From an optimization exercise on the open Yosys and OpenROAD flow, aimed at small area, a short achievable clock period and few clock cycles; shortcuts taken in it are not production practice.
At most, simulation tests tie the RTL to the original design; equivalence was not proved.
Some runs may be left out. An edit can pass the tests and still lose a function that they never use.
The RTL of runs 2 to 4 was laid out without a check of its function.
Power figures rest on the tool's default switching activity, not on a simulated workload.

$ cat flow/constraint.sdc
create_clock -name core_clock -period 11.0 [get_ports {clk}]
set_input_delay 2.2000 -clock core_clock [delete_from_list [all_inputs] [get_ports {clk}]]
set_output_delay 2.2000 -clock core_clock [all_outputs]
set_load 0.01 [all_outputs]
$ cat flow/design.v
module Program_Counter
( 
    clk, 
    rst_n, 
    in_address, 
    out_address
);
input clk, rst_n;
input [31:0] in_address;
output reg [31:0] out_address;
always @ (posedge clk or negedge rst_n)
begin
  if(!rst_n)
  out_address <= 32'd0;
  else
  out_address <= in_address;
end
endmodule
module Sign_Extension
( 
    bits16_in, 
    bits32_out 
);
input [15:0] bits16_in;
output wire [31:0] bits32_out;
assign bits32_out = {{16{bits16_in[15]}} , bits16_in[15:0]};
endmodule
module Shifter
(
    indata, 
    shift_amt, 
    shift_left,
    outdata
);
input [31:0] indata;
input [1:0] shift_amt;
input shift_left;
output wire [31:0] outdata;
assign outdata = shift_left ? indata<<shift_amt : indata>>shift_amt;
endmodule
module Adder
( 
    in1, 
    in2, 
    out
);
input [31:0] in1;
input [31:0] in2;
output wire [31:0] out;
assign out = in1 + in2;
endmodule
module Alu_Control
(
	opcode,
	func_field,
	alu_control
);
input [5:0] opcode;
input [5:0] func_field;
output reg [2:0] alu_control;
reg [2:0] func_code;
always @ (*)
begin
	case (func_field)
	6'h20: func_code = 3'h0;
	6'h22: func_code = 3'h1;
	6'h24: func_code = 3'h2;
	6'h25: func_code = 3'h3;
	6'h27: func_code = 3'h4;
	6'h2A: func_code = 3'h5;
	default: func_code = 3'h0;
	endcase
	case (opcode)
	6'h00: alu_control = func_code;
	6'h04: alu_control = 3'h1;
	6'h23: alu_control = 3'h0;
	6'h2B: alu_control = 3'h0;
	default: alu_control = 3'h0;
	endcase
end
endmodule
module Alu_Core
(
	A,
	B,
	alu_control,
	result,
	zero
);
input [31:0] A;
input [31:0] B;
input [2:0] alu_control;
output reg [31:0] result;
output wire zero;
assign zero = !(|result);
always @ (*)
begin
	case(alu_control)
	3'h0: result = A + B;
	3'h1: result = A - B;
	3'h2: result = A & B;
	3'h3: result = A | B;
	3'h4: result = ~(A | B);
	3'h5: result = (A < B);
	default: result = A + B;
	endcase
end
endmodule
module Alu_Top
( 
    opcode, 
    func_field, 
    A, 
    B, 
    result, 
    zero
);
input  [5:0] opcode;
input  [5:0] func_field;
input  [31:0] A;
input  [31:0] B;
output [31:0] result;
output zero;
wire   [2:0] alu_control;
Alu_Control alu_ctrlr_inst 
(
    .opcode (opcode),
    .func_field (func_field),
    .alu_control (alu_control)
);
Alu_Core alu_core_inst 
(
    .A (A),
    .B (B),
    .alu_control (alu_control),
    .result (result),
    .zero (zero)
);
endmodule
module Register_File
(
    clk, 
    rst_n, 
    read_addr1, 
    read_addr2, 
    write_en, 
    write_addr, 
    write_data, 
    read_data1, 
    read_data2 
);
input clk;
input rst_n;
input [4:0] read_addr1;
input [4:0] read_addr2;
input write_en;
input [4:0] write_addr;
input [31:0] write_data;
output wire [31:0] read_data1;
output wire [31:0] read_data2;
reg [31:0] reg_mem [0:31];
assign read_data1 = reg_mem[read_addr1];
assign read_data2 = reg_mem[read_addr2];
always @ (posedge clk)
begin
  if (write_en)
    reg_mem[write_addr] <= write_data;
end
endmodule
module Control_Logic
(
    instrn,
	instrn_opcode,
	address_plus_4,
	branch_address,
	ctrl_in_address,
	alu_result,
	zero_out,
	ctrl_write_en,
	ctrl_write_addr,
	read_data2,
	sign_ext_out,
	ctrl_aluin2,
	ctrl_datamem_write_en,
	datamem_read_data,
	ctrl_regwrite_data
);
input [31:0] instrn;	 
input [5:0] instrn_opcode;
input [31:0] address_plus_4;
input [31:0] branch_address;
input [31:0] datamem_read_data;
input [31:0] alu_result;
input zero_out;
input [31:0] read_data2;
input [31:0] sign_ext_out;
output wire [31:0] ctrl_in_address;
output wire ctrl_write_en;
output wire [4:0] ctrl_write_addr;
output wire [31:0] ctrl_aluin2;
output wire ctrl_datamem_write_en;
output wire [31:0] ctrl_regwrite_data;
assign ctrl_in_address = (instrn_opcode==6'h04 && zero_out) ? branch_address : address_plus_4;
assign ctrl_write_en = (instrn_opcode==6'h00) || (instrn_opcode==6'h23);
assign ctrl_write_addr = (instrn_opcode==6'h00) ? instrn[15:11] : instrn[20:16];
assign ctrl_regwrite_data = (instrn_opcode==6'h23) ? datamem_read_data : alu_result;
assign ctrl_aluin2 = (instrn_opcode==6'h23 || instrn_opcode==6'h2B) ? sign_ext_out : read_data2;
assign ctrl_datamem_write_en = (instrn_opcode==6'h2B); 
endmodule
module Processor_Top
( 
    clk, rst_n,
    imem_addr, imem_rdata,
    dmem_addr, dmem_wdata, dmem_we, dmem_rdata
);
input clk;
input rst_n;
output [31:0] imem_addr;
input [31:0] imem_rdata;
output [31:0] dmem_addr;
output [31:0] dmem_wdata;
output dmem_we;
input [31:0] dmem_rdata;
wire [31:0] ctrl_in_address;
wire [31:0] out_address;
wire [31:0] addr_incr;
wire [31:0] address_plus_4;
wire [31:0] branch_addr_offset;
wire [31:0] branch_address;
wire [31:0] instrn;
wire ctrl_write_en;
wire final_write_en;
wire [4:0] ctrl_write_addr;
wire [31:0] ctrl_regwrite_data;
wire [31:0] read_data1;
wire [31:0] read_data2;
wire [31:0] sign_ext_out;
wire [31:0] ctrl_aluin2;
wire [31:0] alu_result;
wire zero_out;
wire [31:0] datamem_read_data;
wire ctrl_datamem_write_en;
assign addr_incr = (!rst_n) ? 32'd0 : 32'd4;
assign final_write_en = (!rst_n) ? 1'b0 : ctrl_write_en;
Program_Counter prg_cntr 
(
    .clk (clk),
    .rst_n (rst_n),
    .in_address (ctrl_in_address),
    .out_address (out_address)	
);
Adder adder_next_addr 
(
    .in1 (out_address),
    .in2 (addr_incr),
    .out (address_plus_4)
);
Adder adder_branch_addr 
(
    .in1 (address_plus_4),
    .in2 (branch_addr_offset),
    .out (branch_address)
);
assign imem_addr = out_address;
assign instrn = imem_rdata;
Register_File regfile 
(
    .clk (clk),
    .rst_n (rst_n),
    .read_addr1 (instrn[25:21]),
    .read_addr2 (instrn[20:16]), 
    .write_en   (final_write_en),
    .write_addr (ctrl_write_addr),
    .write_data (ctrl_regwrite_data),
    .read_data1 (read_data1),
    .read_data2 (read_data2)
);
Sign_Extension sign_ext 
(
    .bits16_in (instrn[15:0]),
    .bits32_out (sign_ext_out)
);
Shifter shifter 
(
    .indata (sign_ext_out),
    .shift_amt (2'd2),
    .shift_left (1'b1),
    .outdata (branch_addr_offset)
);
Alu_Top alu 
(
    .opcode (instrn[31:26]),
    .func_field (instrn[5:0]),
    .A (read_data1),
    .B (ctrl_aluin2),
    .result (alu_result),
    .zero (zero_out)
);
assign dmem_addr = alu_result;
assign dmem_wdata = read_data2;
assign dmem_we = ctrl_datamem_write_en;
assign datamem_read_data = dmem_rdata;
Control_Logic ctrl_logic 
(
    .instrn	(instrn),
    .instrn_opcode (instrn[31:26]),
    .address_plus_4 (address_plus_4),
    .branch_address (branch_address),
    .ctrl_in_address (ctrl_in_address),
    .alu_result (alu_result),
    .zero_out (zero_out),
    .ctrl_write_en (ctrl_write_en),
    .ctrl_write_addr (ctrl_write_addr),
    .read_data2 (read_data2),
    .sign_ext_out (sign_ext_out),
    .ctrl_aluin2 (ctrl_aluin2),
    .ctrl_datamem_write_en (ctrl_datamem_write_en),
    .datamem_read_data (datamem_read_data),
    .ctrl_regwrite_data (ctrl_regwrite_data)
);
endmodule
$ cat flow/run.sh
#!/bin/bash
# synth_recipe.tcl (not shown) runs the flow's synth.tcl, then flattens the netlist and writes it again
# the make line also repeats each setting of config.mk as NAME=value (left out here)
make -C /OpenROAD-flow-scripts/flow DESIGN_CONFIG=/design/flow/config.mk WORK_HOME=/design/flow/orfs CLKGATE_MAP_FILE= SYNTH_SCRIPT=/design/flow/synth_recipe.tcl finish
$ cat flow/config.mk
export PLATFORM = sky130hd
export DESIGN_NAME = Processor_Top
export DESIGN_NICKNAME = Processor_Top
export VERILOG_FILES = /design/flow/design.v
export SDC_FILE = /design/flow/constraint.sdc
export NUM_CORES = 4
export LEC_CHECK = 0
export CAP_MARGIN = 20
export CORE_MARGIN = 2
export CORE_UTILIZATION = 40
export SLEW_MARGIN = 20
==> results.cfg, run 1 <==
[status]
status = finished clean

[floorplan]
fp.dieArea_mm2 = 0.1463
start_util_pct = 40.37

[logic_synthesis]
synth_top_family_by_area = multiplexers
muxShareOfSynthArea_pct = 26.30
ys_warn_count = 4
synth_edf_count = 1024
netlist_area_mm2 = 0.05730
yosys.area_share.simple_pct = 5.540
synthAdderAreaFrac_pct = 3.027
synth_top_area_share_pct = 53.67
synth_common_cells = 1024 x edfxtp_1, 548 x mux4_2, 197 x nor2_1
synth_xor_area_share_pct = 1.116
syn_inst = 3608
seq_area_frac_synth_pct = 54.98
synth-seq-cells = 1054
postSynth.asyncResetShare_pct = 2.846
synth_cell_types = 99

[setup_path]
reg2regPathDepth = 18
critical_path.top_delay_family = buffers and inverters
path_max_fanout = 48
cp_num_buf_inv = 7
endpoint = dmem_addr[31]
crit_slowest_cell = nor4_2

[pwr]
finalPower_uw = 11650
power_leakage_uw = 0.02251
intPower_uw = 8215
maxPowerGroup = registers
seqPwrFrac_pct = 42.8

[drt]
route.met2.wl_um = 90100
viasPerCell = 6.415
ant_nets = 0
wire_per_inst_um = 32.79

[grt]
grt_pass1_wl_um = 270700

[finish]
synthToLayoutAreaGrowth_pct = 15.42
drive_gt1_share_pct = 27.62
largest_register_ffs = 1024
top_register = regfile.reg_mem

[sta]
min_period_ns = 10.67
finalHoldViolations = 0
grt_setup_unrepaired = false
holdWs_ns = 0.5990
worst_pin_slew_ns = 1.172
fin_skew_ns = 0.04658

[placement]
place_area_mm2 = 0.06233

[run]
cap_violations = 0

[worst_hold_path]
hold_path.class = reg2reg
Testbench counts for the RTL of run 1, summed over its fixed seeds: cycles 28,212.
run 1: cell usage in the layout, fill, tap and decap left out, types with 35 or more instances in the layout:
cell | synthesis | final
a21oi_1 | 148 | 144
a22oi_1 | 77 | 77
buf_4 | 9 | 181
clkbuf_16 | 0 | 107
clkdlybuf4s50_1 | 0 | 149
edfxtp_1 | 1024 | 1024
ha_1 | 137 | 137
inv_1 | 116 | 116
mux2_2 | 54 | 54
mux2i_1 | 188 | 188
mux4_2 | 548 | 548
nand2_1 | 139 | 137
nand2b_1 | 39 | 39
nand3_1 | 59 | 59
nor2_1 | 197 | 152
nor2_4 | 0 | 35
nor3_1 | 37 | 37
o21ai_0 | 103 | 99
xnor2_1 | 51 | 51
run 1: layout make-up:
type | count | area (um2) | area share [%]
clock inverter | 76 | 1008 | 1.525
inverter | 117 | 440.4 | 0.6660
tap | 1890 | 2365 | 3.576
clock buffer | 125 | 2745 | 4.151
timing repair buffer | 360 | 3395 | 5.133
sequential | 1054 | 31500 | 47.63
antenna | 3 | 7.507 | 0.01135
multi-input combinational | 2211 | 24670 | 37.31
==> run_1/pinout.png <==
Scale bar: 100 um. Pins as bars across the die edge, other pins in gray.
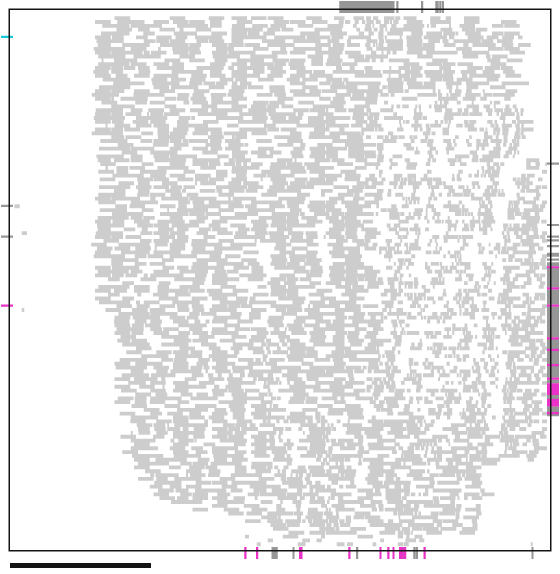
[clk] cyan | pins: 1 | direction: input | edge: west
[imem_rdata] magenta | pins: 32 | direction: input | edge: 18 east, 13 south, 1 west
all pins by edge: 88 east, 48 north, 23 south, 4 west

==> run_1/floorplan.png <==
Pins as bars on the die edge. Tap cells in gray.
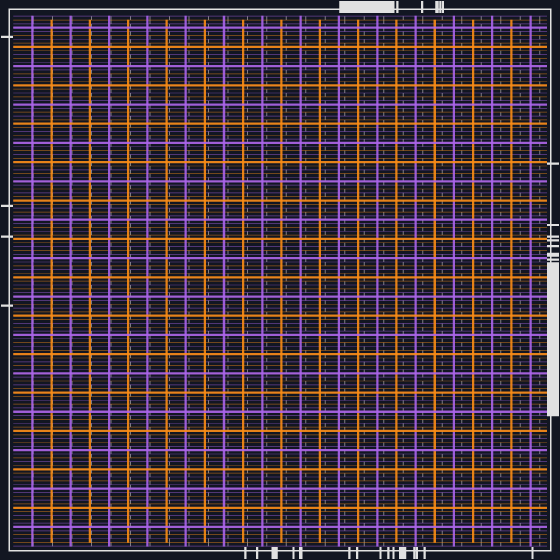
[VSS] purple
[VDD] orange
met4 straps: 27
signal pins: 163
Chip Width: 382.5 um
die height: 382.5 um
VDD IR max: 0.0001455 V
core footprint: 0.1419 mm2

==> run_1/blocks.png <==
Scale bar: 100 um. Other cells in gray.
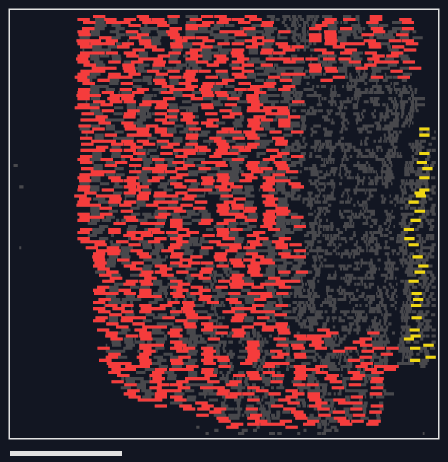
[regfile] red | sequential cells: 1024
[prg_cntr] yellow | sequential cells: 30
Final Util: 46.59%
final std cells w/o fill: 5836

--- run 2 (changed files replaced; the others as in run 1) ---
==> flow/design.v <==
module Program_Counter
( 
    clk, 
    rst_n, 
    in_address, 
    out_address
);
input clk, rst_n;
input [31:0] in_address;
output reg [31:0] out_address;
always @ (posedge clk or negedge rst_n)
begin
  if(!rst_n)
  out_address <= 32'd0;
  else
  out_address <= in_address;
end
endmodule
module Sign_Extension
( 
    bits16_in, 
    bits32_out 
);
input [15:0] bits16_in;
output wire [31:0] bits32_out;
assign bits32_out = {{16{bits16_in[15]}} , bits16_in[15:0]};
endmodule
module Shifter
(
    indata, 
    shift_amt, 
    shift_left,
    outdata
);
input [31:0] indata;
input [1:0] shift_amt;
input shift_left;
output wire [31:0] outdata;
assign outdata = shift_left ? indata<<shift_amt : indata>>shift_amt;
endmodule
module Adder
( 
    in1, 
    in2, 
    out
);
input [31:0] in1;
input [31:0] in2;
output wire [31:0] out;
assign out = in1 + in2;
endmodule
module Alu_Control
(
	opcode,
	func_field,
	alu_control
);
input [5:0] opcode;
input [5:0] func_field;
output reg [2:0] alu_control;
reg [2:0] func_code;
always @ (*)
begin
	case (func_field)
	6'h20: func_code = 3'h0;
	6'h22: func_code = 3'h1;
	6'h24: func_code = 3'h2;
	6'h25: func_code = 3'h3;
	6'h27: func_code = 3'h4;
	6'h2A: func_code = 3'h5;
	default: func_code = 3'h0;
	endcase
	case (opcode)
	6'h00: alu_control = func_code;
	6'h04: alu_control = 3'h1;
	6'h23: alu_control = 3'h0;
	6'h2B: alu_control = 3'h0;
	default: alu_control = 3'h0;
	endcase
end
endmodule
module Alu_Core
(
	A,
	B,
	sub,
	op_and,
	op_or,
	op_nor,
	op_slt,
	result
);
input [31:0] A;
input [31:0] B;
input sub;
input op_and;
input op_or;
input op_nor;
input op_slt;
output reg [31:0] result;
wire [32:0] sum = {1'b0, A} + {1'b0, B ^ {32{sub}}} + {32'd0, sub};
wire ltu = ~sum[32];
always @ (*)
begin
	if (op_and)      result = A & B;
	else if (op_or)  result = A | B;
	else if (op_nor) result = ~(A | B);
	else if (op_slt) result = {31'd0, ltu};
	else             result = sum[31:0];
end
endmodule
module Alu_Top
(
    A,
    B,
    sub,
    op_and,
    op_or,
    op_nor,
    op_slt,
    result
);
input  [31:0] A;
input  [31:0] B;
input  sub;
input  op_and;
input  op_or;
input  op_nor;
input  op_slt;
output [31:0] result;
Alu_Core alu_core_inst
(
    .A (A),
    .B (B),
    .sub (sub),
    .op_and (op_and),
    .op_or (op_or),
    .op_nor (op_nor),
    .op_slt (op_slt),
    .result (result)
);
endmodule
module Register_File
(
    clk,
    read_addr1,
    read_addr2,
    write_en,
    write_addr,
    write_data,
    read_data1,
    read_data2
);
input clk;
input [4:0] read_addr1;
input [4:0] read_addr2;
input write_en;
input [4:0] write_addr;
input [31:0] write_data;
output wire [31:0] read_data1;
output wire [31:0] read_data2;
reg [31:0] reg_mem [0:31];
assign read_data1 = reg_mem[read_addr1];
assign read_data2 = reg_mem[read_addr2];
always @ (posedge clk)
begin
  if (write_en)
    reg_mem[write_addr] <= write_data;
end
endmodule
module Control_Logic
(
    instrn,
	instrn_opcode,
	address_plus_4,
	branch_address,
	ctrl_in_address,
	alu_result,
	zero_out,
	ctrl_write_en,
	ctrl_write_addr,
	read_data2,
	sign_ext_out,
	ctrl_aluin2,
	ctrl_datamem_write_en,
	datamem_read_data,
	ctrl_regwrite_data
);
input [31:0] instrn;	 
input [5:0] instrn_opcode;
input [31:0] address_plus_4;
input [31:0] branch_address;
input [31:0] datamem_read_data;
input [31:0] alu_result;
input zero_out;
input [31:0] read_data2;
input [31:0] sign_ext_out;
output wire [31:0] ctrl_in_address;
output wire ctrl_write_en;
output wire [4:0] ctrl_write_addr;
output wire [31:0] ctrl_aluin2;
output wire ctrl_datamem_write_en;
output wire [31:0] ctrl_regwrite_data;
assign ctrl_in_address = (instrn_opcode==6'h04 && zero_out) ? branch_address : address_plus_4;
assign ctrl_write_en = (instrn_opcode==6'h00) || (instrn_opcode==6'h23);
assign ctrl_write_addr = (instrn_opcode==6'h00) ? instrn[15:11] : instrn[20:16];
assign ctrl_regwrite_data = (instrn_opcode==6'h23) ? datamem_read_data : alu_result;
assign ctrl_aluin2 = (instrn_opcode==6'h23 || instrn_opcode==6'h2B) ? sign_ext_out : read_data2;
assign ctrl_datamem_write_en = (instrn_opcode==6'h2B); 
endmodule
module Processor_Top
(
    clk, rst_n,
    imem_addr, imem_rdata,
    dmem_addr, dmem_wdata, dmem_we, dmem_rdata
);
input clk;
input rst_n;
output [31:0] imem_addr;
input [31:0] imem_rdata;
output [31:0] dmem_addr;
output [31:0] dmem_wdata;
output dmem_we;
input [31:0] dmem_rdata;
reg  [9:0] pc;           
reg        id_valid;
reg [31:0] id_ir;
reg  [9:0] id_pc1;       
wire [5:0] id_op = id_ir[31:26];
wire [4:0] id_rs = id_ir[25:21];
wire [4:0] id_rt = id_ir[20:16];
wire [4:0] id_rdf = id_ir[15:11];
wire [5:0] id_fn = id_ir[5:0];
wire id_is_r  = (id_op == 6'h00);
wire id_is_lw = (id_op == 6'h23);
wire id_is_sw = (id_op == 6'h2B);
wire id_is_beq = (id_op == 6'h04);
wire id_same = (id_rs == id_rt);
wire id_uncond = id_is_beq & id_same;
wire id_cond = id_is_beq & ~id_same;
wire id_writes = id_is_r | id_is_lw;
wire [4:0] id_dest = id_is_r ? id_rdf : id_rt;
wire id_use_rs = id_is_r | id_is_lw | id_is_sw | id_cond;
wire id_use_rt = id_is_r | id_is_sw | id_cond;
wire id_f_sub = id_is_r & ((id_fn == 6'h22) | (id_fn == 6'h2A));
wire id_f_and = id_is_r & (id_fn == 6'h24);
wire id_f_or  = id_is_r & (id_fn == 6'h25);
wire id_f_nor = id_is_r & (id_fn == 6'h27);
wire id_f_slt = id_is_r & (id_fn == 6'h2A);
wire [9:0] id_target = id_pc1 + id_ir[9:0];
reg        ex_valid;
reg [31:0] ex_a, ex_b;
reg [15:0] ex_imm;
reg  [4:0] ex_dest;
reg        ex_writes, ex_lw, ex_sw, ex_cond, ex_useimm;
reg        ex_sub, ex_and, ex_or, ex_nor, ex_slt;
reg        ex_fa_mem, ex_fa_wb, ex_fb_mem, ex_fb_wb;
reg  [9:0] ex_target;
reg [31:0] mem_res;
reg [31:0] mem_sd;
reg        mem_sw, mem_lw, mem_writes;
reg  [4:0] mem_dest;
reg [31:0] wb_data;
reg        wb_we;
reg  [4:0] wb_dest;
wire [31:0] rf_a, rf_b;
Register_File regfile
(
    .clk (clk),
    .read_addr1 (id_rs),
    .read_addr2 (id_rt),
    .write_en (wb_we),
    .write_addr (wb_dest),
    .write_data (wb_data),
    .read_data1 (rf_a),
    .read_data2 (rf_b)
);
wire [31:0] id_a = (wb_we && wb_dest == id_rs) ? wb_data : rf_a;
wire [31:0] id_b = (wb_we && wb_dest == id_rt) ? wb_data : rf_b;
wire ex_live_w = ex_valid & ex_writes;
wire id_stall = id_valid & ex_valid & ex_lw &
                ((id_use_rs & (ex_dest == id_rs)) | (id_use_rt & (ex_dest == id_rt)));
wire [31:0] x_a = ex_fa_mem ? mem_res : ex_fa_wb ? wb_data : ex_a;
wire [31:0] x_b = ex_fb_mem ? mem_res : ex_fb_wb ? wb_data : ex_b;
wire [31:0] x_op2 = ex_useimm ? {{16{ex_imm[15]}}, ex_imm} : x_b;
wire [31:0] x_res;
Alu_Top alu
(
    .A (x_a),
    .B (x_op2),
    .sub (ex_sub),
    .op_and (ex_and),
    .op_or (ex_or),
    .op_nor (ex_nor),
    .op_slt (ex_slt),
    .result (x_res)
);
wire ex_taken = ex_valid & ex_cond & (x_a == x_b);
wire id_taken = id_valid & id_uncond & ~ex_taken;
always @ (posedge clk or negedge rst_n)
begin
  if (!rst_n) begin
    pc <= 10'd0;
    id_valid <= 1'b0;
    ex_valid <= 1'b0;
    mem_sw <= 1'b0;
    mem_writes <= 1'b0;
    wb_we <= 1'b0;
  end else begin
    if (ex_taken) begin
      pc <= ex_target;
      id_valid <= 1'b0;
    end else if (id_taken) begin
      pc <= id_target;
      id_valid <= 1'b0;
    end else if (!id_stall) begin
      pc <= pc + 10'd1;
      id_valid <= 1'b1;
    end
    ex_valid <= id_valid & ~id_stall & ~ex_taken & ~id_uncond;
    mem_sw <= ex_valid & ex_sw;
    mem_writes <= ex_valid & ex_writes;
    wb_we <= mem_writes;
  end
end
always @ (posedge clk)
begin
  if (!id_stall) begin
    id_ir <= imem_rdata;
    id_pc1 <= pc + 10'd1;
  end
  ex_a <= id_a;
  ex_b <= id_b;
  ex_imm <= id_ir[15:0];
  ex_dest <= id_dest;
  ex_writes <= id_writes;
  ex_lw <= id_is_lw;
  ex_sw <= id_is_sw;
  ex_cond <= id_cond;
  ex_useimm <= id_is_lw | id_is_sw;
  ex_sub <= id_f_sub | id_cond;
  ex_and <= id_f_and;
  ex_or <= id_f_or;
  ex_nor <= id_f_nor;
  ex_slt <= id_f_slt;
  ex_fa_mem <= ex_live_w & (ex_dest == id_rs);
  ex_fa_wb <= mem_writes & (mem_dest == id_rs);
  ex_fb_mem <= ex_live_w & (ex_dest == id_rt);
  ex_fb_wb <= mem_writes & (mem_dest == id_rt);
  ex_target <= id_target;
  mem_res <= x_res;
  mem_sd <= x_b;
  mem_lw <= ex_lw;
  mem_dest <= ex_dest;
  wb_data <= mem_lw ? dmem_rdata : mem_res;
  wb_dest <= mem_dest;
end
assign imem_addr = {20'd0, pc, 2'b00};
assign dmem_addr = mem_res;
assign dmem_wdata = mem_sd;
assign dmem_we = mem_sw;
endmodule
==> results.cfg, run 2 <==
[sta]
min_period_ns = 7.199
holdWs_ns = 0.3493
finalHoldViolations = 0
worst_pin_slew_ns = 1.320
grt_setup_unrepaired = false
relSlewSlack_pct = 12.01
fin_skew_ns = 0.03242

[placement]
place_area_mm2 = 0.06336
hpwl_um = 139000
gp_congestion = 1.005

[logic_synthesis]
synth_edf_count = 1066
ys_warn_count = 3
synth_common_cells = 1066 x edfxtp_1, 476 x mux4_2, 200 x mux2i_1
synth_top_area_share_pct = 53.77
netlist_area_mm2 = 0.05953
synth-seq-cells = 1243
synth_cell_types = 88
synthAdderAreaFrac_pct = 1.097
seq_area_frac_synth_pct = 59.85
muxShareOfSynthArea_pct = 22.49
synth_top_family_by_area = multiplexers
synth_top_flop_cell = edfxtp_1
syn-mean-instance-area_um2 = 16.28
synth_xor_area_share_pct = 2.060
syn_inst = 3658
postSynth.asyncResetShare_pct = 1.207

[setup_path]
cp_cell_sequence = buf_4, buf_4, nand2b_1, a21oi_1, nand3_1, and4_1, a21oi_1, mux2_2, xnor2_1, fa_1, nand3_1, a21oi_1, o211ai_1, a311oi_1, a21oi_1, o41a_1, o21a_1, o21ai_0, xnor2_1, o221ai_1
cp_num_buf_inv = 2
crit_slowest_cell = dfxtp_4
endpoint = mem_res[30]
critical_path.top_delay_family = compound AO/OA/AOI/OAI gates
path_max_fanout = 47
reg2regPathDepth = 20

[drt]
route.met2.wl_um = 96320
wire_per_inst_um = 36.62
ant_nets = 0
route.detailed.drc = 0
viasPerCell = 6.575

[clock_tree]
worstSkewPairLatency_ns = 0.79
numCtsBuffers = 133

[pwr]
irDropWorstVdd_v = 0.0001644
power_leakage_uw = 0.02250

[finish]
drive_gt1_share_pct = 24.03
final_cell_mix = 1066 x edfxtp_1, 476 x mux4_2, 200 x mux2i_1
final_common_cell = edfxtp_1
synthToLayoutAreaGrowth_pct = 13.45
instances_no_fill = 5882
finish.utilization_pct = 45.69

[run]
cap_violations = 0

[worst_hold_path]
whs_endpoint = ex_imm[10]
hold_path.class = reg2reg

[status]
status = finished clean

[floorplan]
fp.dieArea_mm2 = 0.1519
fp.coreArea_mm2 = 0.1478
fp.dieH_um = 389.8
start_util_pct = 40.27
die_w_um = 389.8

[grt]
grt_pass1_wl_um = 296500
## run 2: final cells by class
| type | instances | area, um2 |
|---|---|---|
| antenna | 2 | 5.005 |
| clock buffer | 176 | 3613 |
| clock inverter | 67 | 560.5 |
| fill | 12860 | 80290 |
| inverter | 59 | 221.5 |
| multi-input combinational | 2125 | 22560 |
| sequential | 1243 | 35670 |
| tap | 1930 | 2415 |
| timing repair buffer | 280 | 2502 |
## run 2: cells by family (layout without fill, tap and decap cells)
| logic type | Yosys count | count (layout) |
|---|---|---|
| multiplexers | 734 | 734 |
| XOR/XNOR | 140 | 140 |
| flip-flops | 1243 | 1243 |
| buffers and inverters | 311 | 582 |
| adder cells (fa/ha/maj) | 51 | 51 |
| AND/OR/NAND/NOR | 589 | 589 |
| AO/OA/AOI/OAI | 589 | 589 |
| other | 1 | 24 |
## run 2: power by group
part / total (uW) / switching, uW / leakage, uW / internal (uW)
Combinational: 2110 / 1300 / 0.00926 / 815
Clock: 4390 / 1910 / 0.00204 / 2480
Sequential: 6380 / 513 / 0.0112 / 5870
Total: 12900 / 3720 / 0.0225 / 9170
==> run_2/floorplan.png <==
Pins as bars on the die edge. Tap cells in gray.
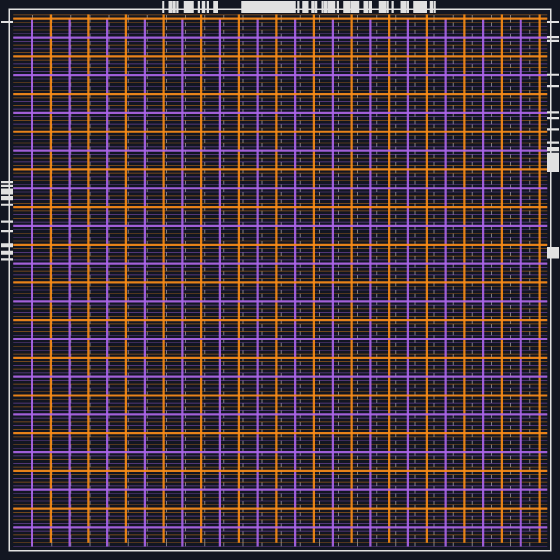
[VDD] orange
[VSS] purple
rows: 141
met1 rails: 142
met4 straps: 28
tap cells: 1930
signal pins: 163

==> run_2/congestion_map.png <==
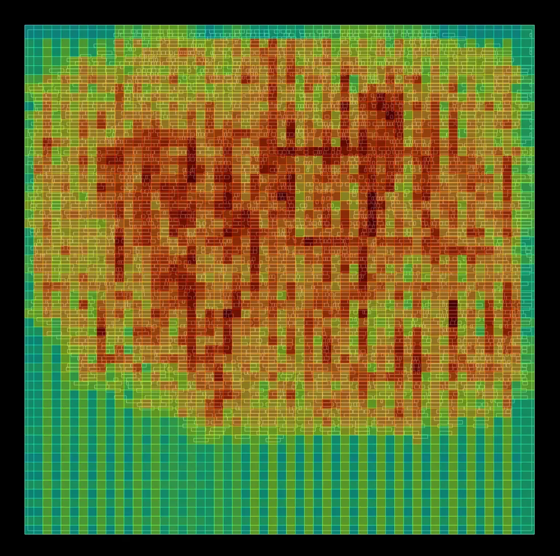
GRT Util Overall: 28.05%
met3 GRT Util: 8.203%

==> run 3, diff against run 2 <==
--- a/flow/design.v
+++ b/flow/design.v
@@ -159,7 +159,17 @@
 input [31:0] write_data;
-output wire [31:0] read_data1;
-output wire [31:0] read_data2;
+output reg [31:0] read_data1;
+output reg [31:0] read_data2;
 reg [31:0] reg_mem [0:31];
-assign read_data1 = reg_mem[read_addr1];
-assign read_data2 = reg_mem[read_addr2];
+wire [31:0] sel1 = 32'd1 << read_addr1;
+wire [31:0] sel2 = 32'd1 << read_addr2;
+integer i;
+always @ (*)
+begin
+  read_data1 = 32'd0;
+  read_data2 = 32'd0;
+  for (i = 0; i < 32; i = i + 1) begin
+    read_data1 = read_data1 | (reg_mem[i] & {32{sel1[i]}});
+    read_data2 = read_data2 | (reg_mem[i] & {32{sel2[i]}});
+  end
+end
 always @ (posedge clk)
@@ -256,3 +266,3 @@
 reg        ex_sub, ex_and, ex_or, ex_nor, ex_slt;
-reg        ex_fa_mem, ex_fa_wb, ex_fb_mem, ex_fb_wb;
+reg        ex_fa_mem, ex_fb_mem;
 reg  [9:0] ex_target;
@@ -262,5 +272,3 @@
 reg  [4:0] mem_dest;
-reg [31:0] wb_data;
-reg        wb_we;
-reg  [4:0] wb_dest;
+wire [31:0] wb_data = mem_lw ? dmem_rdata : mem_res;
 wire [31:0] rf_a, rf_b;
@@ -271,4 +279,4 @@
     .read_addr2 (id_rt),
-    .write_en (wb_we),
-    .write_addr (wb_dest),
+    .write_en (mem_writes),
+    .write_addr (mem_dest),
     .write_data (wb_data),
@@ -277,4 +285,4 @@
 );
-wire [31:0] id_a = (wb_we && wb_dest == id_rs) ? wb_data : rf_a;
-wire [31:0] id_b = (wb_we && wb_dest == id_rt) ? wb_data : rf_b;
+wire [31:0] id_a = (mem_writes && mem_dest == id_rs) ? wb_data : rf_a;
+wire [31:0] id_b = (mem_writes && mem_dest == id_rt) ? wb_data : rf_b;
 wire ex_live_w = ex_valid & ex_writes;
@@ -282,4 +290,4 @@
                 ((id_use_rs & (ex_dest == id_rs)) | (id_use_rt & (ex_dest == id_rt)));
-wire [31:0] x_a = ex_fa_mem ? mem_res : ex_fa_wb ? wb_data : ex_a;
-wire [31:0] x_b = ex_fb_mem ? mem_res : ex_fb_wb ? wb_data : ex_b;
+wire [31:0] x_a = ex_fa_mem ? mem_res : ex_a;
+wire [31:0] x_b = ex_fb_mem ? mem_res : ex_b;
 wire [31:0] x_op2 = ex_useimm ? {{16{ex_imm[15]}}, ex_imm} : x_b;
@@ -307,3 +315,2 @@
     mem_writes <= 1'b0;
-    wb_we <= 1'b0;
   end else begin
@@ -322,3 +329,2 @@
     mem_writes <= ex_valid & ex_writes;
-    wb_we <= mem_writes;
   end
@@ -346,5 +352,3 @@
   ex_fa_mem <= ex_live_w & (ex_dest == id_rs);
-  ex_fa_wb <= mem_writes & (mem_dest == id_rs);
   ex_fb_mem <= ex_live_w & (ex_dest == id_rt);
-  ex_fb_wb <= mem_writes & (mem_dest == id_rt);
   ex_target <= id_target;
@@ -354,4 +358,2 @@
   mem_dest <= ex_dest;
-  wb_data <= mem_lw ? dmem_rdata : mem_res;
-  wb_dest <= mem_dest;
 end
==> flow/flow/run.sh (new file) <==
#!/bin/bash
# Standard layout, with repair_timing aiming for extra setup margin so that
# the layout is optimised for a shorter achieved period than the fixed clock.
set -euo pipefail
bash standard.sh SETUP_SLACK_MARGIN=7.5 finish > standard_make.log 2>&1
==> flow/standard.sh (new file) <==
#!/bin/bash
# synth_recipe.tcl (not shown) runs the flow's synth.tcl, then flattens the netlist and writes it again
# the make line also repeats each setting of config.mk as NAME=value (left out here)
make -C /OpenROAD-flow-scripts/flow DESIGN_CONFIG=/design/flow/config.mk WORK_HOME=/design/flow/orfs CLKGATE_MAP_FILE= SYNTH_SCRIPT=/design/flow/synth_recipe.tcl "${@:-finish}"
removed: flow/run.sh
==> run_3/closeup.png <==
Region (265, 78) to (295, 108) um. Cells in gray, sequential cells in the stronger gray; small squares are vias.
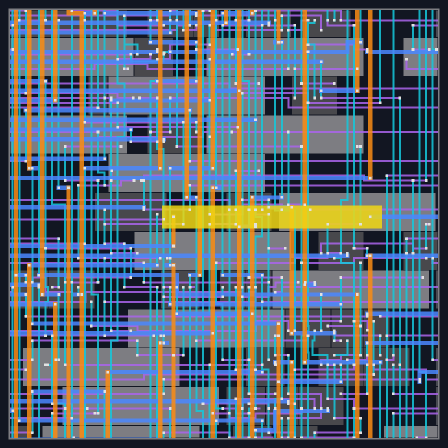
[M1] purple
[M4] orange
[M2] cyan
[M5] yellow
[M3] blue
sequential cells in the window: 12
cells with their middle in the window: 39
netlist names of flops here include: regfile.reg_mem (12)
most frequent: edfxtp_1 (12), a221oi_1 (7), a22o_1 (6)

==> results.cfg, run 3 <==
[logic_synthesis]
postSynth.asyncResetShare_pct = 1.114
synth_cell_types = 83
syn_inst = 3907
muxShareOfSynthArea_pct = 2.722
synth-seq-cells = 1257
synth_edf_count = 1066
synth_xor_area_share_pct = 2.178
synth_common_cells = 1066 x edfxtp_1, 427 x a221oi_1, 384 x a22o_1
ys_warn_count = 3
synth_top_family_by_area = compound AO/OA/AOI/OAI gates
synth_top_flop_cell = edfxtp_1

[grt]
global_route.usage.met1_pct = 43.65

[floorplan]
taps = 1781
fp.dieArea_mm2 = 0.1397
start_util_pct = 40.32

[finish]
multi_input_comb_area_mm2 = 0.01882
final_common_cell = edfxtp_1
synthToLayoutAreaGrowth_pct = 19.39
final_cell_mix = 1066 x edfxtp_1, 420 x a221oi_1, 383 x a22o_1
largestClassByArea = flip-flops and latches
multi_input_gates = 2299
nonClockInverterCount = 86
drive_gt1_share_pct = 21.33
seq_share_pct = 55.20
diodes = 5
n_all_buffers = 406
clock_area_share_pct = 6.661
nFlopsAndLatches = 1257
buf_share_pct = 5.329
nClkBuffers = 172
regArea_mm2 = 0.03604
fillerInstances = 11640

[clock_tree]
worstSkewPairLatency_ns = 0.79
numCtsBuffers = 131

[run]
cap_violations = 0

[drt]
viasPerCell = 7.576
route.detailed.drc = 0
ant_nets = 0
route.met2.wl_um = 107100
wire_per_inst_um = 43.50

[setup_path]
path_max_fanout = 19
reg2regPathDepth = 9
endpoint = ex_b[16]
critical_path.top_delay_family = simple AND/OR/NAND/NOR gates
cp_num_buf_inv = 2
crit_slowest_cell = or3b_2

[placement]
place_area_mm2 = 0.05884
hpwl_um = 142500
gp_congestion = 0.9449

[sta]
fin_skew_ns = 0.02577
worst_pin_slew_ns = 1.240
min_period_ns = 3.850
finalHoldViolations = 0
relSlewSlack_pct = 17.13

[worst_hold_path]
whs_endpoint = ex_imm[10]

[status]
status = finished clean

[pwr]
power_leakage_uw = 0.02143
==> run_3/floorplan.png <==
Pins as bars on the die edge. Tap cells in gray.
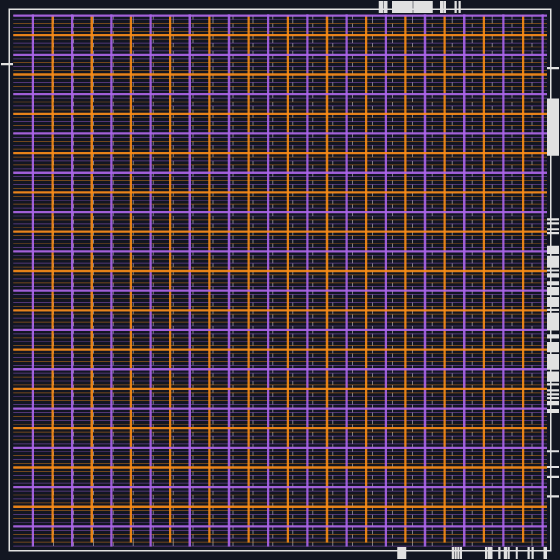
[VDD] orange
[VSS] purple
signal pins: 163
met5 straps: 27
core footprint: 0.1356 mm2
die height: 373.8 um
Chip Width: 373.8 um
VDD IR max: 0.0001076 V

-- run 3: changes by cell type after synthesis, moves of 22 or more --
| cell | before | now |
|---|---|---|
| buf_6 | 29 | 4 |
| nor3_1 | 36 | 79 |
| o22ai_1 | 57 | 4 |
| a22oi_1 | 90 | 222 |
| mux4_2 | 476 | 0 |
| a221oi_1 | 25 | 427 |
| a22o_1 | 11 | 384 |
| nand2_1 | 159 | 94 |
| mux2i_1 | 200 | 60 |
| inv_1 | 57 | 79 |
| clkbuf_1 | 97 | 203 |
| buf_4 | 45 | 23 |
| nand4_1 | 13 | 140 |
| a21oi_1 | 124 | 95 |
-- run 3: metrics by stage --
step / total power, uW / std cells
final: 13390 / 6071
after global routing: 13670 / 6066
after CTS: 13090 / 6017
after detailed placement: 8393 / 5683
after global placement: 8363 / 5683
after floorplan: 7372 / 3928
-- run 3: power breakdown --
group	switching, uW	total (uW)	internal [uW]	leakage [uW]
Clock	1950	4590	2640	0.00214
Combinational	1760	2650	893	0.00798
Sequential	172	6150	5980	0.0113
Total	3880	13400	9510	0.0214
==> run 4, diff against run 3 <==
--- a/flow/design.v
+++ b/flow/design.v
@@ -235,27 +235,2 @@
 reg  [9:0] pc;           
-reg        id_valid;
-reg [31:0] id_ir;
-reg  [9:0] id_pc1;       
-wire [5:0] id_op = id_ir[31:26];
-wire [4:0] id_rs = id_ir[25:21];
-wire [4:0] id_rt = id_ir[20:16];
-wire [4:0] id_rdf = id_ir[15:11];
-wire [5:0] id_fn = id_ir[5:0];
-wire id_is_r  = (id_op == 6'h00);
-wire id_is_lw = (id_op == 6'h23);
-wire id_is_sw = (id_op == 6'h2B);
-wire id_is_beq = (id_op == 6'h04);
-wire id_same = (id_rs == id_rt);
-wire id_uncond = id_is_beq & id_same;
-wire id_cond = id_is_beq & ~id_same;
-wire id_writes = id_is_r | id_is_lw;
-wire [4:0] id_dest = id_is_r ? id_rdf : id_rt;
-wire id_use_rs = id_is_r | id_is_lw | id_is_sw | id_cond;
-wire id_use_rt = id_is_r | id_is_sw | id_cond;
-wire id_f_sub = id_is_r & ((id_fn == 6'h22) | (id_fn == 6'h2A));
-wire id_f_and = id_is_r & (id_fn == 6'h24);
-wire id_f_or  = id_is_r & (id_fn == 6'h25);
-wire id_f_nor = id_is_r & (id_fn == 6'h27);
-wire id_f_slt = id_is_r & (id_fn == 6'h2A);
-wire [9:0] id_target = id_pc1 + id_ir[9:0];
 reg        ex_valid;
@@ -266,3 +241,3 @@
 reg        ex_sub, ex_and, ex_or, ex_nor, ex_slt;
-reg        ex_fa_mem, ex_fb_mem;
+reg        ex_fa, ex_fb;
 reg  [9:0] ex_target;
@@ -272,2 +247,26 @@
 reg  [4:0] mem_dest;
+wire [31:0] ins = imem_rdata;
+wire [5:0] f_op = ins[31:26];
+wire [4:0] f_rs = ins[25:21];
+wire [4:0] f_rt = ins[20:16];
+wire [4:0] f_rdf = ins[15:11];
+wire [5:0] f_fn = ins[5:0];
+wire f_is_r  = (f_op == 6'h00);
+wire f_is_lw = (f_op == 6'h23);
+wire f_is_sw = (f_op == 6'h2B);
+wire f_is_beq = (f_op == 6'h04);
+wire f_same = (f_rs == f_rt);
+wire f_uncond = f_is_beq & f_same;
+wire f_cond = f_is_beq & ~f_same;
+wire f_writes = f_is_r | f_is_lw;
+wire [4:0] f_dest = f_is_r ? f_rdf : f_rt;
+wire f_use_rs = f_is_r | f_is_lw | f_is_sw | f_cond;
+wire f_use_rt = f_is_r | f_is_sw | f_cond;
+wire f_sub = f_is_r & ((f_fn == 6'h22) | (f_fn == 6'h2A));
+wire f_and = f_is_r & (f_fn == 6'h24);
+wire f_or  = f_is_r & (f_fn == 6'h25);
+wire f_nor = f_is_r & (f_fn == 6'h27);
+wire f_slt = f_is_r & (f_fn == 6'h2A);
+wire [9:0] pc1 = pc + 10'd1;
+wire [9:0] f_target = pc1 + ins[9:0];
 wire [31:0] wb_data = mem_lw ? dmem_rdata : mem_res;
@@ -277,4 +276,4 @@
     .clk (clk),
-    .read_addr1 (id_rs),
-    .read_addr2 (id_rt),
+    .read_addr1 (f_rs),
+    .read_addr2 (f_rt),
     .write_en (mem_writes),
@@ -285,9 +284,6 @@
 );
-wire [31:0] id_a = (mem_writes && mem_dest == id_rs) ? wb_data : rf_a;
-wire [31:0] id_b = (mem_writes && mem_dest == id_rt) ? wb_data : rf_b;
-wire ex_live_w = ex_valid & ex_writes;
-wire id_stall = id_valid & ex_valid & ex_lw &
-                ((id_use_rs & (ex_dest == id_rs)) | (id_use_rt & (ex_dest == id_rt)));
-wire [31:0] x_a = ex_fa_mem ? mem_res : ex_a;
-wire [31:0] x_b = ex_fb_mem ? mem_res : ex_b;
+wire [31:0] f_a = (mem_writes && mem_dest == f_rs) ? wb_data : rf_a;
+wire [31:0] f_b = (mem_writes && mem_dest == f_rt) ? wb_data : rf_b;
+wire [31:0] x_a = ex_fa ? mem_res : ex_a;
+wire [31:0] x_b = ex_fb ? mem_res : ex_b;
 wire [31:0] x_op2 = ex_useimm ? {{16{ex_imm[15]}}, ex_imm} : x_b;
@@ -306,3 +302,5 @@
 wire ex_taken = ex_valid & ex_cond & (x_a == x_b);
-wire id_taken = id_valid & id_uncond & ~ex_taken;
+wire ex_live_w = ex_valid & ex_writes;
+wire f_stall = ex_valid & ex_lw &
+               ((f_use_rs & (ex_dest == f_rs)) | (f_use_rt & (ex_dest == f_rt)));
 always @ (posedge clk or negedge rst_n)
@@ -311,3 +309,2 @@
     pc <= 10'd0;
-    id_valid <= 1'b0;
     ex_valid <= 1'b0;
@@ -316,15 +313,13 @@
   end else begin
-    if (ex_taken) begin
+    if (ex_taken)
       pc <= ex_target;
-      id_valid <= 1'b0;
-    end else if (id_taken) begin
-      pc <= id_target;
-      id_valid <= 1'b0;
-    end else if (!id_stall) begin
-      pc <= pc + 10'd1;
-      id_valid <= 1'b1;
-    end
-    ex_valid <= id_valid & ~id_stall & ~ex_taken & ~id_uncond;
+    else if (f_stall)
+      pc <= pc;
+    else if (f_uncond)
+      pc <= f_target;
+    else
+      pc <= pc1;
+    ex_valid <= ~ex_taken & ~f_stall & ~f_uncond;
     mem_sw <= ex_valid & ex_sw;
-    mem_writes <= ex_valid & ex_writes;
+    mem_writes <= ex_live_w;
   end
@@ -333,23 +328,19 @@
 begin
-  if (!id_stall) begin
-    id_ir <= imem_rdata;
-    id_pc1 <= pc + 10'd1;
-  end
-  ex_a <= id_a;
-  ex_b <= id_b;
-  ex_imm <= id_ir[15:0];
-  ex_dest <= id_dest;
-  ex_writes <= id_writes;
-  ex_lw <= id_is_lw;
-  ex_sw <= id_is_sw;
-  ex_cond <= id_cond;
-  ex_useimm <= id_is_lw | id_is_sw;
-  ex_sub <= id_f_sub | id_cond;
-  ex_and <= id_f_and;
-  ex_or <= id_f_or;
-  ex_nor <= id_f_nor;
-  ex_slt <= id_f_slt;
-  ex_fa_mem <= ex_live_w & (ex_dest == id_rs);
-  ex_fb_mem <= ex_live_w & (ex_dest == id_rt);
-  ex_target <= id_target;
+  ex_a <= f_a;
+  ex_b <= f_b;
+  ex_imm <= ins[15:0];
+  ex_dest <= f_dest;
+  ex_writes <= f_writes;
+  ex_lw <= f_is_lw;
+  ex_sw <= f_is_sw;
+  ex_cond <= f_cond;
+  ex_useimm <= f_is_lw | f_is_sw;
+  ex_sub <= f_sub;
+  ex_and <= f_and;
+  ex_or <= f_or;
+  ex_nor <= f_nor;
+  ex_slt <= f_slt;
+  ex_fa <= ex_live_w & (ex_dest == f_rs);
+  ex_fb <= ex_live_w & (ex_dest == f_rt);
+  ex_target <= f_target;
   mem_res <= x_res;
==> run_4/congestion_map.png <==
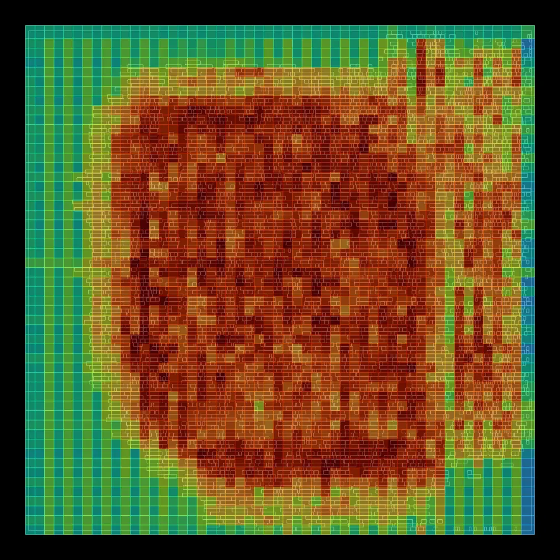
busiest grt layer: met2
drt wl/cell: 45.30 um
met2 Use GR: 53.58%

==> results.cfg, run 4 <==
[pwr]
seqPwrFrac_pct = 46.0
finalPower_uw = 12940
power_leakage_uw = 0.02322
switching_share_pct = 29.58
p_switching_uw = 3829
intPower_uw = 9113
comb_power_share_pct = 20.9
irDropWorstVdd_v = 0.0001537

[logic_synthesis]
synth_edf_count = 1024
synth-seq-cells = 1214
syn_inst = 3821
synth_cell_types = 71
ys_warn_count = 3
postSynth.asyncResetShare_pct = 1.071

[placement]
hpwl_um = 137800
gp_congestion = 0.9517
place_inst = 5573

[finish]
nonClockInverterCount = 80
synthToLayoutAreaGrowth_pct = 30.15
buf_share_pct = 9.623
instances_no_fill = 6141
regArea_mm2 = 0.03473
diodes = 4
final_common_cell = edfxtp_1
final_cell_mix = 1024 x edfxtp_1, 510 x a22o_1, 294 x buf_4
nClkBuffers = 166
fillerInstances = 10640
seq_share_pct = 50.25
nFlopsAndLatches = 1214
n_all_buffers = 599
largestClassByArea = flip-flops and latches
drive_gt1_share_pct = 33.34

[drt]
route.detailed.drc = 0
ant_nets = 0
viasPerCell = 7.649

[setup_path]
cp_num_buf_inv = 1
reg2regPathDepth = 14
r2r_end = mem_res[0]
endpoint = mem_res[0]
crit_slowest_cell = dfxtp_4
path_max_fanout = 6

[floorplan]
start_util_pct = 40.34
fp.coreArea_mm2 = 0.1316
die_w_um = 368.3
taps = 1755
fp.dieH_um = 368.3
fp.dieArea_mm2 = 0.1357

[sta]
relSlewSlack_pct = 19.02
fin_skew_ns = 0.03873
grt_setup_unrepaired = true
min_period_ns = 4.006

[clock_tree]
numCtsBuffers = 120

[status]
status = finished clean

[worst_hold_path]
whs_endpoint = mem_lw
==> run_4/floorplan.png <==
Pins as bars on the die edge. Tap cells in gray.
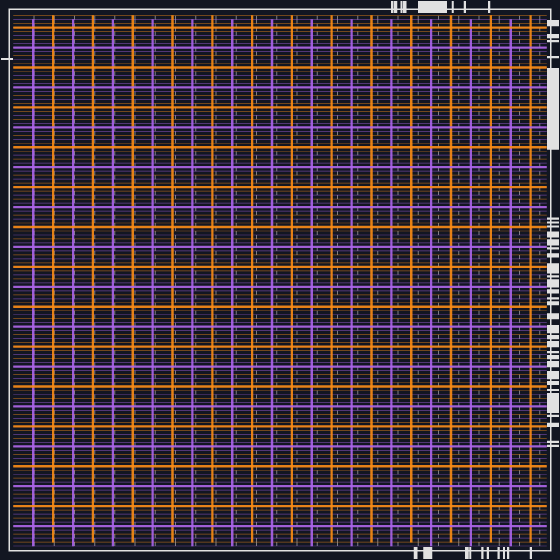
[VDD] orange
[VSS] purple
met1 rails: 134
met5 straps: 26
tap cells: 1755
signal pins: 163
rows: 133

## run 4: cell count changes after synthesis, moves of 21 or more
cell and delta:
a21oi_1 +21, a221oi_1 +107, a22o_1 +128, a22oi_1 -219
a32oi_1 -23, clkbuf_1 +33, edfxtp_1 -42, nand3_1 -25
## run 4: logic make-up (layout without fill, tap and decap cells)
kind of cell | Yosys count | count (layout) | share of synthesized area [%]
compound gates | 1345 | 1346 | 20.70
flops | 1214 | 1214 | 65.20
simple gates | 606 | 607 | 5.754
buf+inv | 368 | 906 | 2.823
mux | 123 | 123 | 2.481
xor+xnor | 121 | 121 | 1.996
fa+ha+maj | 43 | 43 | 1.042
other cells | 1 | 26 | 0.007063
## run 4: per-layer routing
| metal | track usage, % | share of wire, % |
|---|---|---|
| met5 | 2.600 | 0.21 |
| met3 | 19.31 | 19 |
| met4 | 26.49 | 9.9 |
| met1 | 45.50 | 32 |
| met2 | 53.58 | 39 |
## run 4: power groups by stage
stage	clock, uW	sequential [uW]	combinational [uW]
global placement	0	6030	2060
finish	4290	5950	2700
floorplan	0	5950	1210
global route	4440	5960	2820
detailed placement	0	6030	2090
CTS	4260	5930	2350
==> run 5, diff against run 4 <==
--- a/flow/design.v
+++ b/flow/design.v
@@ -84,4 +84,4 @@
 	A,
-	B,
-	sub,
+	BX,
+	cin,
 	op_and,
@@ -90,7 +90,8 @@
 	op_slt,
-	result
+	result,
+	all_p
 );
 input [31:0] A;
-input [31:0] B;
-input sub;
+input [31:0] BX;
+input cin;
 input op_and;
@@ -100,11 +101,36 @@
 output reg [31:0] result;
-wire [32:0] sum = {1'b0, A} + {1'b0, B ^ {32{sub}}} + {32'd0, sub};
-wire ltu = ~sum[32];
+output wire all_p;
+wire [31:0] p0 = A ^ BX;
+wire [31:0] g0 = A & BX;
+wire [31:0] g0c = g0 | {31'd0, p0[0] & cin};
+wire [31:0] gl [0:5];
+wire [31:0] pl [0:5];
+assign gl[0] = g0c;
+assign pl[0] = p0;
+genvar l, i;
+generate
+  for (l = 0; l < 5; l = l + 1) begin : lvl
+    for (i = 0; i < 32; i = i + 1) begin : bt
+      if ((i >> l) & 1) begin : comb
+        localparam integer J = ((i >> l) << l) - 1;
+        assign gl[l+1][i] = gl[l][i] | (pl[l][i] & gl[l][J]);
+        assign pl[l+1][i] = pl[l][i] & pl[l][J];
+      end else begin : pass
+        assign gl[l+1][i] = gl[l][i];
+        assign pl[l+1][i] = pl[l][i];
+      end
+    end
+  end
+endgenerate
+wire [31:0] carry = {gl[5][30:0], cin};
+wire [31:0] sum = p0 ^ carry;
+wire ltu = ~gl[5][31];
+assign all_p = &p0;
 always @ (*)
 begin
-	if (op_and)      result = A & B;
-	else if (op_or)  result = A | B;
-	else if (op_nor) result = ~(A | B);
+	if (op_and)      result = g0;
+	else if (op_or)  result = g0 | p0;
+	else if (op_nor) result = ~(g0 | p0);
 	else if (op_slt) result = {31'd0, ltu};
-	else             result = sum[31:0];
+	else             result = sum;
 end
@@ -114,4 +140,4 @@
     A,
-    B,
-    sub,
+    BX,
+    cin,
     op_and,
@@ -120,7 +146,8 @@
     op_slt,
-    result
+    result,
+    all_p
 );
 input  [31:0] A;
-input  [31:0] B;
-input  sub;
+input  [31:0] BX;
+input  cin;
 input  op_and;
@@ -130,2 +157,3 @@
 output [31:0] result;
+output all_p;
 Alu_Core alu_core_inst
@@ -133,4 +161,4 @@
     .A (A),
-    .B (B),
-    .sub (sub),
+    .BX (BX),
+    .cin (cin),
     .op_and (op_and),
@@ -139,3 +167,4 @@
     .op_slt (op_slt),
-    .result (result)
+    .result (result),
+    .all_p (all_p)
 );
@@ -145,6 +174,5 @@
     clk,
-    read_addr1,
-    read_addr2,
-    write_en,
-    write_addr,
+    read_sel1,
+    read_sel2,
+    write_sel,
     write_data,
@@ -154,6 +182,5 @@
 input clk;
-input [4:0] read_addr1;
-input [4:0] read_addr2;
-input write_en;
-input [4:0] write_addr;
+input [31:0] read_sel1;
+input [31:0] read_sel2;
+input [31:0] write_sel;
 input [31:0] write_data;
@@ -162,4 +189,2 @@
 reg [31:0] reg_mem [0:31];
-wire [31:0] sel1 = 32'd1 << read_addr1;
-wire [31:0] sel2 = 32'd1 << read_addr2;
 integer i;
@@ -170,4 +195,4 @@
   for (i = 0; i < 32; i = i + 1) begin
-    read_data1 = read_data1 | (reg_mem[i] & {32{sel1[i]}});
-    read_data2 = read_data2 | (reg_mem[i] & {32{sel2[i]}});
+    read_data1 = read_data1 | (reg_mem[i] & {32{read_sel1[i]}});
+    read_data2 = read_data2 | (reg_mem[i] & {32{read_sel2[i]}});
   end
@@ -176,4 +201,5 @@
 begin
-  if (write_en)
-    reg_mem[write_addr] <= write_data;
+  for (i = 0; i < 32; i = i + 1)
+    if (write_sel[i])
+      reg_mem[i] <= write_data;
 end
@@ -236,3 +262,4 @@
 reg        ex_valid;
-reg [31:0] ex_a, ex_b;
+reg [31:0] ex_a;         
+reg [31:0] ex_bx;        
 reg [15:0] ex_imm;
@@ -264,3 +291,3 @@
 wire f_use_rt = f_is_r | f_is_sw | f_cond;
-wire f_sub = f_is_r & ((f_fn == 6'h22) | (f_fn == 6'h2A));
+wire f_sub = (f_is_r & ((f_fn == 6'h22) | (f_fn == 6'h2A))) | f_cond;
 wire f_and = f_is_r & (f_fn == 6'h24);
@@ -272,2 +299,7 @@
 wire [31:0] wb_data = mem_lw ? dmem_rdata : mem_res;
+wire [31:0] wsel = {31'd0, mem_writes} << mem_dest;
+wire [31:0] dec_a = 32'd1 << f_rs;
+wire [31:0] dec_b = 32'd1 << f_rt;
+wire byp_a = mem_writes & (mem_dest == f_rs);
+wire byp_b = mem_writes & (mem_dest == f_rt);
 wire [31:0] rf_a, rf_b;
@@ -276,6 +308,5 @@
     .clk (clk),
-    .read_addr1 (f_rs),
-    .read_addr2 (f_rt),
-    .write_en (mem_writes),
-    .write_addr (mem_dest),
+    .read_sel1 (dec_a & ~wsel),
+    .read_sel2 (dec_b & ~wsel),
+    .write_sel (wsel),
     .write_data (wb_data),
@@ -284,8 +315,10 @@
 );
-wire [31:0] f_a = (mem_writes && mem_dest == f_rs) ? wb_data : rf_a;
-wire [31:0] f_b = (mem_writes && mem_dest == f_rt) ? wb_data : rf_b;
+wire [31:0] f_a = rf_a | (wb_data & {32{byp_a}});
+wire [31:0] f_b = rf_b | (wb_data & {32{byp_b}});
 wire [31:0] x_a = ex_fa ? mem_res : ex_a;
-wire [31:0] x_b = ex_fb ? mem_res : ex_b;
-wire [31:0] x_op2 = ex_useimm ? {{16{ex_imm[15]}}, ex_imm} : x_b;
+wire [31:0] x_op2 = ex_useimm ? {{16{ex_imm[15]}}, ex_imm} :
+                    ex_fb ? (mem_res ^ {32{ex_sub}}) : ex_bx;
+wire [31:0] x_sd = ex_fb ? mem_res : ex_bx;
 wire [31:0] x_res;
+wire x_eq;
 Alu_Top alu
@@ -293,4 +326,4 @@
     .A (x_a),
-    .B (x_op2),
-    .sub (ex_sub),
+    .BX (x_op2),
+    .cin (ex_sub),
     .op_and (ex_and),
@@ -299,5 +332,6 @@
     .op_slt (ex_slt),
-    .result (x_res)
+    .result (x_res),
+    .all_p (x_eq)
 );
-wire ex_taken = ex_valid & ex_cond & (x_a == x_b);
+wire ex_taken = ex_valid & ex_cond & x_eq;
 wire ex_live_w = ex_valid & ex_writes;
@@ -329,3 +363,3 @@
   ex_a <= f_a;
-  ex_b <= f_b;
+  ex_bx <= f_b ^ {32{f_sub}};
   ex_imm <= ins[15:0];
@@ -346,3 +380,3 @@
   mem_res <= x_res;
-  mem_sd <= x_b;
+  mem_sd <= x_sd;
   mem_lw <= ex_lw;
--- a/flow/flow/run.sh
+++ b/flow/flow/run.sh
@@ -4,2 +4,2 @@
 set -euo pipefail
-bash standard.sh SETUP_SLACK_MARGIN=7.5 finish > standard_make.log 2>&1
+bash standard.sh SETUP_SLACK_MARGIN=7.0 finish > standard_make.log 2>&1
==> run_5/congestion_map.png <==
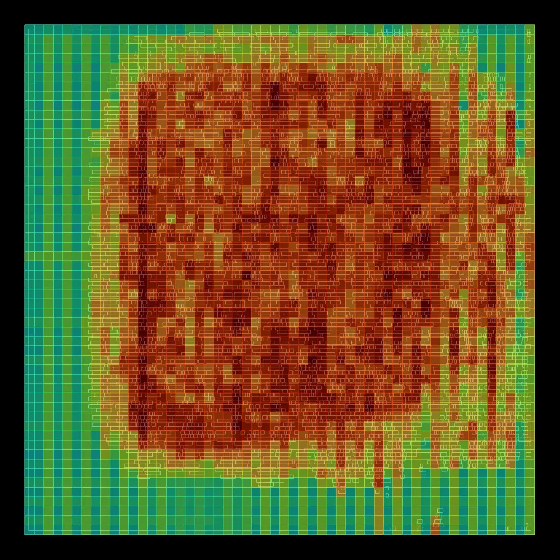
Final Util: 47.24%
met2 Use GR: 53.19%
GRT Util Overall: 37.31%

==> run_5/closeup.png <==
Region (265, 78) to (295, 108) um. Cells in gray, sequential cells in the stronger gray; small squares are vias.
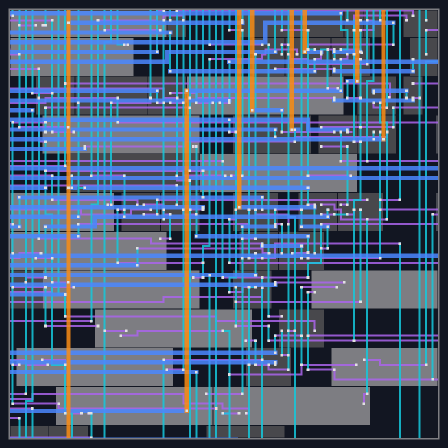
[M3] blue
[M4] orange
[M2] cyan
[M1] purple
sequential cells in the window: 14
netlist names of flops here include: regfile.reg_mem (14)
most frequent: edfxtp_1 (14), a22oi_1 (10), nand2_1 (4)
cells with their middle in the window: 42

==> results.cfg, run 5 <==
[status]
status = finished clean

[finish]
drive_gt1_share_pct = 15.90
final_common_cell = edfxtp_1
synthToLayoutAreaGrowth_pct = 17.37
fillerInstances = 11830
instances_no_fill = 6250

[setup_path]
slowest_delay_ns = 0.46
reg2regPathDepth = 9
path_max_fanout = 29
r2r_end = ex_a[18]
endpoint = ex_bx[2]
crit_slowest_cell = or4_1

[logic_synthesis]
syn_inst = 4167
syn-mean-instance-area_um2 = 13.05
synth_cell_types = 84
synth_edf_count = 1024
postSynth.asyncResetShare_pct = 1.071
ys_warn_count = 4
synth-seq-cells = 1214

[sta]
relSlewSlack_pct = 21.83
min_period_ns = 4.060
fin_skew_ns = 0.02914
grt_setup_unrepaired = true

[floorplan]
fp.coreArea_mm2 = 0.1351
start_util_pct = 40.25
fp.dieArea_mm2 = 0.1389
die_w_um = 372.7
io_pins = 163

[placement]
gp_congestion = 0.9634
hpwl_um = 145400
place_inst = 5940

[drt]
ant_nets = 0
viasPerCell = 7.409
route.detailed.drc = 0
wl_um = 270900
wire_per_inst_um = 43.34

[pwr]
maxPowerGroup = registers
p_comb_uw = 2070
finalPower_uw = 12240
p_seq_uw = 6060
irDropWorstVdd_v = 0.0001477
intPower_uw = 8692
comb_power_share_pct = 16.9
seqPwrFrac_pct = 49.5
switching_share_pct = 29.01
clock_power_uw = 4110

[worst_hold_path]
whs_endpoint = mem_lw

[clock_tree]
numCtsBuffers = 118
tritoncts = yes

[grt]
grt_pass1_vias = 42310
grt_antenna_before_repair = 17
Testbench counts for the RTL of run 5, summed over its fixed seeds: cycles 29,352.
## run 5: cell families (layout without fill, tap and decap cells)
group	Yosys count	after routing	synth area share, %
AOI/OAI and AO/OA	1358	1358	19.02
DFF	1214	1214	63.65
and+or+nand+nor	877	877	7.932
buffers and inverters	409	680	3.354
xor gates and xnor gates	115	115	1.852
muxes	112	112	2.218
adders and majority gates	81	81	1.960
other	1	32	0.006895
## run 5: timing repair
action / 4_1_cts / 5_1_grt
gates cloned: 4 / 2
endpoints found under the setup margin: 128 / 88
hold buffers: 0 / 0
buffers inserted: 49 / 26
gates resized for setup: 178 / 83
pin swaps: 20 / 12
## run 5: final cells by class
cell class | count | area, um2 | share of cell area [%]
timing repair buffer | 359 | 3505 | 5.490
antenna | 10 | 25.02 | 0.03920
clock inverter | 78 | 743.2 | 1.164
sequential | 1214 | 34670 | 54.31
clock buffer | 141 | 3109 | 4.871
multi-input combinational | 2565 | 19170 | 30.03
inverter | 102 | 385.4 | 0.6037
tap | 1781 | 2228 | 3.491
## run 5: per-layer routing
metal  up-vias  GRT usage, %  wire [um]
li1      17100             -          -
met1     22370         45.00      88440
met2      5263         53.19     109400
met3      1560         16.84      48110
met4        24         25.61      24670
met5         -       0.03494        228
==> run 6, diff against run 5 <==
--- a/flow/design.v
+++ b/flow/design.v
@@ -261,2 +261,5 @@
 reg  [9:0] pc;           
+reg        id_valid;
+reg [31:0] id_ir;
+reg  [9:0] id_pc1;       
 reg        ex_valid;
@@ -274,32 +277,36 @@
 reg  [4:0] mem_dest;
+reg [31:0] w_data;
+reg        w_we;
+reg  [4:0] w_dest;
 wire [31:0] ins = imem_rdata;
-wire [5:0] f_op = ins[31:26];
-wire [4:0] f_rs = ins[25:21];
-wire [4:0] f_rt = ins[20:16];
-wire [4:0] f_rdf = ins[15:11];
-wire [5:0] f_fn = ins[5:0];
-wire f_is_r  = (f_op == 6'h00);
-wire f_is_lw = (f_op == 6'h23);
-wire f_is_sw = (f_op == 6'h2B);
-wire f_is_beq = (f_op == 6'h04);
-wire f_same = (f_rs == f_rt);
-wire f_uncond = f_is_beq & f_same;
-wire f_cond = f_is_beq & ~f_same;
-wire f_writes = f_is_r | f_is_lw;
-wire [4:0] f_dest = f_is_r ? f_rdf : f_rt;
-wire f_use_rs = f_is_r | f_is_lw | f_is_sw | f_cond;
-wire f_use_rt = f_is_r | f_is_sw | f_cond;
-wire f_sub = (f_is_r & ((f_fn == 6'h22) | (f_fn == 6'h2A))) | f_cond;
-wire f_and = f_is_r & (f_fn == 6'h24);
-wire f_or  = f_is_r & (f_fn == 6'h25);
-wire f_nor = f_is_r & (f_fn == 6'h27);
-wire f_slt = f_is_r & (f_fn == 6'h2A);
+wire f_uncond = (ins[31:26] == 6'h04) & (ins[25:21] == ins[20:16]);
 wire [9:0] pc1 = pc + 10'd1;
 wire [9:0] f_target = pc1 + ins[9:0];
-wire [31:0] wb_data = mem_lw ? dmem_rdata : mem_res;
-wire [31:0] wsel = {31'd0, mem_writes} << mem_dest;
-wire [31:0] dec_a = 32'd1 << f_rs;
-wire [31:0] dec_b = 32'd1 << f_rt;
-wire byp_a = mem_writes & (mem_dest == f_rs);
-wire byp_b = mem_writes & (mem_dest == f_rt);
+wire [5:0] d_op = id_ir[31:26];
+wire [4:0] d_rs = id_ir[25:21];
+wire [4:0] d_rt = id_ir[20:16];
+wire [4:0] d_rdf = id_ir[15:11];
+wire [5:0] d_fn = id_ir[5:0];
+wire d_is_r  = (d_op == 6'h00);
+wire d_is_lw = (d_op == 6'h23);
+wire d_is_sw = (d_op == 6'h2B);
+wire d_cond = (d_op == 6'h04) & (d_rs != d_rt);
+wire d_writes = d_is_r | d_is_lw;
+wire [4:0] d_dest = d_is_r ? d_rdf : d_rt;
+wire d_use_rs = d_is_r | d_is_lw | d_is_sw | d_cond;
+wire d_use_rt = d_is_r | d_is_sw | d_cond;
+wire d_sub = (d_is_r & ((d_fn == 6'h22) | (d_fn == 6'h2A))) | d_cond;
+wire d_and = d_is_r & (d_fn == 6'h24);
+wire d_or  = d_is_r & (d_fn == 6'h25);
+wire d_nor = d_is_r & (d_fn == 6'h27);
+wire d_slt = d_is_r & (d_fn == 6'h2A);
+wire [31:0] m_data = mem_lw ? dmem_rdata : mem_res;
+wire [31:0] msel = {31'd0, mem_writes} << mem_dest;
+wire [31:0] wsel = {31'd0, w_we} << w_dest;
+wire [31:0] dec_a = 32'd1 << d_rs;
+wire [31:0] dec_b = 32'd1 << d_rt;
+wire bm_a = mem_writes & (mem_dest == d_rs);
+wire bm_b = mem_writes & (mem_dest == d_rt);
+wire bw_a = w_we & (w_dest == d_rs) & ~bm_a;
+wire bw_b = w_we & (w_dest == d_rt) & ~bm_b;
 wire [31:0] rf_a, rf_b;
@@ -308,6 +315,6 @@
     .clk (clk),
-    .read_sel1 (dec_a & ~wsel),
-    .read_sel2 (dec_b & ~wsel),
+    .read_sel1 (dec_a & ~msel & ~wsel),
+    .read_sel2 (dec_b & ~msel & ~wsel),
     .write_sel (wsel),
-    .write_data (wb_data),
+    .write_data (w_data),
     .read_data1 (rf_a),
@@ -315,4 +322,4 @@
 );
-wire [31:0] f_a = rf_a | (wb_data & {32{byp_a}});
-wire [31:0] f_b = rf_b | (wb_data & {32{byp_b}});
+wire [31:0] d_a = rf_a | (m_data & {32{bm_a}}) | (w_data & {32{bw_a}});
+wire [31:0] d_b = rf_b | (m_data & {32{bm_b}}) | (w_data & {32{bw_b}});
 wire [31:0] x_a = ex_fa ? mem_res : ex_a;
@@ -337,4 +344,4 @@
 wire ex_live_w = ex_valid & ex_writes;
-wire f_stall = ex_valid & ex_lw &
-               ((f_use_rs & (ex_dest == f_rs)) | (f_use_rt & (ex_dest == f_rt)));
+wire d_stall = id_valid & ex_valid & ex_lw &
+               ((d_use_rs & (ex_dest == d_rs)) | (d_use_rt & (ex_dest == d_rt)));
 always @ (posedge clk or negedge rst_n)
@@ -343,2 +350,3 @@
     pc <= 10'd0;
+    id_valid <= 1'b0;
     ex_valid <= 1'b0;
@@ -346,14 +354,15 @@
     mem_writes <= 1'b0;
+    w_we <= 1'b0;
   end else begin
-    if (ex_taken)
+    if (ex_taken) begin
       pc <= ex_target;
-    else if (f_stall)
-      pc <= pc;
-    else if (f_uncond)
-      pc <= f_target;
-    else
-      pc <= pc1;
-    ex_valid <= ~ex_taken & ~f_stall & ~f_uncond;
+      id_valid <= 1'b0;
+    end else if (!d_stall) begin
+      pc <= f_uncond ? f_target : pc1;
+      id_valid <= ~f_uncond;
+    end
+    ex_valid <= id_valid & ~d_stall & ~ex_taken;
     mem_sw <= ex_valid & ex_sw;
     mem_writes <= ex_live_w;
+    w_we <= mem_writes;
   end
@@ -362,19 +371,23 @@
 begin
-  ex_a <= f_a;
-  ex_bx <= f_b ^ {32{f_sub}};
-  ex_imm <= ins[15:0];
-  ex_dest <= f_dest;
-  ex_writes <= f_writes;
-  ex_lw <= f_is_lw;
-  ex_sw <= f_is_sw;
-  ex_cond <= f_cond;
-  ex_useimm <= f_is_lw | f_is_sw;
-  ex_sub <= f_sub;
-  ex_and <= f_and;
-  ex_or <= f_or;
-  ex_nor <= f_nor;
-  ex_slt <= f_slt;
-  ex_fa <= ex_live_w & (ex_dest == f_rs);
-  ex_fb <= ex_live_w & (ex_dest == f_rt);
-  ex_target <= f_target;
+  if (!d_stall) begin
+    id_ir <= ins;
+    id_pc1 <= pc1;
+  end
+  ex_a <= d_a;
+  ex_bx <= d_b ^ {32{d_sub}};
+  ex_imm <= id_ir[15:0];
+  ex_dest <= d_dest;
+  ex_writes <= d_writes;
+  ex_lw <= d_is_lw;
+  ex_sw <= d_is_sw;
+  ex_cond <= d_cond;
+  ex_useimm <= d_is_lw | d_is_sw;
+  ex_sub <= d_sub;
+  ex_and <= d_and;
+  ex_or <= d_or;
+  ex_nor <= d_nor;
+  ex_slt <= d_slt;
+  ex_fa <= ex_live_w & (ex_dest == d_rs);
+  ex_fb <= ex_live_w & (ex_dest == d_rt);
+  ex_target <= id_pc1 + id_ir[9:0];
   mem_res <= x_res;
@@ -383,2 +396,4 @@
   mem_dest <= ex_dest;
+  w_data <= m_data;
+  w_dest <= mem_dest;
 end
==> flow/flow/run.sh (replaced) <==
#!/bin/bash
# Standard layout (standard synthesis unchanged), with three changes to how
# the layout is made:
#  - repair_timing aims for 7.6 ns of extra setup margin, so the layout is
#    optimised for a shorter achieved period than the fixed clock;
#  - the port buffers are buf_2 cells instead of the default delay buffers;
#  - sizing may swap cells of different footprints.
set -euo pipefail
bash standard.sh SETUP_SLACK_MARGIN=7.6 \
  "BUFFER_PORTS_ARGS=-buffer_cell sky130_fd_sc_hd__buf_2" \
  MATCH_CELL_FOOTPRINT=0 finish > standard_make.log 2>&1
==> results.cfg, run 6 <==
[logic_synthesis]
synthAdderAreaFrac_pct = 2.087
postSynth.asyncResetShare_pct = 1.158
ys_warn_count = 4
muxShareOfSynthArea_pct = 2.168
syn_inst = 4192
synth_cell_types = 86

[finish]
multi_input_gates = 2467
buf_share_pct = 4.789
nClkBuffers = 173
instances_no_fill = 6419
final_common_cell = edfxtp_1
clock_area_share_pct = 6.750
n_all_buffers = 390
fillerInstances = 12390
largestClassByArea = flip-flops and latches
synthToLayoutAreaGrowth_pct = 16.80
drive_gt1_share_pct = 21.20

[sta]
grt_setup_unrepaired = true
relSlewSlack_pct = 20.53
fin_skew_ns = 0.03237
min_period_ns = 3.603

[grt]
grt_antenna_before_repair = 16
grtUsageTotal_pct = 36.29

[drt]
wire_per_inst_um = 42.98
wl_um = 275900
viasPerCell = 7.438

[floorplan]
io_pins = 163
fp.dieArea_mm2 = 0.1466

[clock_tree]
numCtsBuffers = 132
tritoncts = yes
ctsHoldBuffers = 0

[placement]
hpwl_um = 141500

[status]
status = finished clean

[setup_path]
path_max_fanout = 23
Testbench counts for the RTL of run 6, summed over its fixed seeds: cycles 30,108.
-- run 6: stage by stage --
stage	instance area (um2)	power, uW	util [%]	hold slack, ns
2_1_floorplan	57590	7576	-	0.3233
3_3_place_gp	60260	8416	42.10	0.3442
3_5_place_dp	60270	8444	42.11	0.3552
4_1_cts	66340	13380	46.35	0.3436
5_1_grt	67030	13950	46.83	0.3382
6_report	67070	13640	46.86	0.3466
-- run 6: worst max-delay path: stages, from the launching register on --
cell,delay [ns]
dfrtp_4,0.55
buf_2,0.20
and4bb_1,0.24
a22oi_1,0.26
nor3b_4,0.67
buf_6,0.53
a22oi_1,0.16
and4_1,0.24
nand4_1,0.11
nor3_2,0.07
xnor2_1,0.39
-- run 6: per-layer routing --
layer  up-vias  GRT usage, %  share of wire [%]  wire length, um
met5         -         1.687               0.14              389
met3      1708         17.29                 18            48740
met1     22940         42.18                 32            87870
met4        30         26.36                9.4            26010
li1      17530             -                  -                -
met2      5538         52.01                 41           112900
-- run 6: power by group --
group	total (uW)	internal (uW)	switching, uW
Clock	4740	2690	2050
Sequential	6860	6180	674
Combinational	2040	836	1200
Total	13600	9710	3930
==> run_6/ff_map.png <==
Scale bar: 100 um. Other sequential cells in the stronger gray, the rest of the logic in the fainter gray.
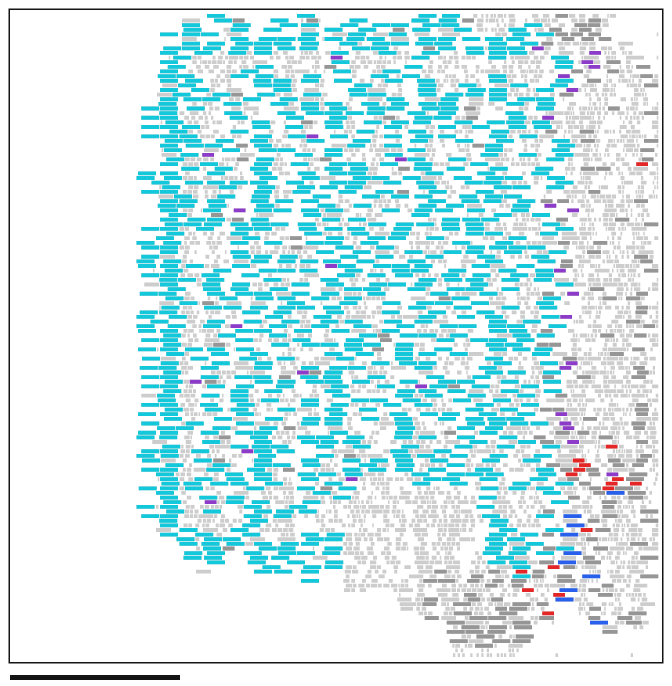
[ex_imm] red | sequential cells: 16 | where: south-east
[id_pc1] blue | sequential cells: 10 | where: south-east
[regfile.reg_mem] cyan | sequential cells: 1024
[ex_bx] purple | sequential cells: 32
not colored: 213
FF/Latch Area: 0.03686 mm2
Final Util: 46.86%
seq pwr: 6860 uW

==> run_6/floorplan.png <==
Pins as bars on the die edge. Tap cells in gray.
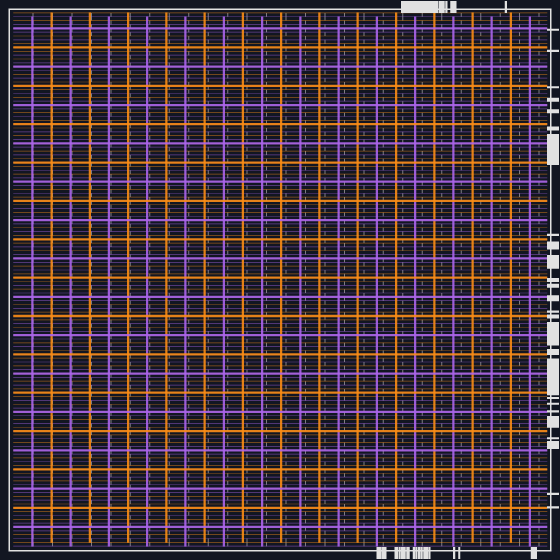
[VSS] purple
[VDD] orange
met5 straps: 27
met4 straps: 27
signal pins: 163

==> run 7, diff against run 6 <==
--- a/flow/config.mk
+++ b/flow/config.mk
@@ -10,2 +10,4 @@
 export CORE_UTILIZATION = 40
+export CTS_CLUSTER_DIAMETER = 60
+export CTS_CLUSTER_SIZE = 20
 export SLEW_MARGIN = 20
==> run_7/closeup.png <==
Region (272, 81) to (302, 111) um. Cells in gray, sequential cells in the stronger gray; small squares are vias.
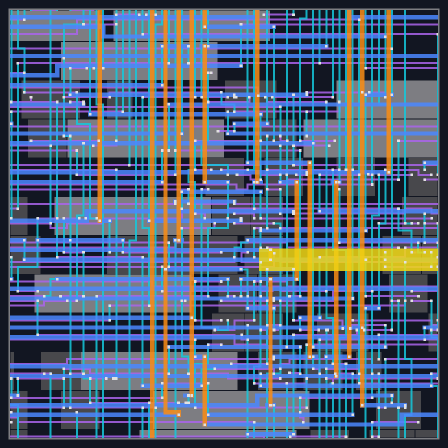

==> run_7/ff_map.png <==
Scale bar: 100 um. Other sequential cells in the stronger gray, the rest of the logic in the fainter gray.
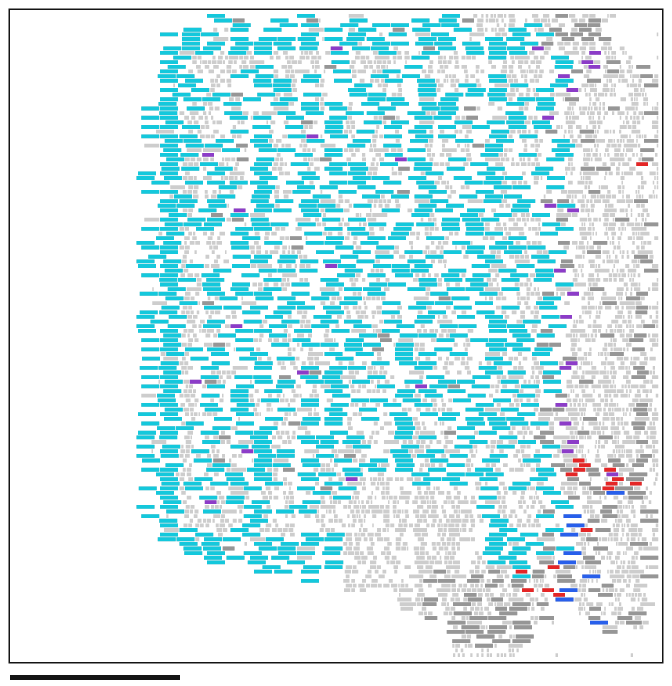
[regfile.reg_mem] cyan | sequential cells: 1024
[ex_imm] red | sequential cells: 16 | where: south-east
[id_pc1] blue | sequential cells: 10 | where: south-east
[ex_bx] purple | sequential cells: 32

==> results.cfg, run 7 <==
[finish]
buf_share_pct = 4.893
drive_gt1_share_pct = 20.87
instances_no_fill = 6350
clock_area_share_pct = 4.975
nClkBuffers = 113
regArea_mm2 = 0.03686
fillerInstances = 12530
synthToLayoutAreaGrowth_pct = 14.61
final_cell_area_mm2 = 0.06581
final_common_cell = edfxtp_1

[sta]
grt_setup_unrepaired = true
fin_skew_ns = 0.06763
holdWs_ns = 0.3638

[pwr]
clock_power_uw = 3790
finalPower_uw = 12680
p_switching_uw = 3865
p_seq_uw = 6850
comb_power_share_pct = 16.1
seqPwrFrac_pct = 54.1
switching_share_pct = 30.49
p_comb_uw = 2040
maxPowerGroup = registers
clock_power_share_pct = 29.9

[floorplan]
fp.dieArea_mm2 = 0.1466
io_pins = 163

[grt]
grt_use_met2_pct = 52.18
grt_antenna_before_repair = 16
grtUsageTotal_pct = 36.11
grtUsageMet3_pct = 17.23
global_route.usage.met1_pct = 41.68
grt_busiest_layer = met2

[placement]
hpwl_um = 141500
place_area_mm2 = 0.06027

[status]
status = finished clean

[drt]
wire_per_inst_um = 43.36
viasPerCell = 7.452
routed.top_layer = met5
wl_met3_um = 48880
wl_met1_um = 86970

[logic_synthesis]
ys_warn_count = 4
postSynth.asyncResetShare_pct = 1.158
syn_inst = 4192
synth_cell_types = 86

[clock_tree]
tritoncts = yes
ctsHoldBuffers = 0
==> run 7: cell counts after synthesis <==
No cell type changed its count.
==> run 7: path summary, 6_finish.rpt <==
path / from / to / slack (ns)
min in group asynchronous: rst_n / pc[5] / 1.41
setup / recovery: id_ir[17] / ex_bx[31] / 7.47
max in group asynchronous: rst_n / w_we / 9.23
hold / removal: ex_lw / mem_lw / 0.36
setup reg to reg: id_ir[17] / ex_bx[31] / 7.47
hold reg to reg: ex_lw / mem_lw / 0.36
==> run 7: logic make-up after synthesis <==
logic type                 share of synthesized area, %
other                                          0.006531
buffers and inverters                             3.726
muxes                                             2.168
DFF                                               63.86
AOI/OAI and AO/OA                                 18.15
and+or+nand+nor                                   7.729
xor gates and xnor gates                          2.273
adders and majority gates                         2.087
==> run 7: critical path: stages (launching register included) <==
cell,delay [ns]
edfxtp_1,0.57
buf_4,0.23
or3b_2,0.57
nor3b_4,0.20
buf_4,0.76
a22oi_1,0.15
and4_1,0.26
nand4_1,0.11
nor3_2,0.07
xnor2_1,0.38
==> run 7: timing repair <==
action                     CTS  global route
gates resized for setup    225           100
pin swaps                   19            44
cloned                       2             1
hold endpoints to repair     0             0
setup endpoints to repair  168           120
setup buffers               82            43
==> run 8, diff against run 7 <==
--- a/flow/config.mk
+++ b/flow/config.mk
@@ -10,4 +10,4 @@
 export CORE_UTILIZATION = 40
-export CTS_CLUSTER_DIAMETER = 60
-export CTS_CLUSTER_SIZE = 20
+export CTS_CLUSTER_DIAMETER = 70
+export CTS_CLUSTER_SIZE = 24
 export SLEW_MARGIN = 20
==> results.cfg, run 8 <==
[status]
status = finished clean

[pwr]
comb_power_share_pct = 16.8
switching_share_pct = 30.56
maxPowerGroup = registers
clock_power_uw = 3170
seqPwrFrac_pct = 56.9
p_seq_uw = 6850
p_comb_uw = 2020
intPower_uw = 8356
p_switching_uw = 3677
clock_power_share_pct = 26.3

[setup_path]
cp_cell_sequence = clkbuf_4, and4bb_1, a22oi_1, nor3b_4, buf_8, a22o_1, a221oi_1, nand4_1, nor3_2, xnor2_1
slowest_delay_ns = 0.69
critical_path.top_delay_family = simple AND/OR/NAND/NOR gates
crit_slowest_cell = nor3b_4
cp_num_buf_inv = 2
cp.depth = 10

[sta]
fin_setup_tns_ns = 0
holdWs_ns = 0.3652
fin_skew_ns = 0.05198

[floorplan]
io_pins = 163
fp.dieArea_mm2 = 0.1466
taps = 1903

[grt]
grtUsageTotal_pct = 36.12
grt_max_degree = 49
grt_antenna_before_repair = 12

[finish]
final_cell_area_mm2 = 0.06492
instances_no_fill = 6302
top_register = regfile.reg_mem
finish.utilization_pct = 45.35
clock_area_share_pct = 3.720
final_common_cell = edfxtp_1
synthToLayoutAreaGrowth_pct = 13.05
fillerInstances = 12610
buf_share_pct = 4.952

[clock_tree]
post_cts_buffers = 81
tritoncts = yes
ctsResizeCount = 216
ctsHoldBuffers = 0

[drt]
viasPerCell = 7.458

[logic_synthesis]
syn_inst = 4192
ys_warn_count = 4
postSynth.asyncResetShare_pct = 1.158
synth_area_leader_cell = edfxtp_1

[placement]
hpwl_um = 141500
place_area_mm2 = 0.06027
run 8: cell counts after synthesis:
No cell type changed its count.
run 8: logic make-up (layout without fill, tap and decap cells):
kind of cell | count (synthesis) | in the layout | share of synthesized area, %
adder cells (fa/ha/maj) | 91 | 91 | 2.087
AND/OR/NAND/NOR | 771 | 772 | 7.729
other | 1 | 29 | 0.006531
buffers and inverters | 452 | 630 | 3.726
XOR/XNOR | 149 | 149 | 2.273
multiplexers | 117 | 117 | 2.168
flip-flops | 1295 | 1295 | 63.86
AO/OA/AOI/OAI | 1316 | 1316 | 18.15
run 8: routing by layer:
layer / track usage, % / up-vias / share of wire, %
met1: 41.92 / 22470 / 31
met4: 25.83 / 21 / 9.6
met3: 17.04 / 1684 / 18
li1: - / 17360 / -
met2: 52.21 / 5473 / 41
met5: 1.124 / - / 0.11
run 8: path summary, 6_finish.rpt:
path | from | to | slack [ns]
min reg2reg | ex_lw | mem_lw | 0.37
max | w_we | ex_bx[31] | 7.45
min in group asynchronous | rst_n | ex_valid | 1.43
max reg2reg | w_we | ex_bx[31] | 7.45
max in group asynchronous | rst_n | w_we | 9.20
min | ex_lw | mem_lw | 0.37
==> run_8/closeup.png <==
Region (272, 81) to (302, 111) um. Cells in gray, sequential cells in the stronger gray; small squares are vias.
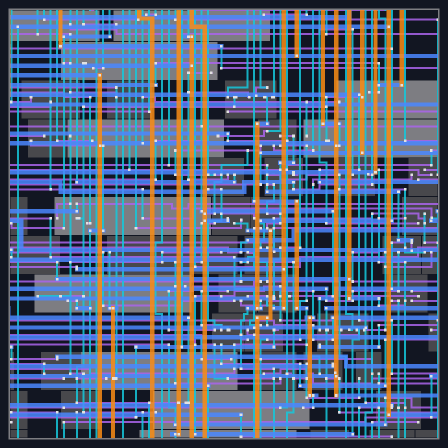

==> run_8/ff_map.png <==
Scale bar: 100 um. Other sequential cells in the stronger gray, the rest of the logic in the fainter gray.
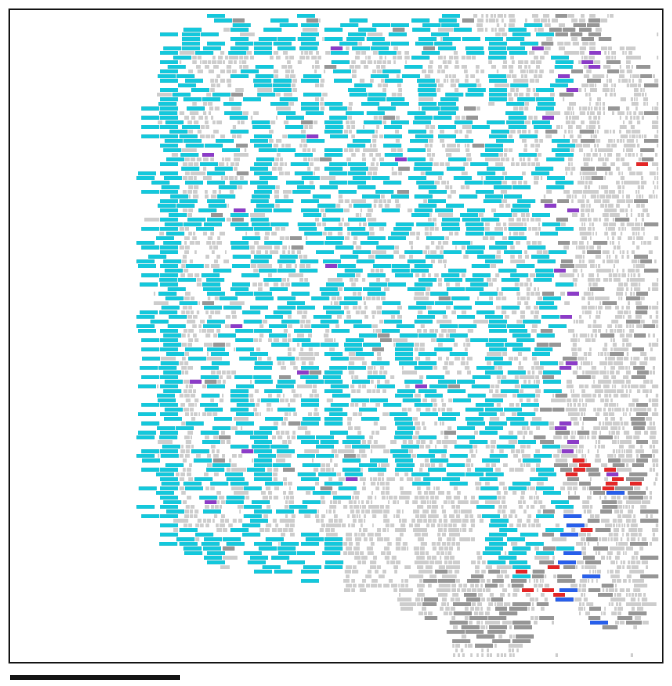
[ex_bx] purple | sequential cells: 32
[id_pc1] blue | sequential cells: 10 | where: south-east
[regfile.reg_mem] cyan | sequential cells: 1024
[ex_imm] red | sequential cells: 16 | where: south-east
not colored: 213

==> run 9, diff against run 8 <==
--- a/flow/config.mk
+++ b/flow/config.mk
@@ -10,4 +10,4 @@
 export CORE_UTILIZATION = 40
-export CTS_CLUSTER_DIAMETER = 70
-export CTS_CLUSTER_SIZE = 24
+export CTS_CLUSTER_DIAMETER = 75
+export CTS_CLUSTER_SIZE = 27
 export SLEW_MARGIN = 20
==> results.cfg, run 9 <==
[status]
status = finished clean

[setup_path]
cp_cell_sequence = nor2b_1, a22oi_1, and3_2, buf_4, a222oi_1, nand3_1, nor4_1, nand2_1
crit_slowest_cell = dfxtp_2
setup.worst_path.start = mem_dest[4]
reg2regPathDepth = 8
r2r_slack_ns = 7.47
r2r_end = ex_a[2]
critical_path.top_delay_family = simple AND/OR/NAND/NOR gates
cp_num_buf_inv = 1
cp.depth = 8
slowest_delay_ns = 0.56
rr_startpoint = mem_dest[4]
endpoint = ex_a[2]
path_max_fanout = 25

[floorplan]
rows = 139
taps = 1903
die_w_um = 382.9
fp.dieArea_mm2 = 0.1466
io_pins = 163

[clock_tree]
worstSkewPairLatency_ns = 0.77
ctsResizeCount = 228
ctsHoldBuffers = 0
tritoncts = yes
post_cts_buffers = 83

[finish]
fillerInstances = 12650
clock_area_share_pct = 2.875
buf_share_pct = 5.077
diodes = 3
seq_share_pct = 57.26
final_common_cell = edfxtp_1
synthToLayoutAreaGrowth_pct = 12.09
top_register = regfile.reg_mem

[placement]
hpwl_um = 141500
pre_cts_ws_ns = 6.354

[sta]
setup_viol = 0
fin_skew_ns = 0.05298
fin_crit_sh_pct = 32.07
fin_setup_tns_ns = 0

[drt]
viasPerCell = 7.413
route.detailed.drc = 0

[logic_synthesis]
postSynth.asyncResetShare_pct = 1.158
muxShareOfSynthArea_pct = 2.168
syn_inst = 4192
synth_top_family_by_area = compound AO/OA/AOI/OAI gates
netlist_area_mm2 = 0.05742
synthTopCellsByArea = edfxtp_1 56%, dfxtp_1 7.5%, a22oi_1 6.5%
yosys.area_share.simple_pct = 7.729
synthAdderAreaFrac_pct = 2.087
ys_warn_count = 4
synth_area_leader_cell = edfxtp_1
synth_compound_area_share_pct = 18.15
synth_xor_area_share_pct = 2.273

[grt]
grt_max_degree = 49
grt_antenna_before_repair = 15
grtUsageTotal_pct = 35.91

[worst_hold_path]
hold_start = ex_lw
hold_depth = 0
whs_endpoint = mem_lw
-- run 9: power breakdown --
| part | switching (uW) | internal [uW] |
|---|---|---|
| Combinational | 1200 | 827 |
| Clock | 1640 | 1090 |
| Sequential | 674 | 6170 |
-- run 9: stage by stage --
step / area [um2] / hold slack (ns) / power [uW] / std cells / utilization [%]
2_1_floorplan: 57590 / 0.3233 / 7576 / 4213 / -
3_3_place_gp: 60260 / 0.3442 / 8416 / 6030 / 42.10
5_1_grt: 64360 / 0.3745 / 11900 / 6272 / 44.97
4_1_cts: 63690 / 0.3731 / 11380 / 6225 / 44.50
6_report: 64370 / 0.3677 / 11610 / 6274 / 44.97
3_5_place_dp: 60270 / 0.3552 / 8444 / 6031 / 42.11
-- run 9: routing by layer --
metal	global-route usage [%]	routed length, um	up-vias
met5	1.190	554	-
met4	25.26	26130	38
met3	17.34	49060	1595
met2	52.06	112400	5158
met1	41.43	85890	22420
li1	-	-	17300
-- run 9: worst reg2reg max path, stage by stage (launching register included) --
cell      delay [ns]
dfxtp_2         0.56
nor2b_1         0.37
a22oi_1         0.17
and3_2          0.40
buf_4           0.47
a222oi_1        0.44
nand3_1         0.11
nor4_1          0.48
nand2_1         0.33
==> run_9/ff_map.png <==
Scale bar: 100 um. Other sequential cells in the stronger gray, the rest of the logic in the fainter gray.
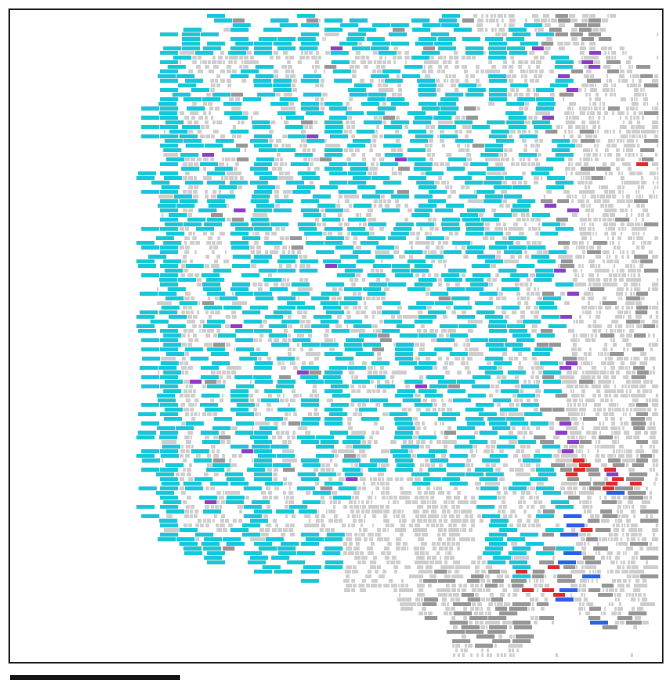
[ex_imm] red | sequential cells: 16 | where: south-east
[regfile.reg_mem] cyan | sequential cells: 1024
[id_pc1] blue | sequential cells: 10 | where: south-east
[ex_bx] purple | sequential cells: 32
not colored: 213

==> run_9/closeup.png <==
Region (272, 81) to (302, 111) um. Cells in gray, sequential cells in the stronger gray; small squares are vias.
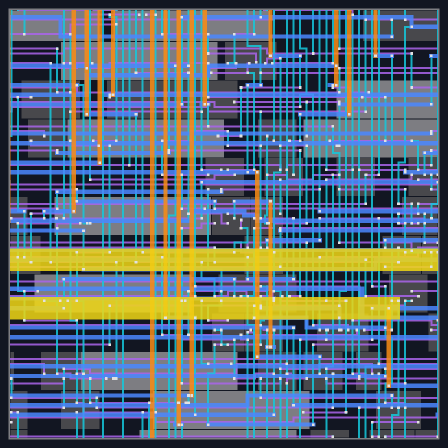
[M3] blue
[M2] cyan
[M5] yellow
[M1] purple
[M4] orange
netlist names of flops here include: regfile.reg_mem (10)
cells with their middle in the window: 39
most frequent: a22oi_1 (15), edfxtp_1 (10)
sequential cells in the window: 10

==> run_9/congestion_map.png <==
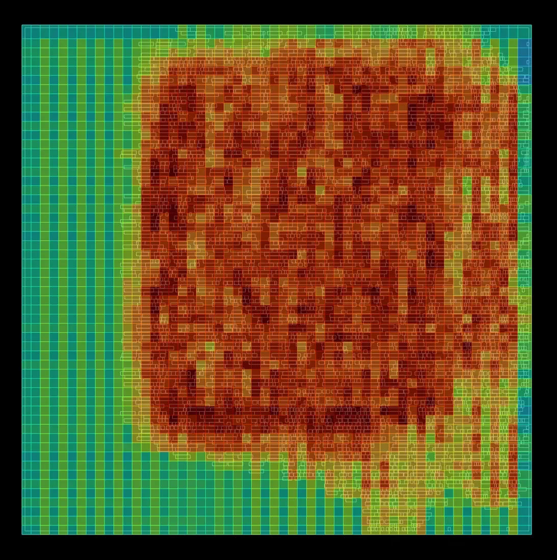

==> run 10, diff against run 9 <==
--- a/flow/flow/run.sh
+++ b/flow/flow/run.sh
@@ -3,3 +3,3 @@
 # the layout is made:
-#  - repair_timing aims for 7.6 ns of extra setup margin, so the layout is
+#  - repair_timing aims for 7.4 ns of extra setup margin, so the layout is
 #    optimised for a shorter achieved period than the fixed clock;
@@ -8,3 +8,3 @@
 set -euo pipefail
-bash standard.sh SETUP_SLACK_MARGIN=7.6 \
+bash standard.sh SETUP_SLACK_MARGIN=7.4 \
   "BUFFER_PORTS_ARGS=-buffer_cell sky130_fd_sc_hd__buf_2" \
--- a/flow/config.mk
+++ b/flow/config.mk
@@ -10,4 +10,4 @@
 export CORE_UTILIZATION = 40
-export CTS_CLUSTER_DIAMETER = 75
-export CTS_CLUSTER_SIZE = 27
+export CTS_CLUSTER_DIAMETER = 70
+export CTS_CLUSTER_SIZE = 24
 export SLEW_MARGIN = 20
==> run_10/congestion_map.png <==
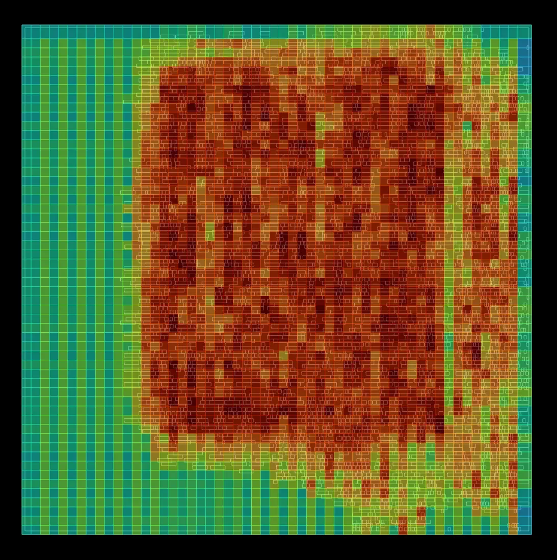
met2 Use GR: 51.39%
drt wl/cell: 43.75 um
GRT Util Overall: 35.52%

==> run_10/floorplan.png <==
Pins as bars on the die edge. Tap cells in gray.
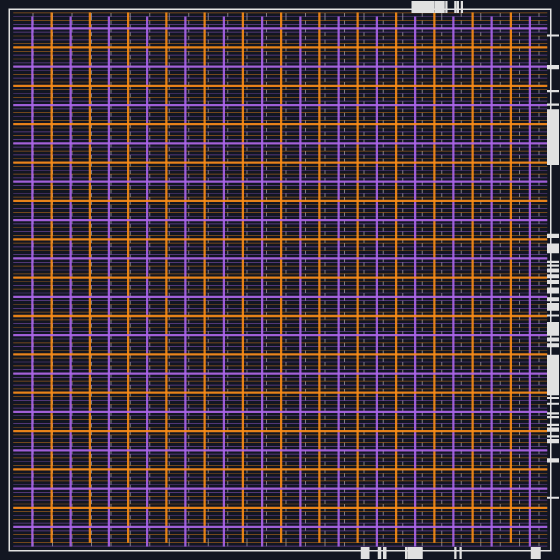
Chip Width: 382.9 um
VDD IR max: 0.0001741 V
die height: 382.9 um

==> results.cfg, run 10 <==
[setup_path]
reg2regPathDepth = 10
path_max_fanout = 31
cp_num_buf_inv = 2
r2r_slack_ns = 7.26
r2r_end = ex_bx[3]
rr_startpoint = w_we
crit_slowest_cell = buf_4
endpoint = ex_bx[3]

[finish]
top_register = regfile.reg_mem
fillerInstances = 12800
instances_no_fill = 6236
final_cell_area_mm2 = 0.06358
synthToLayoutAreaGrowth_pct = 10.72

[logic_synthesis]
synth_xor_area_share_pct = 2.273
yosys.area_share.simple_pct = 7.729
syn_inst = 4192
synth_area_leader_cell = edfxtp_1
synth_compound_area_share_pct = 18.15
netlist_area_mm2 = 0.05742
muxShareOfSynthArea_pct = 2.168
synthTopCellsByArea = edfxtp_1 56%, dfxtp_1 7.5%, a22oi_1 6.5%

[pwr]
p_per_area_mw_per_mm2 = 183.3

[clock_tree]
tritoncts = yes
worstSkewPairLatency_ns = 0.74
ctsHoldBuffers = 0
ctsResizeCount = 83
post_cts_buffers = 6

[sta]
fin_crit_sh_pct = 34.04
fin_setup_tns_ns = 0
holdWs_ns = 0.3476
setup_viol = 0

[floorplan]
io_pins = 163
fp.dieArea_mm2 = 0.1466
rows = 139

[placement]
hpwl_um = 138200
place_area_mm2 = 0.06019
place_inst = 6027
pre_cts_ws_ns = 6.222

[grt]
grt_antenna_before_repair = 11
grt_max_degree = 48

[drt]
viasPerCell = 7.546
route.detailed.drc = 0

[worst_hold_path]
hold_start = ex_lw
whs_endpoint = mem_lw
hold_depth = 0

[status]
status = finished clean
## run 10: cell types whose count changed in the layout (fill, tap and decap cells not counted), moves of 16 or more
cell	previous run	this run
dfxtp_4	39	6
dfxtp_1	151	177
buf_2	86	140
buf_6	86	19
o21ai_0	92	108
buf_4	209	159
## run 10: per-stage QoR
stage / total power [uW] / util [%]
2_1_floorplan: 7572 / -
3_3_place_gp: 8396 / 42.05
3_5_place_dp: 8426 / 42.05
4_1_cts: 11450 / 43.93
5_1_grt: 11930 / 44.40
6_report: 11650 / 44.42
## run 10: where the power goes
group	internal, uW	switching (uW)
Clock	1360	1770
Combinational	621	1090
Sequential	6140	667
Total	8120	3530
## run 10: layout make-up
class | count | area, um2 | area share [%]
Clock inverter | 28 | 351.6 | 0.5530
Antenna cell | 12 | 30.03 | 0.04723
Sequential cell | 1295 | 36740 | 57.78
Tap cell | 1903 | 2381 | 3.745
Timing Repair Buffer | 327 | 2298 | 3.615
Multi-Input combinational cell | 2468 | 19400 | 30.52
Inverter | 101 | 379.1 | 0.5963
Clock buffer | 102 | 1998 | 3.143
## run 10: per-layer routing
metal	routed length, um	track usage, %
met1	85090	41.12
met3	48690	16.51
met2	110700	51.39
met5	183	0.5952
met4	28130	26.07

-- port drivers added, routing unchanged --
The flow's constraints put no driver on any port. The routed layouts listed below were extracted and timed again, unchanged, in two steps.
Step 1: set_driving_cell puts a clkbuf_16 on clk and a buf_2 on each other input, an assumption about the parent block.
Step 2 adds t to the input delays and takes it off the output delays; t is the mean of the earliest and latest rising clock arrival at the registers after step 1. Input paths then give back, and output paths get back, about the clock's delay inside the block.
a / b / c = ideal / step 1 / step 2; a / b = the first two.
| run | t (ns) | setup WS [ns] | worst setup path after step 2 | clock arrival spread, ns |
|---|---|---|---|---|
| run 1 | 0.821 | 0.331 / 0.284 / 0.284 | input to output | 0.046 / 0.047 |
| run 2 | 0.859 | 3.801 / 3.801 / 3.801 | register to register | 0.038 / 0.038 |
| run 3 | 0.857 | 7.150 / 7.150 / 6.531 | input to register | 0.027 / 0.026 |
| run 4 | 0.848 | 6.994 / 6.994 / 6.448 | input to register | 0.045 / 0.044 |
| run 5 | 0.789 | 6.940 / 6.916 / 6.127 | input to register | 0.032 / 0.032 |
| run 6 | 0.861 | 7.397 / 7.368 / 6.739 | input to register | 0.036 / 0.035 |
| run 7 | 0.828 | 7.472 / 7.414 / 6.751 | input to register | 0.069 / 0.068 |
| run 8 | 0.807 | 7.450 / 7.431 / 6.710 | input to register | 0.054 / 0.054 |
| run 9 | 0.825 | 7.472 / 7.392 / 6.755 | input to register | 0.054 / 0.054 |
| run 10 | 0.787 | 7.256 / 7.256 / 6.671 | input to register | 0.053 / 0.053 |
After both steps setup and hold are still met in every run listed. The setup slack of run 5, which loses most, moves by -0.024 ns with the drivers and by -0.813 ns with both steps.
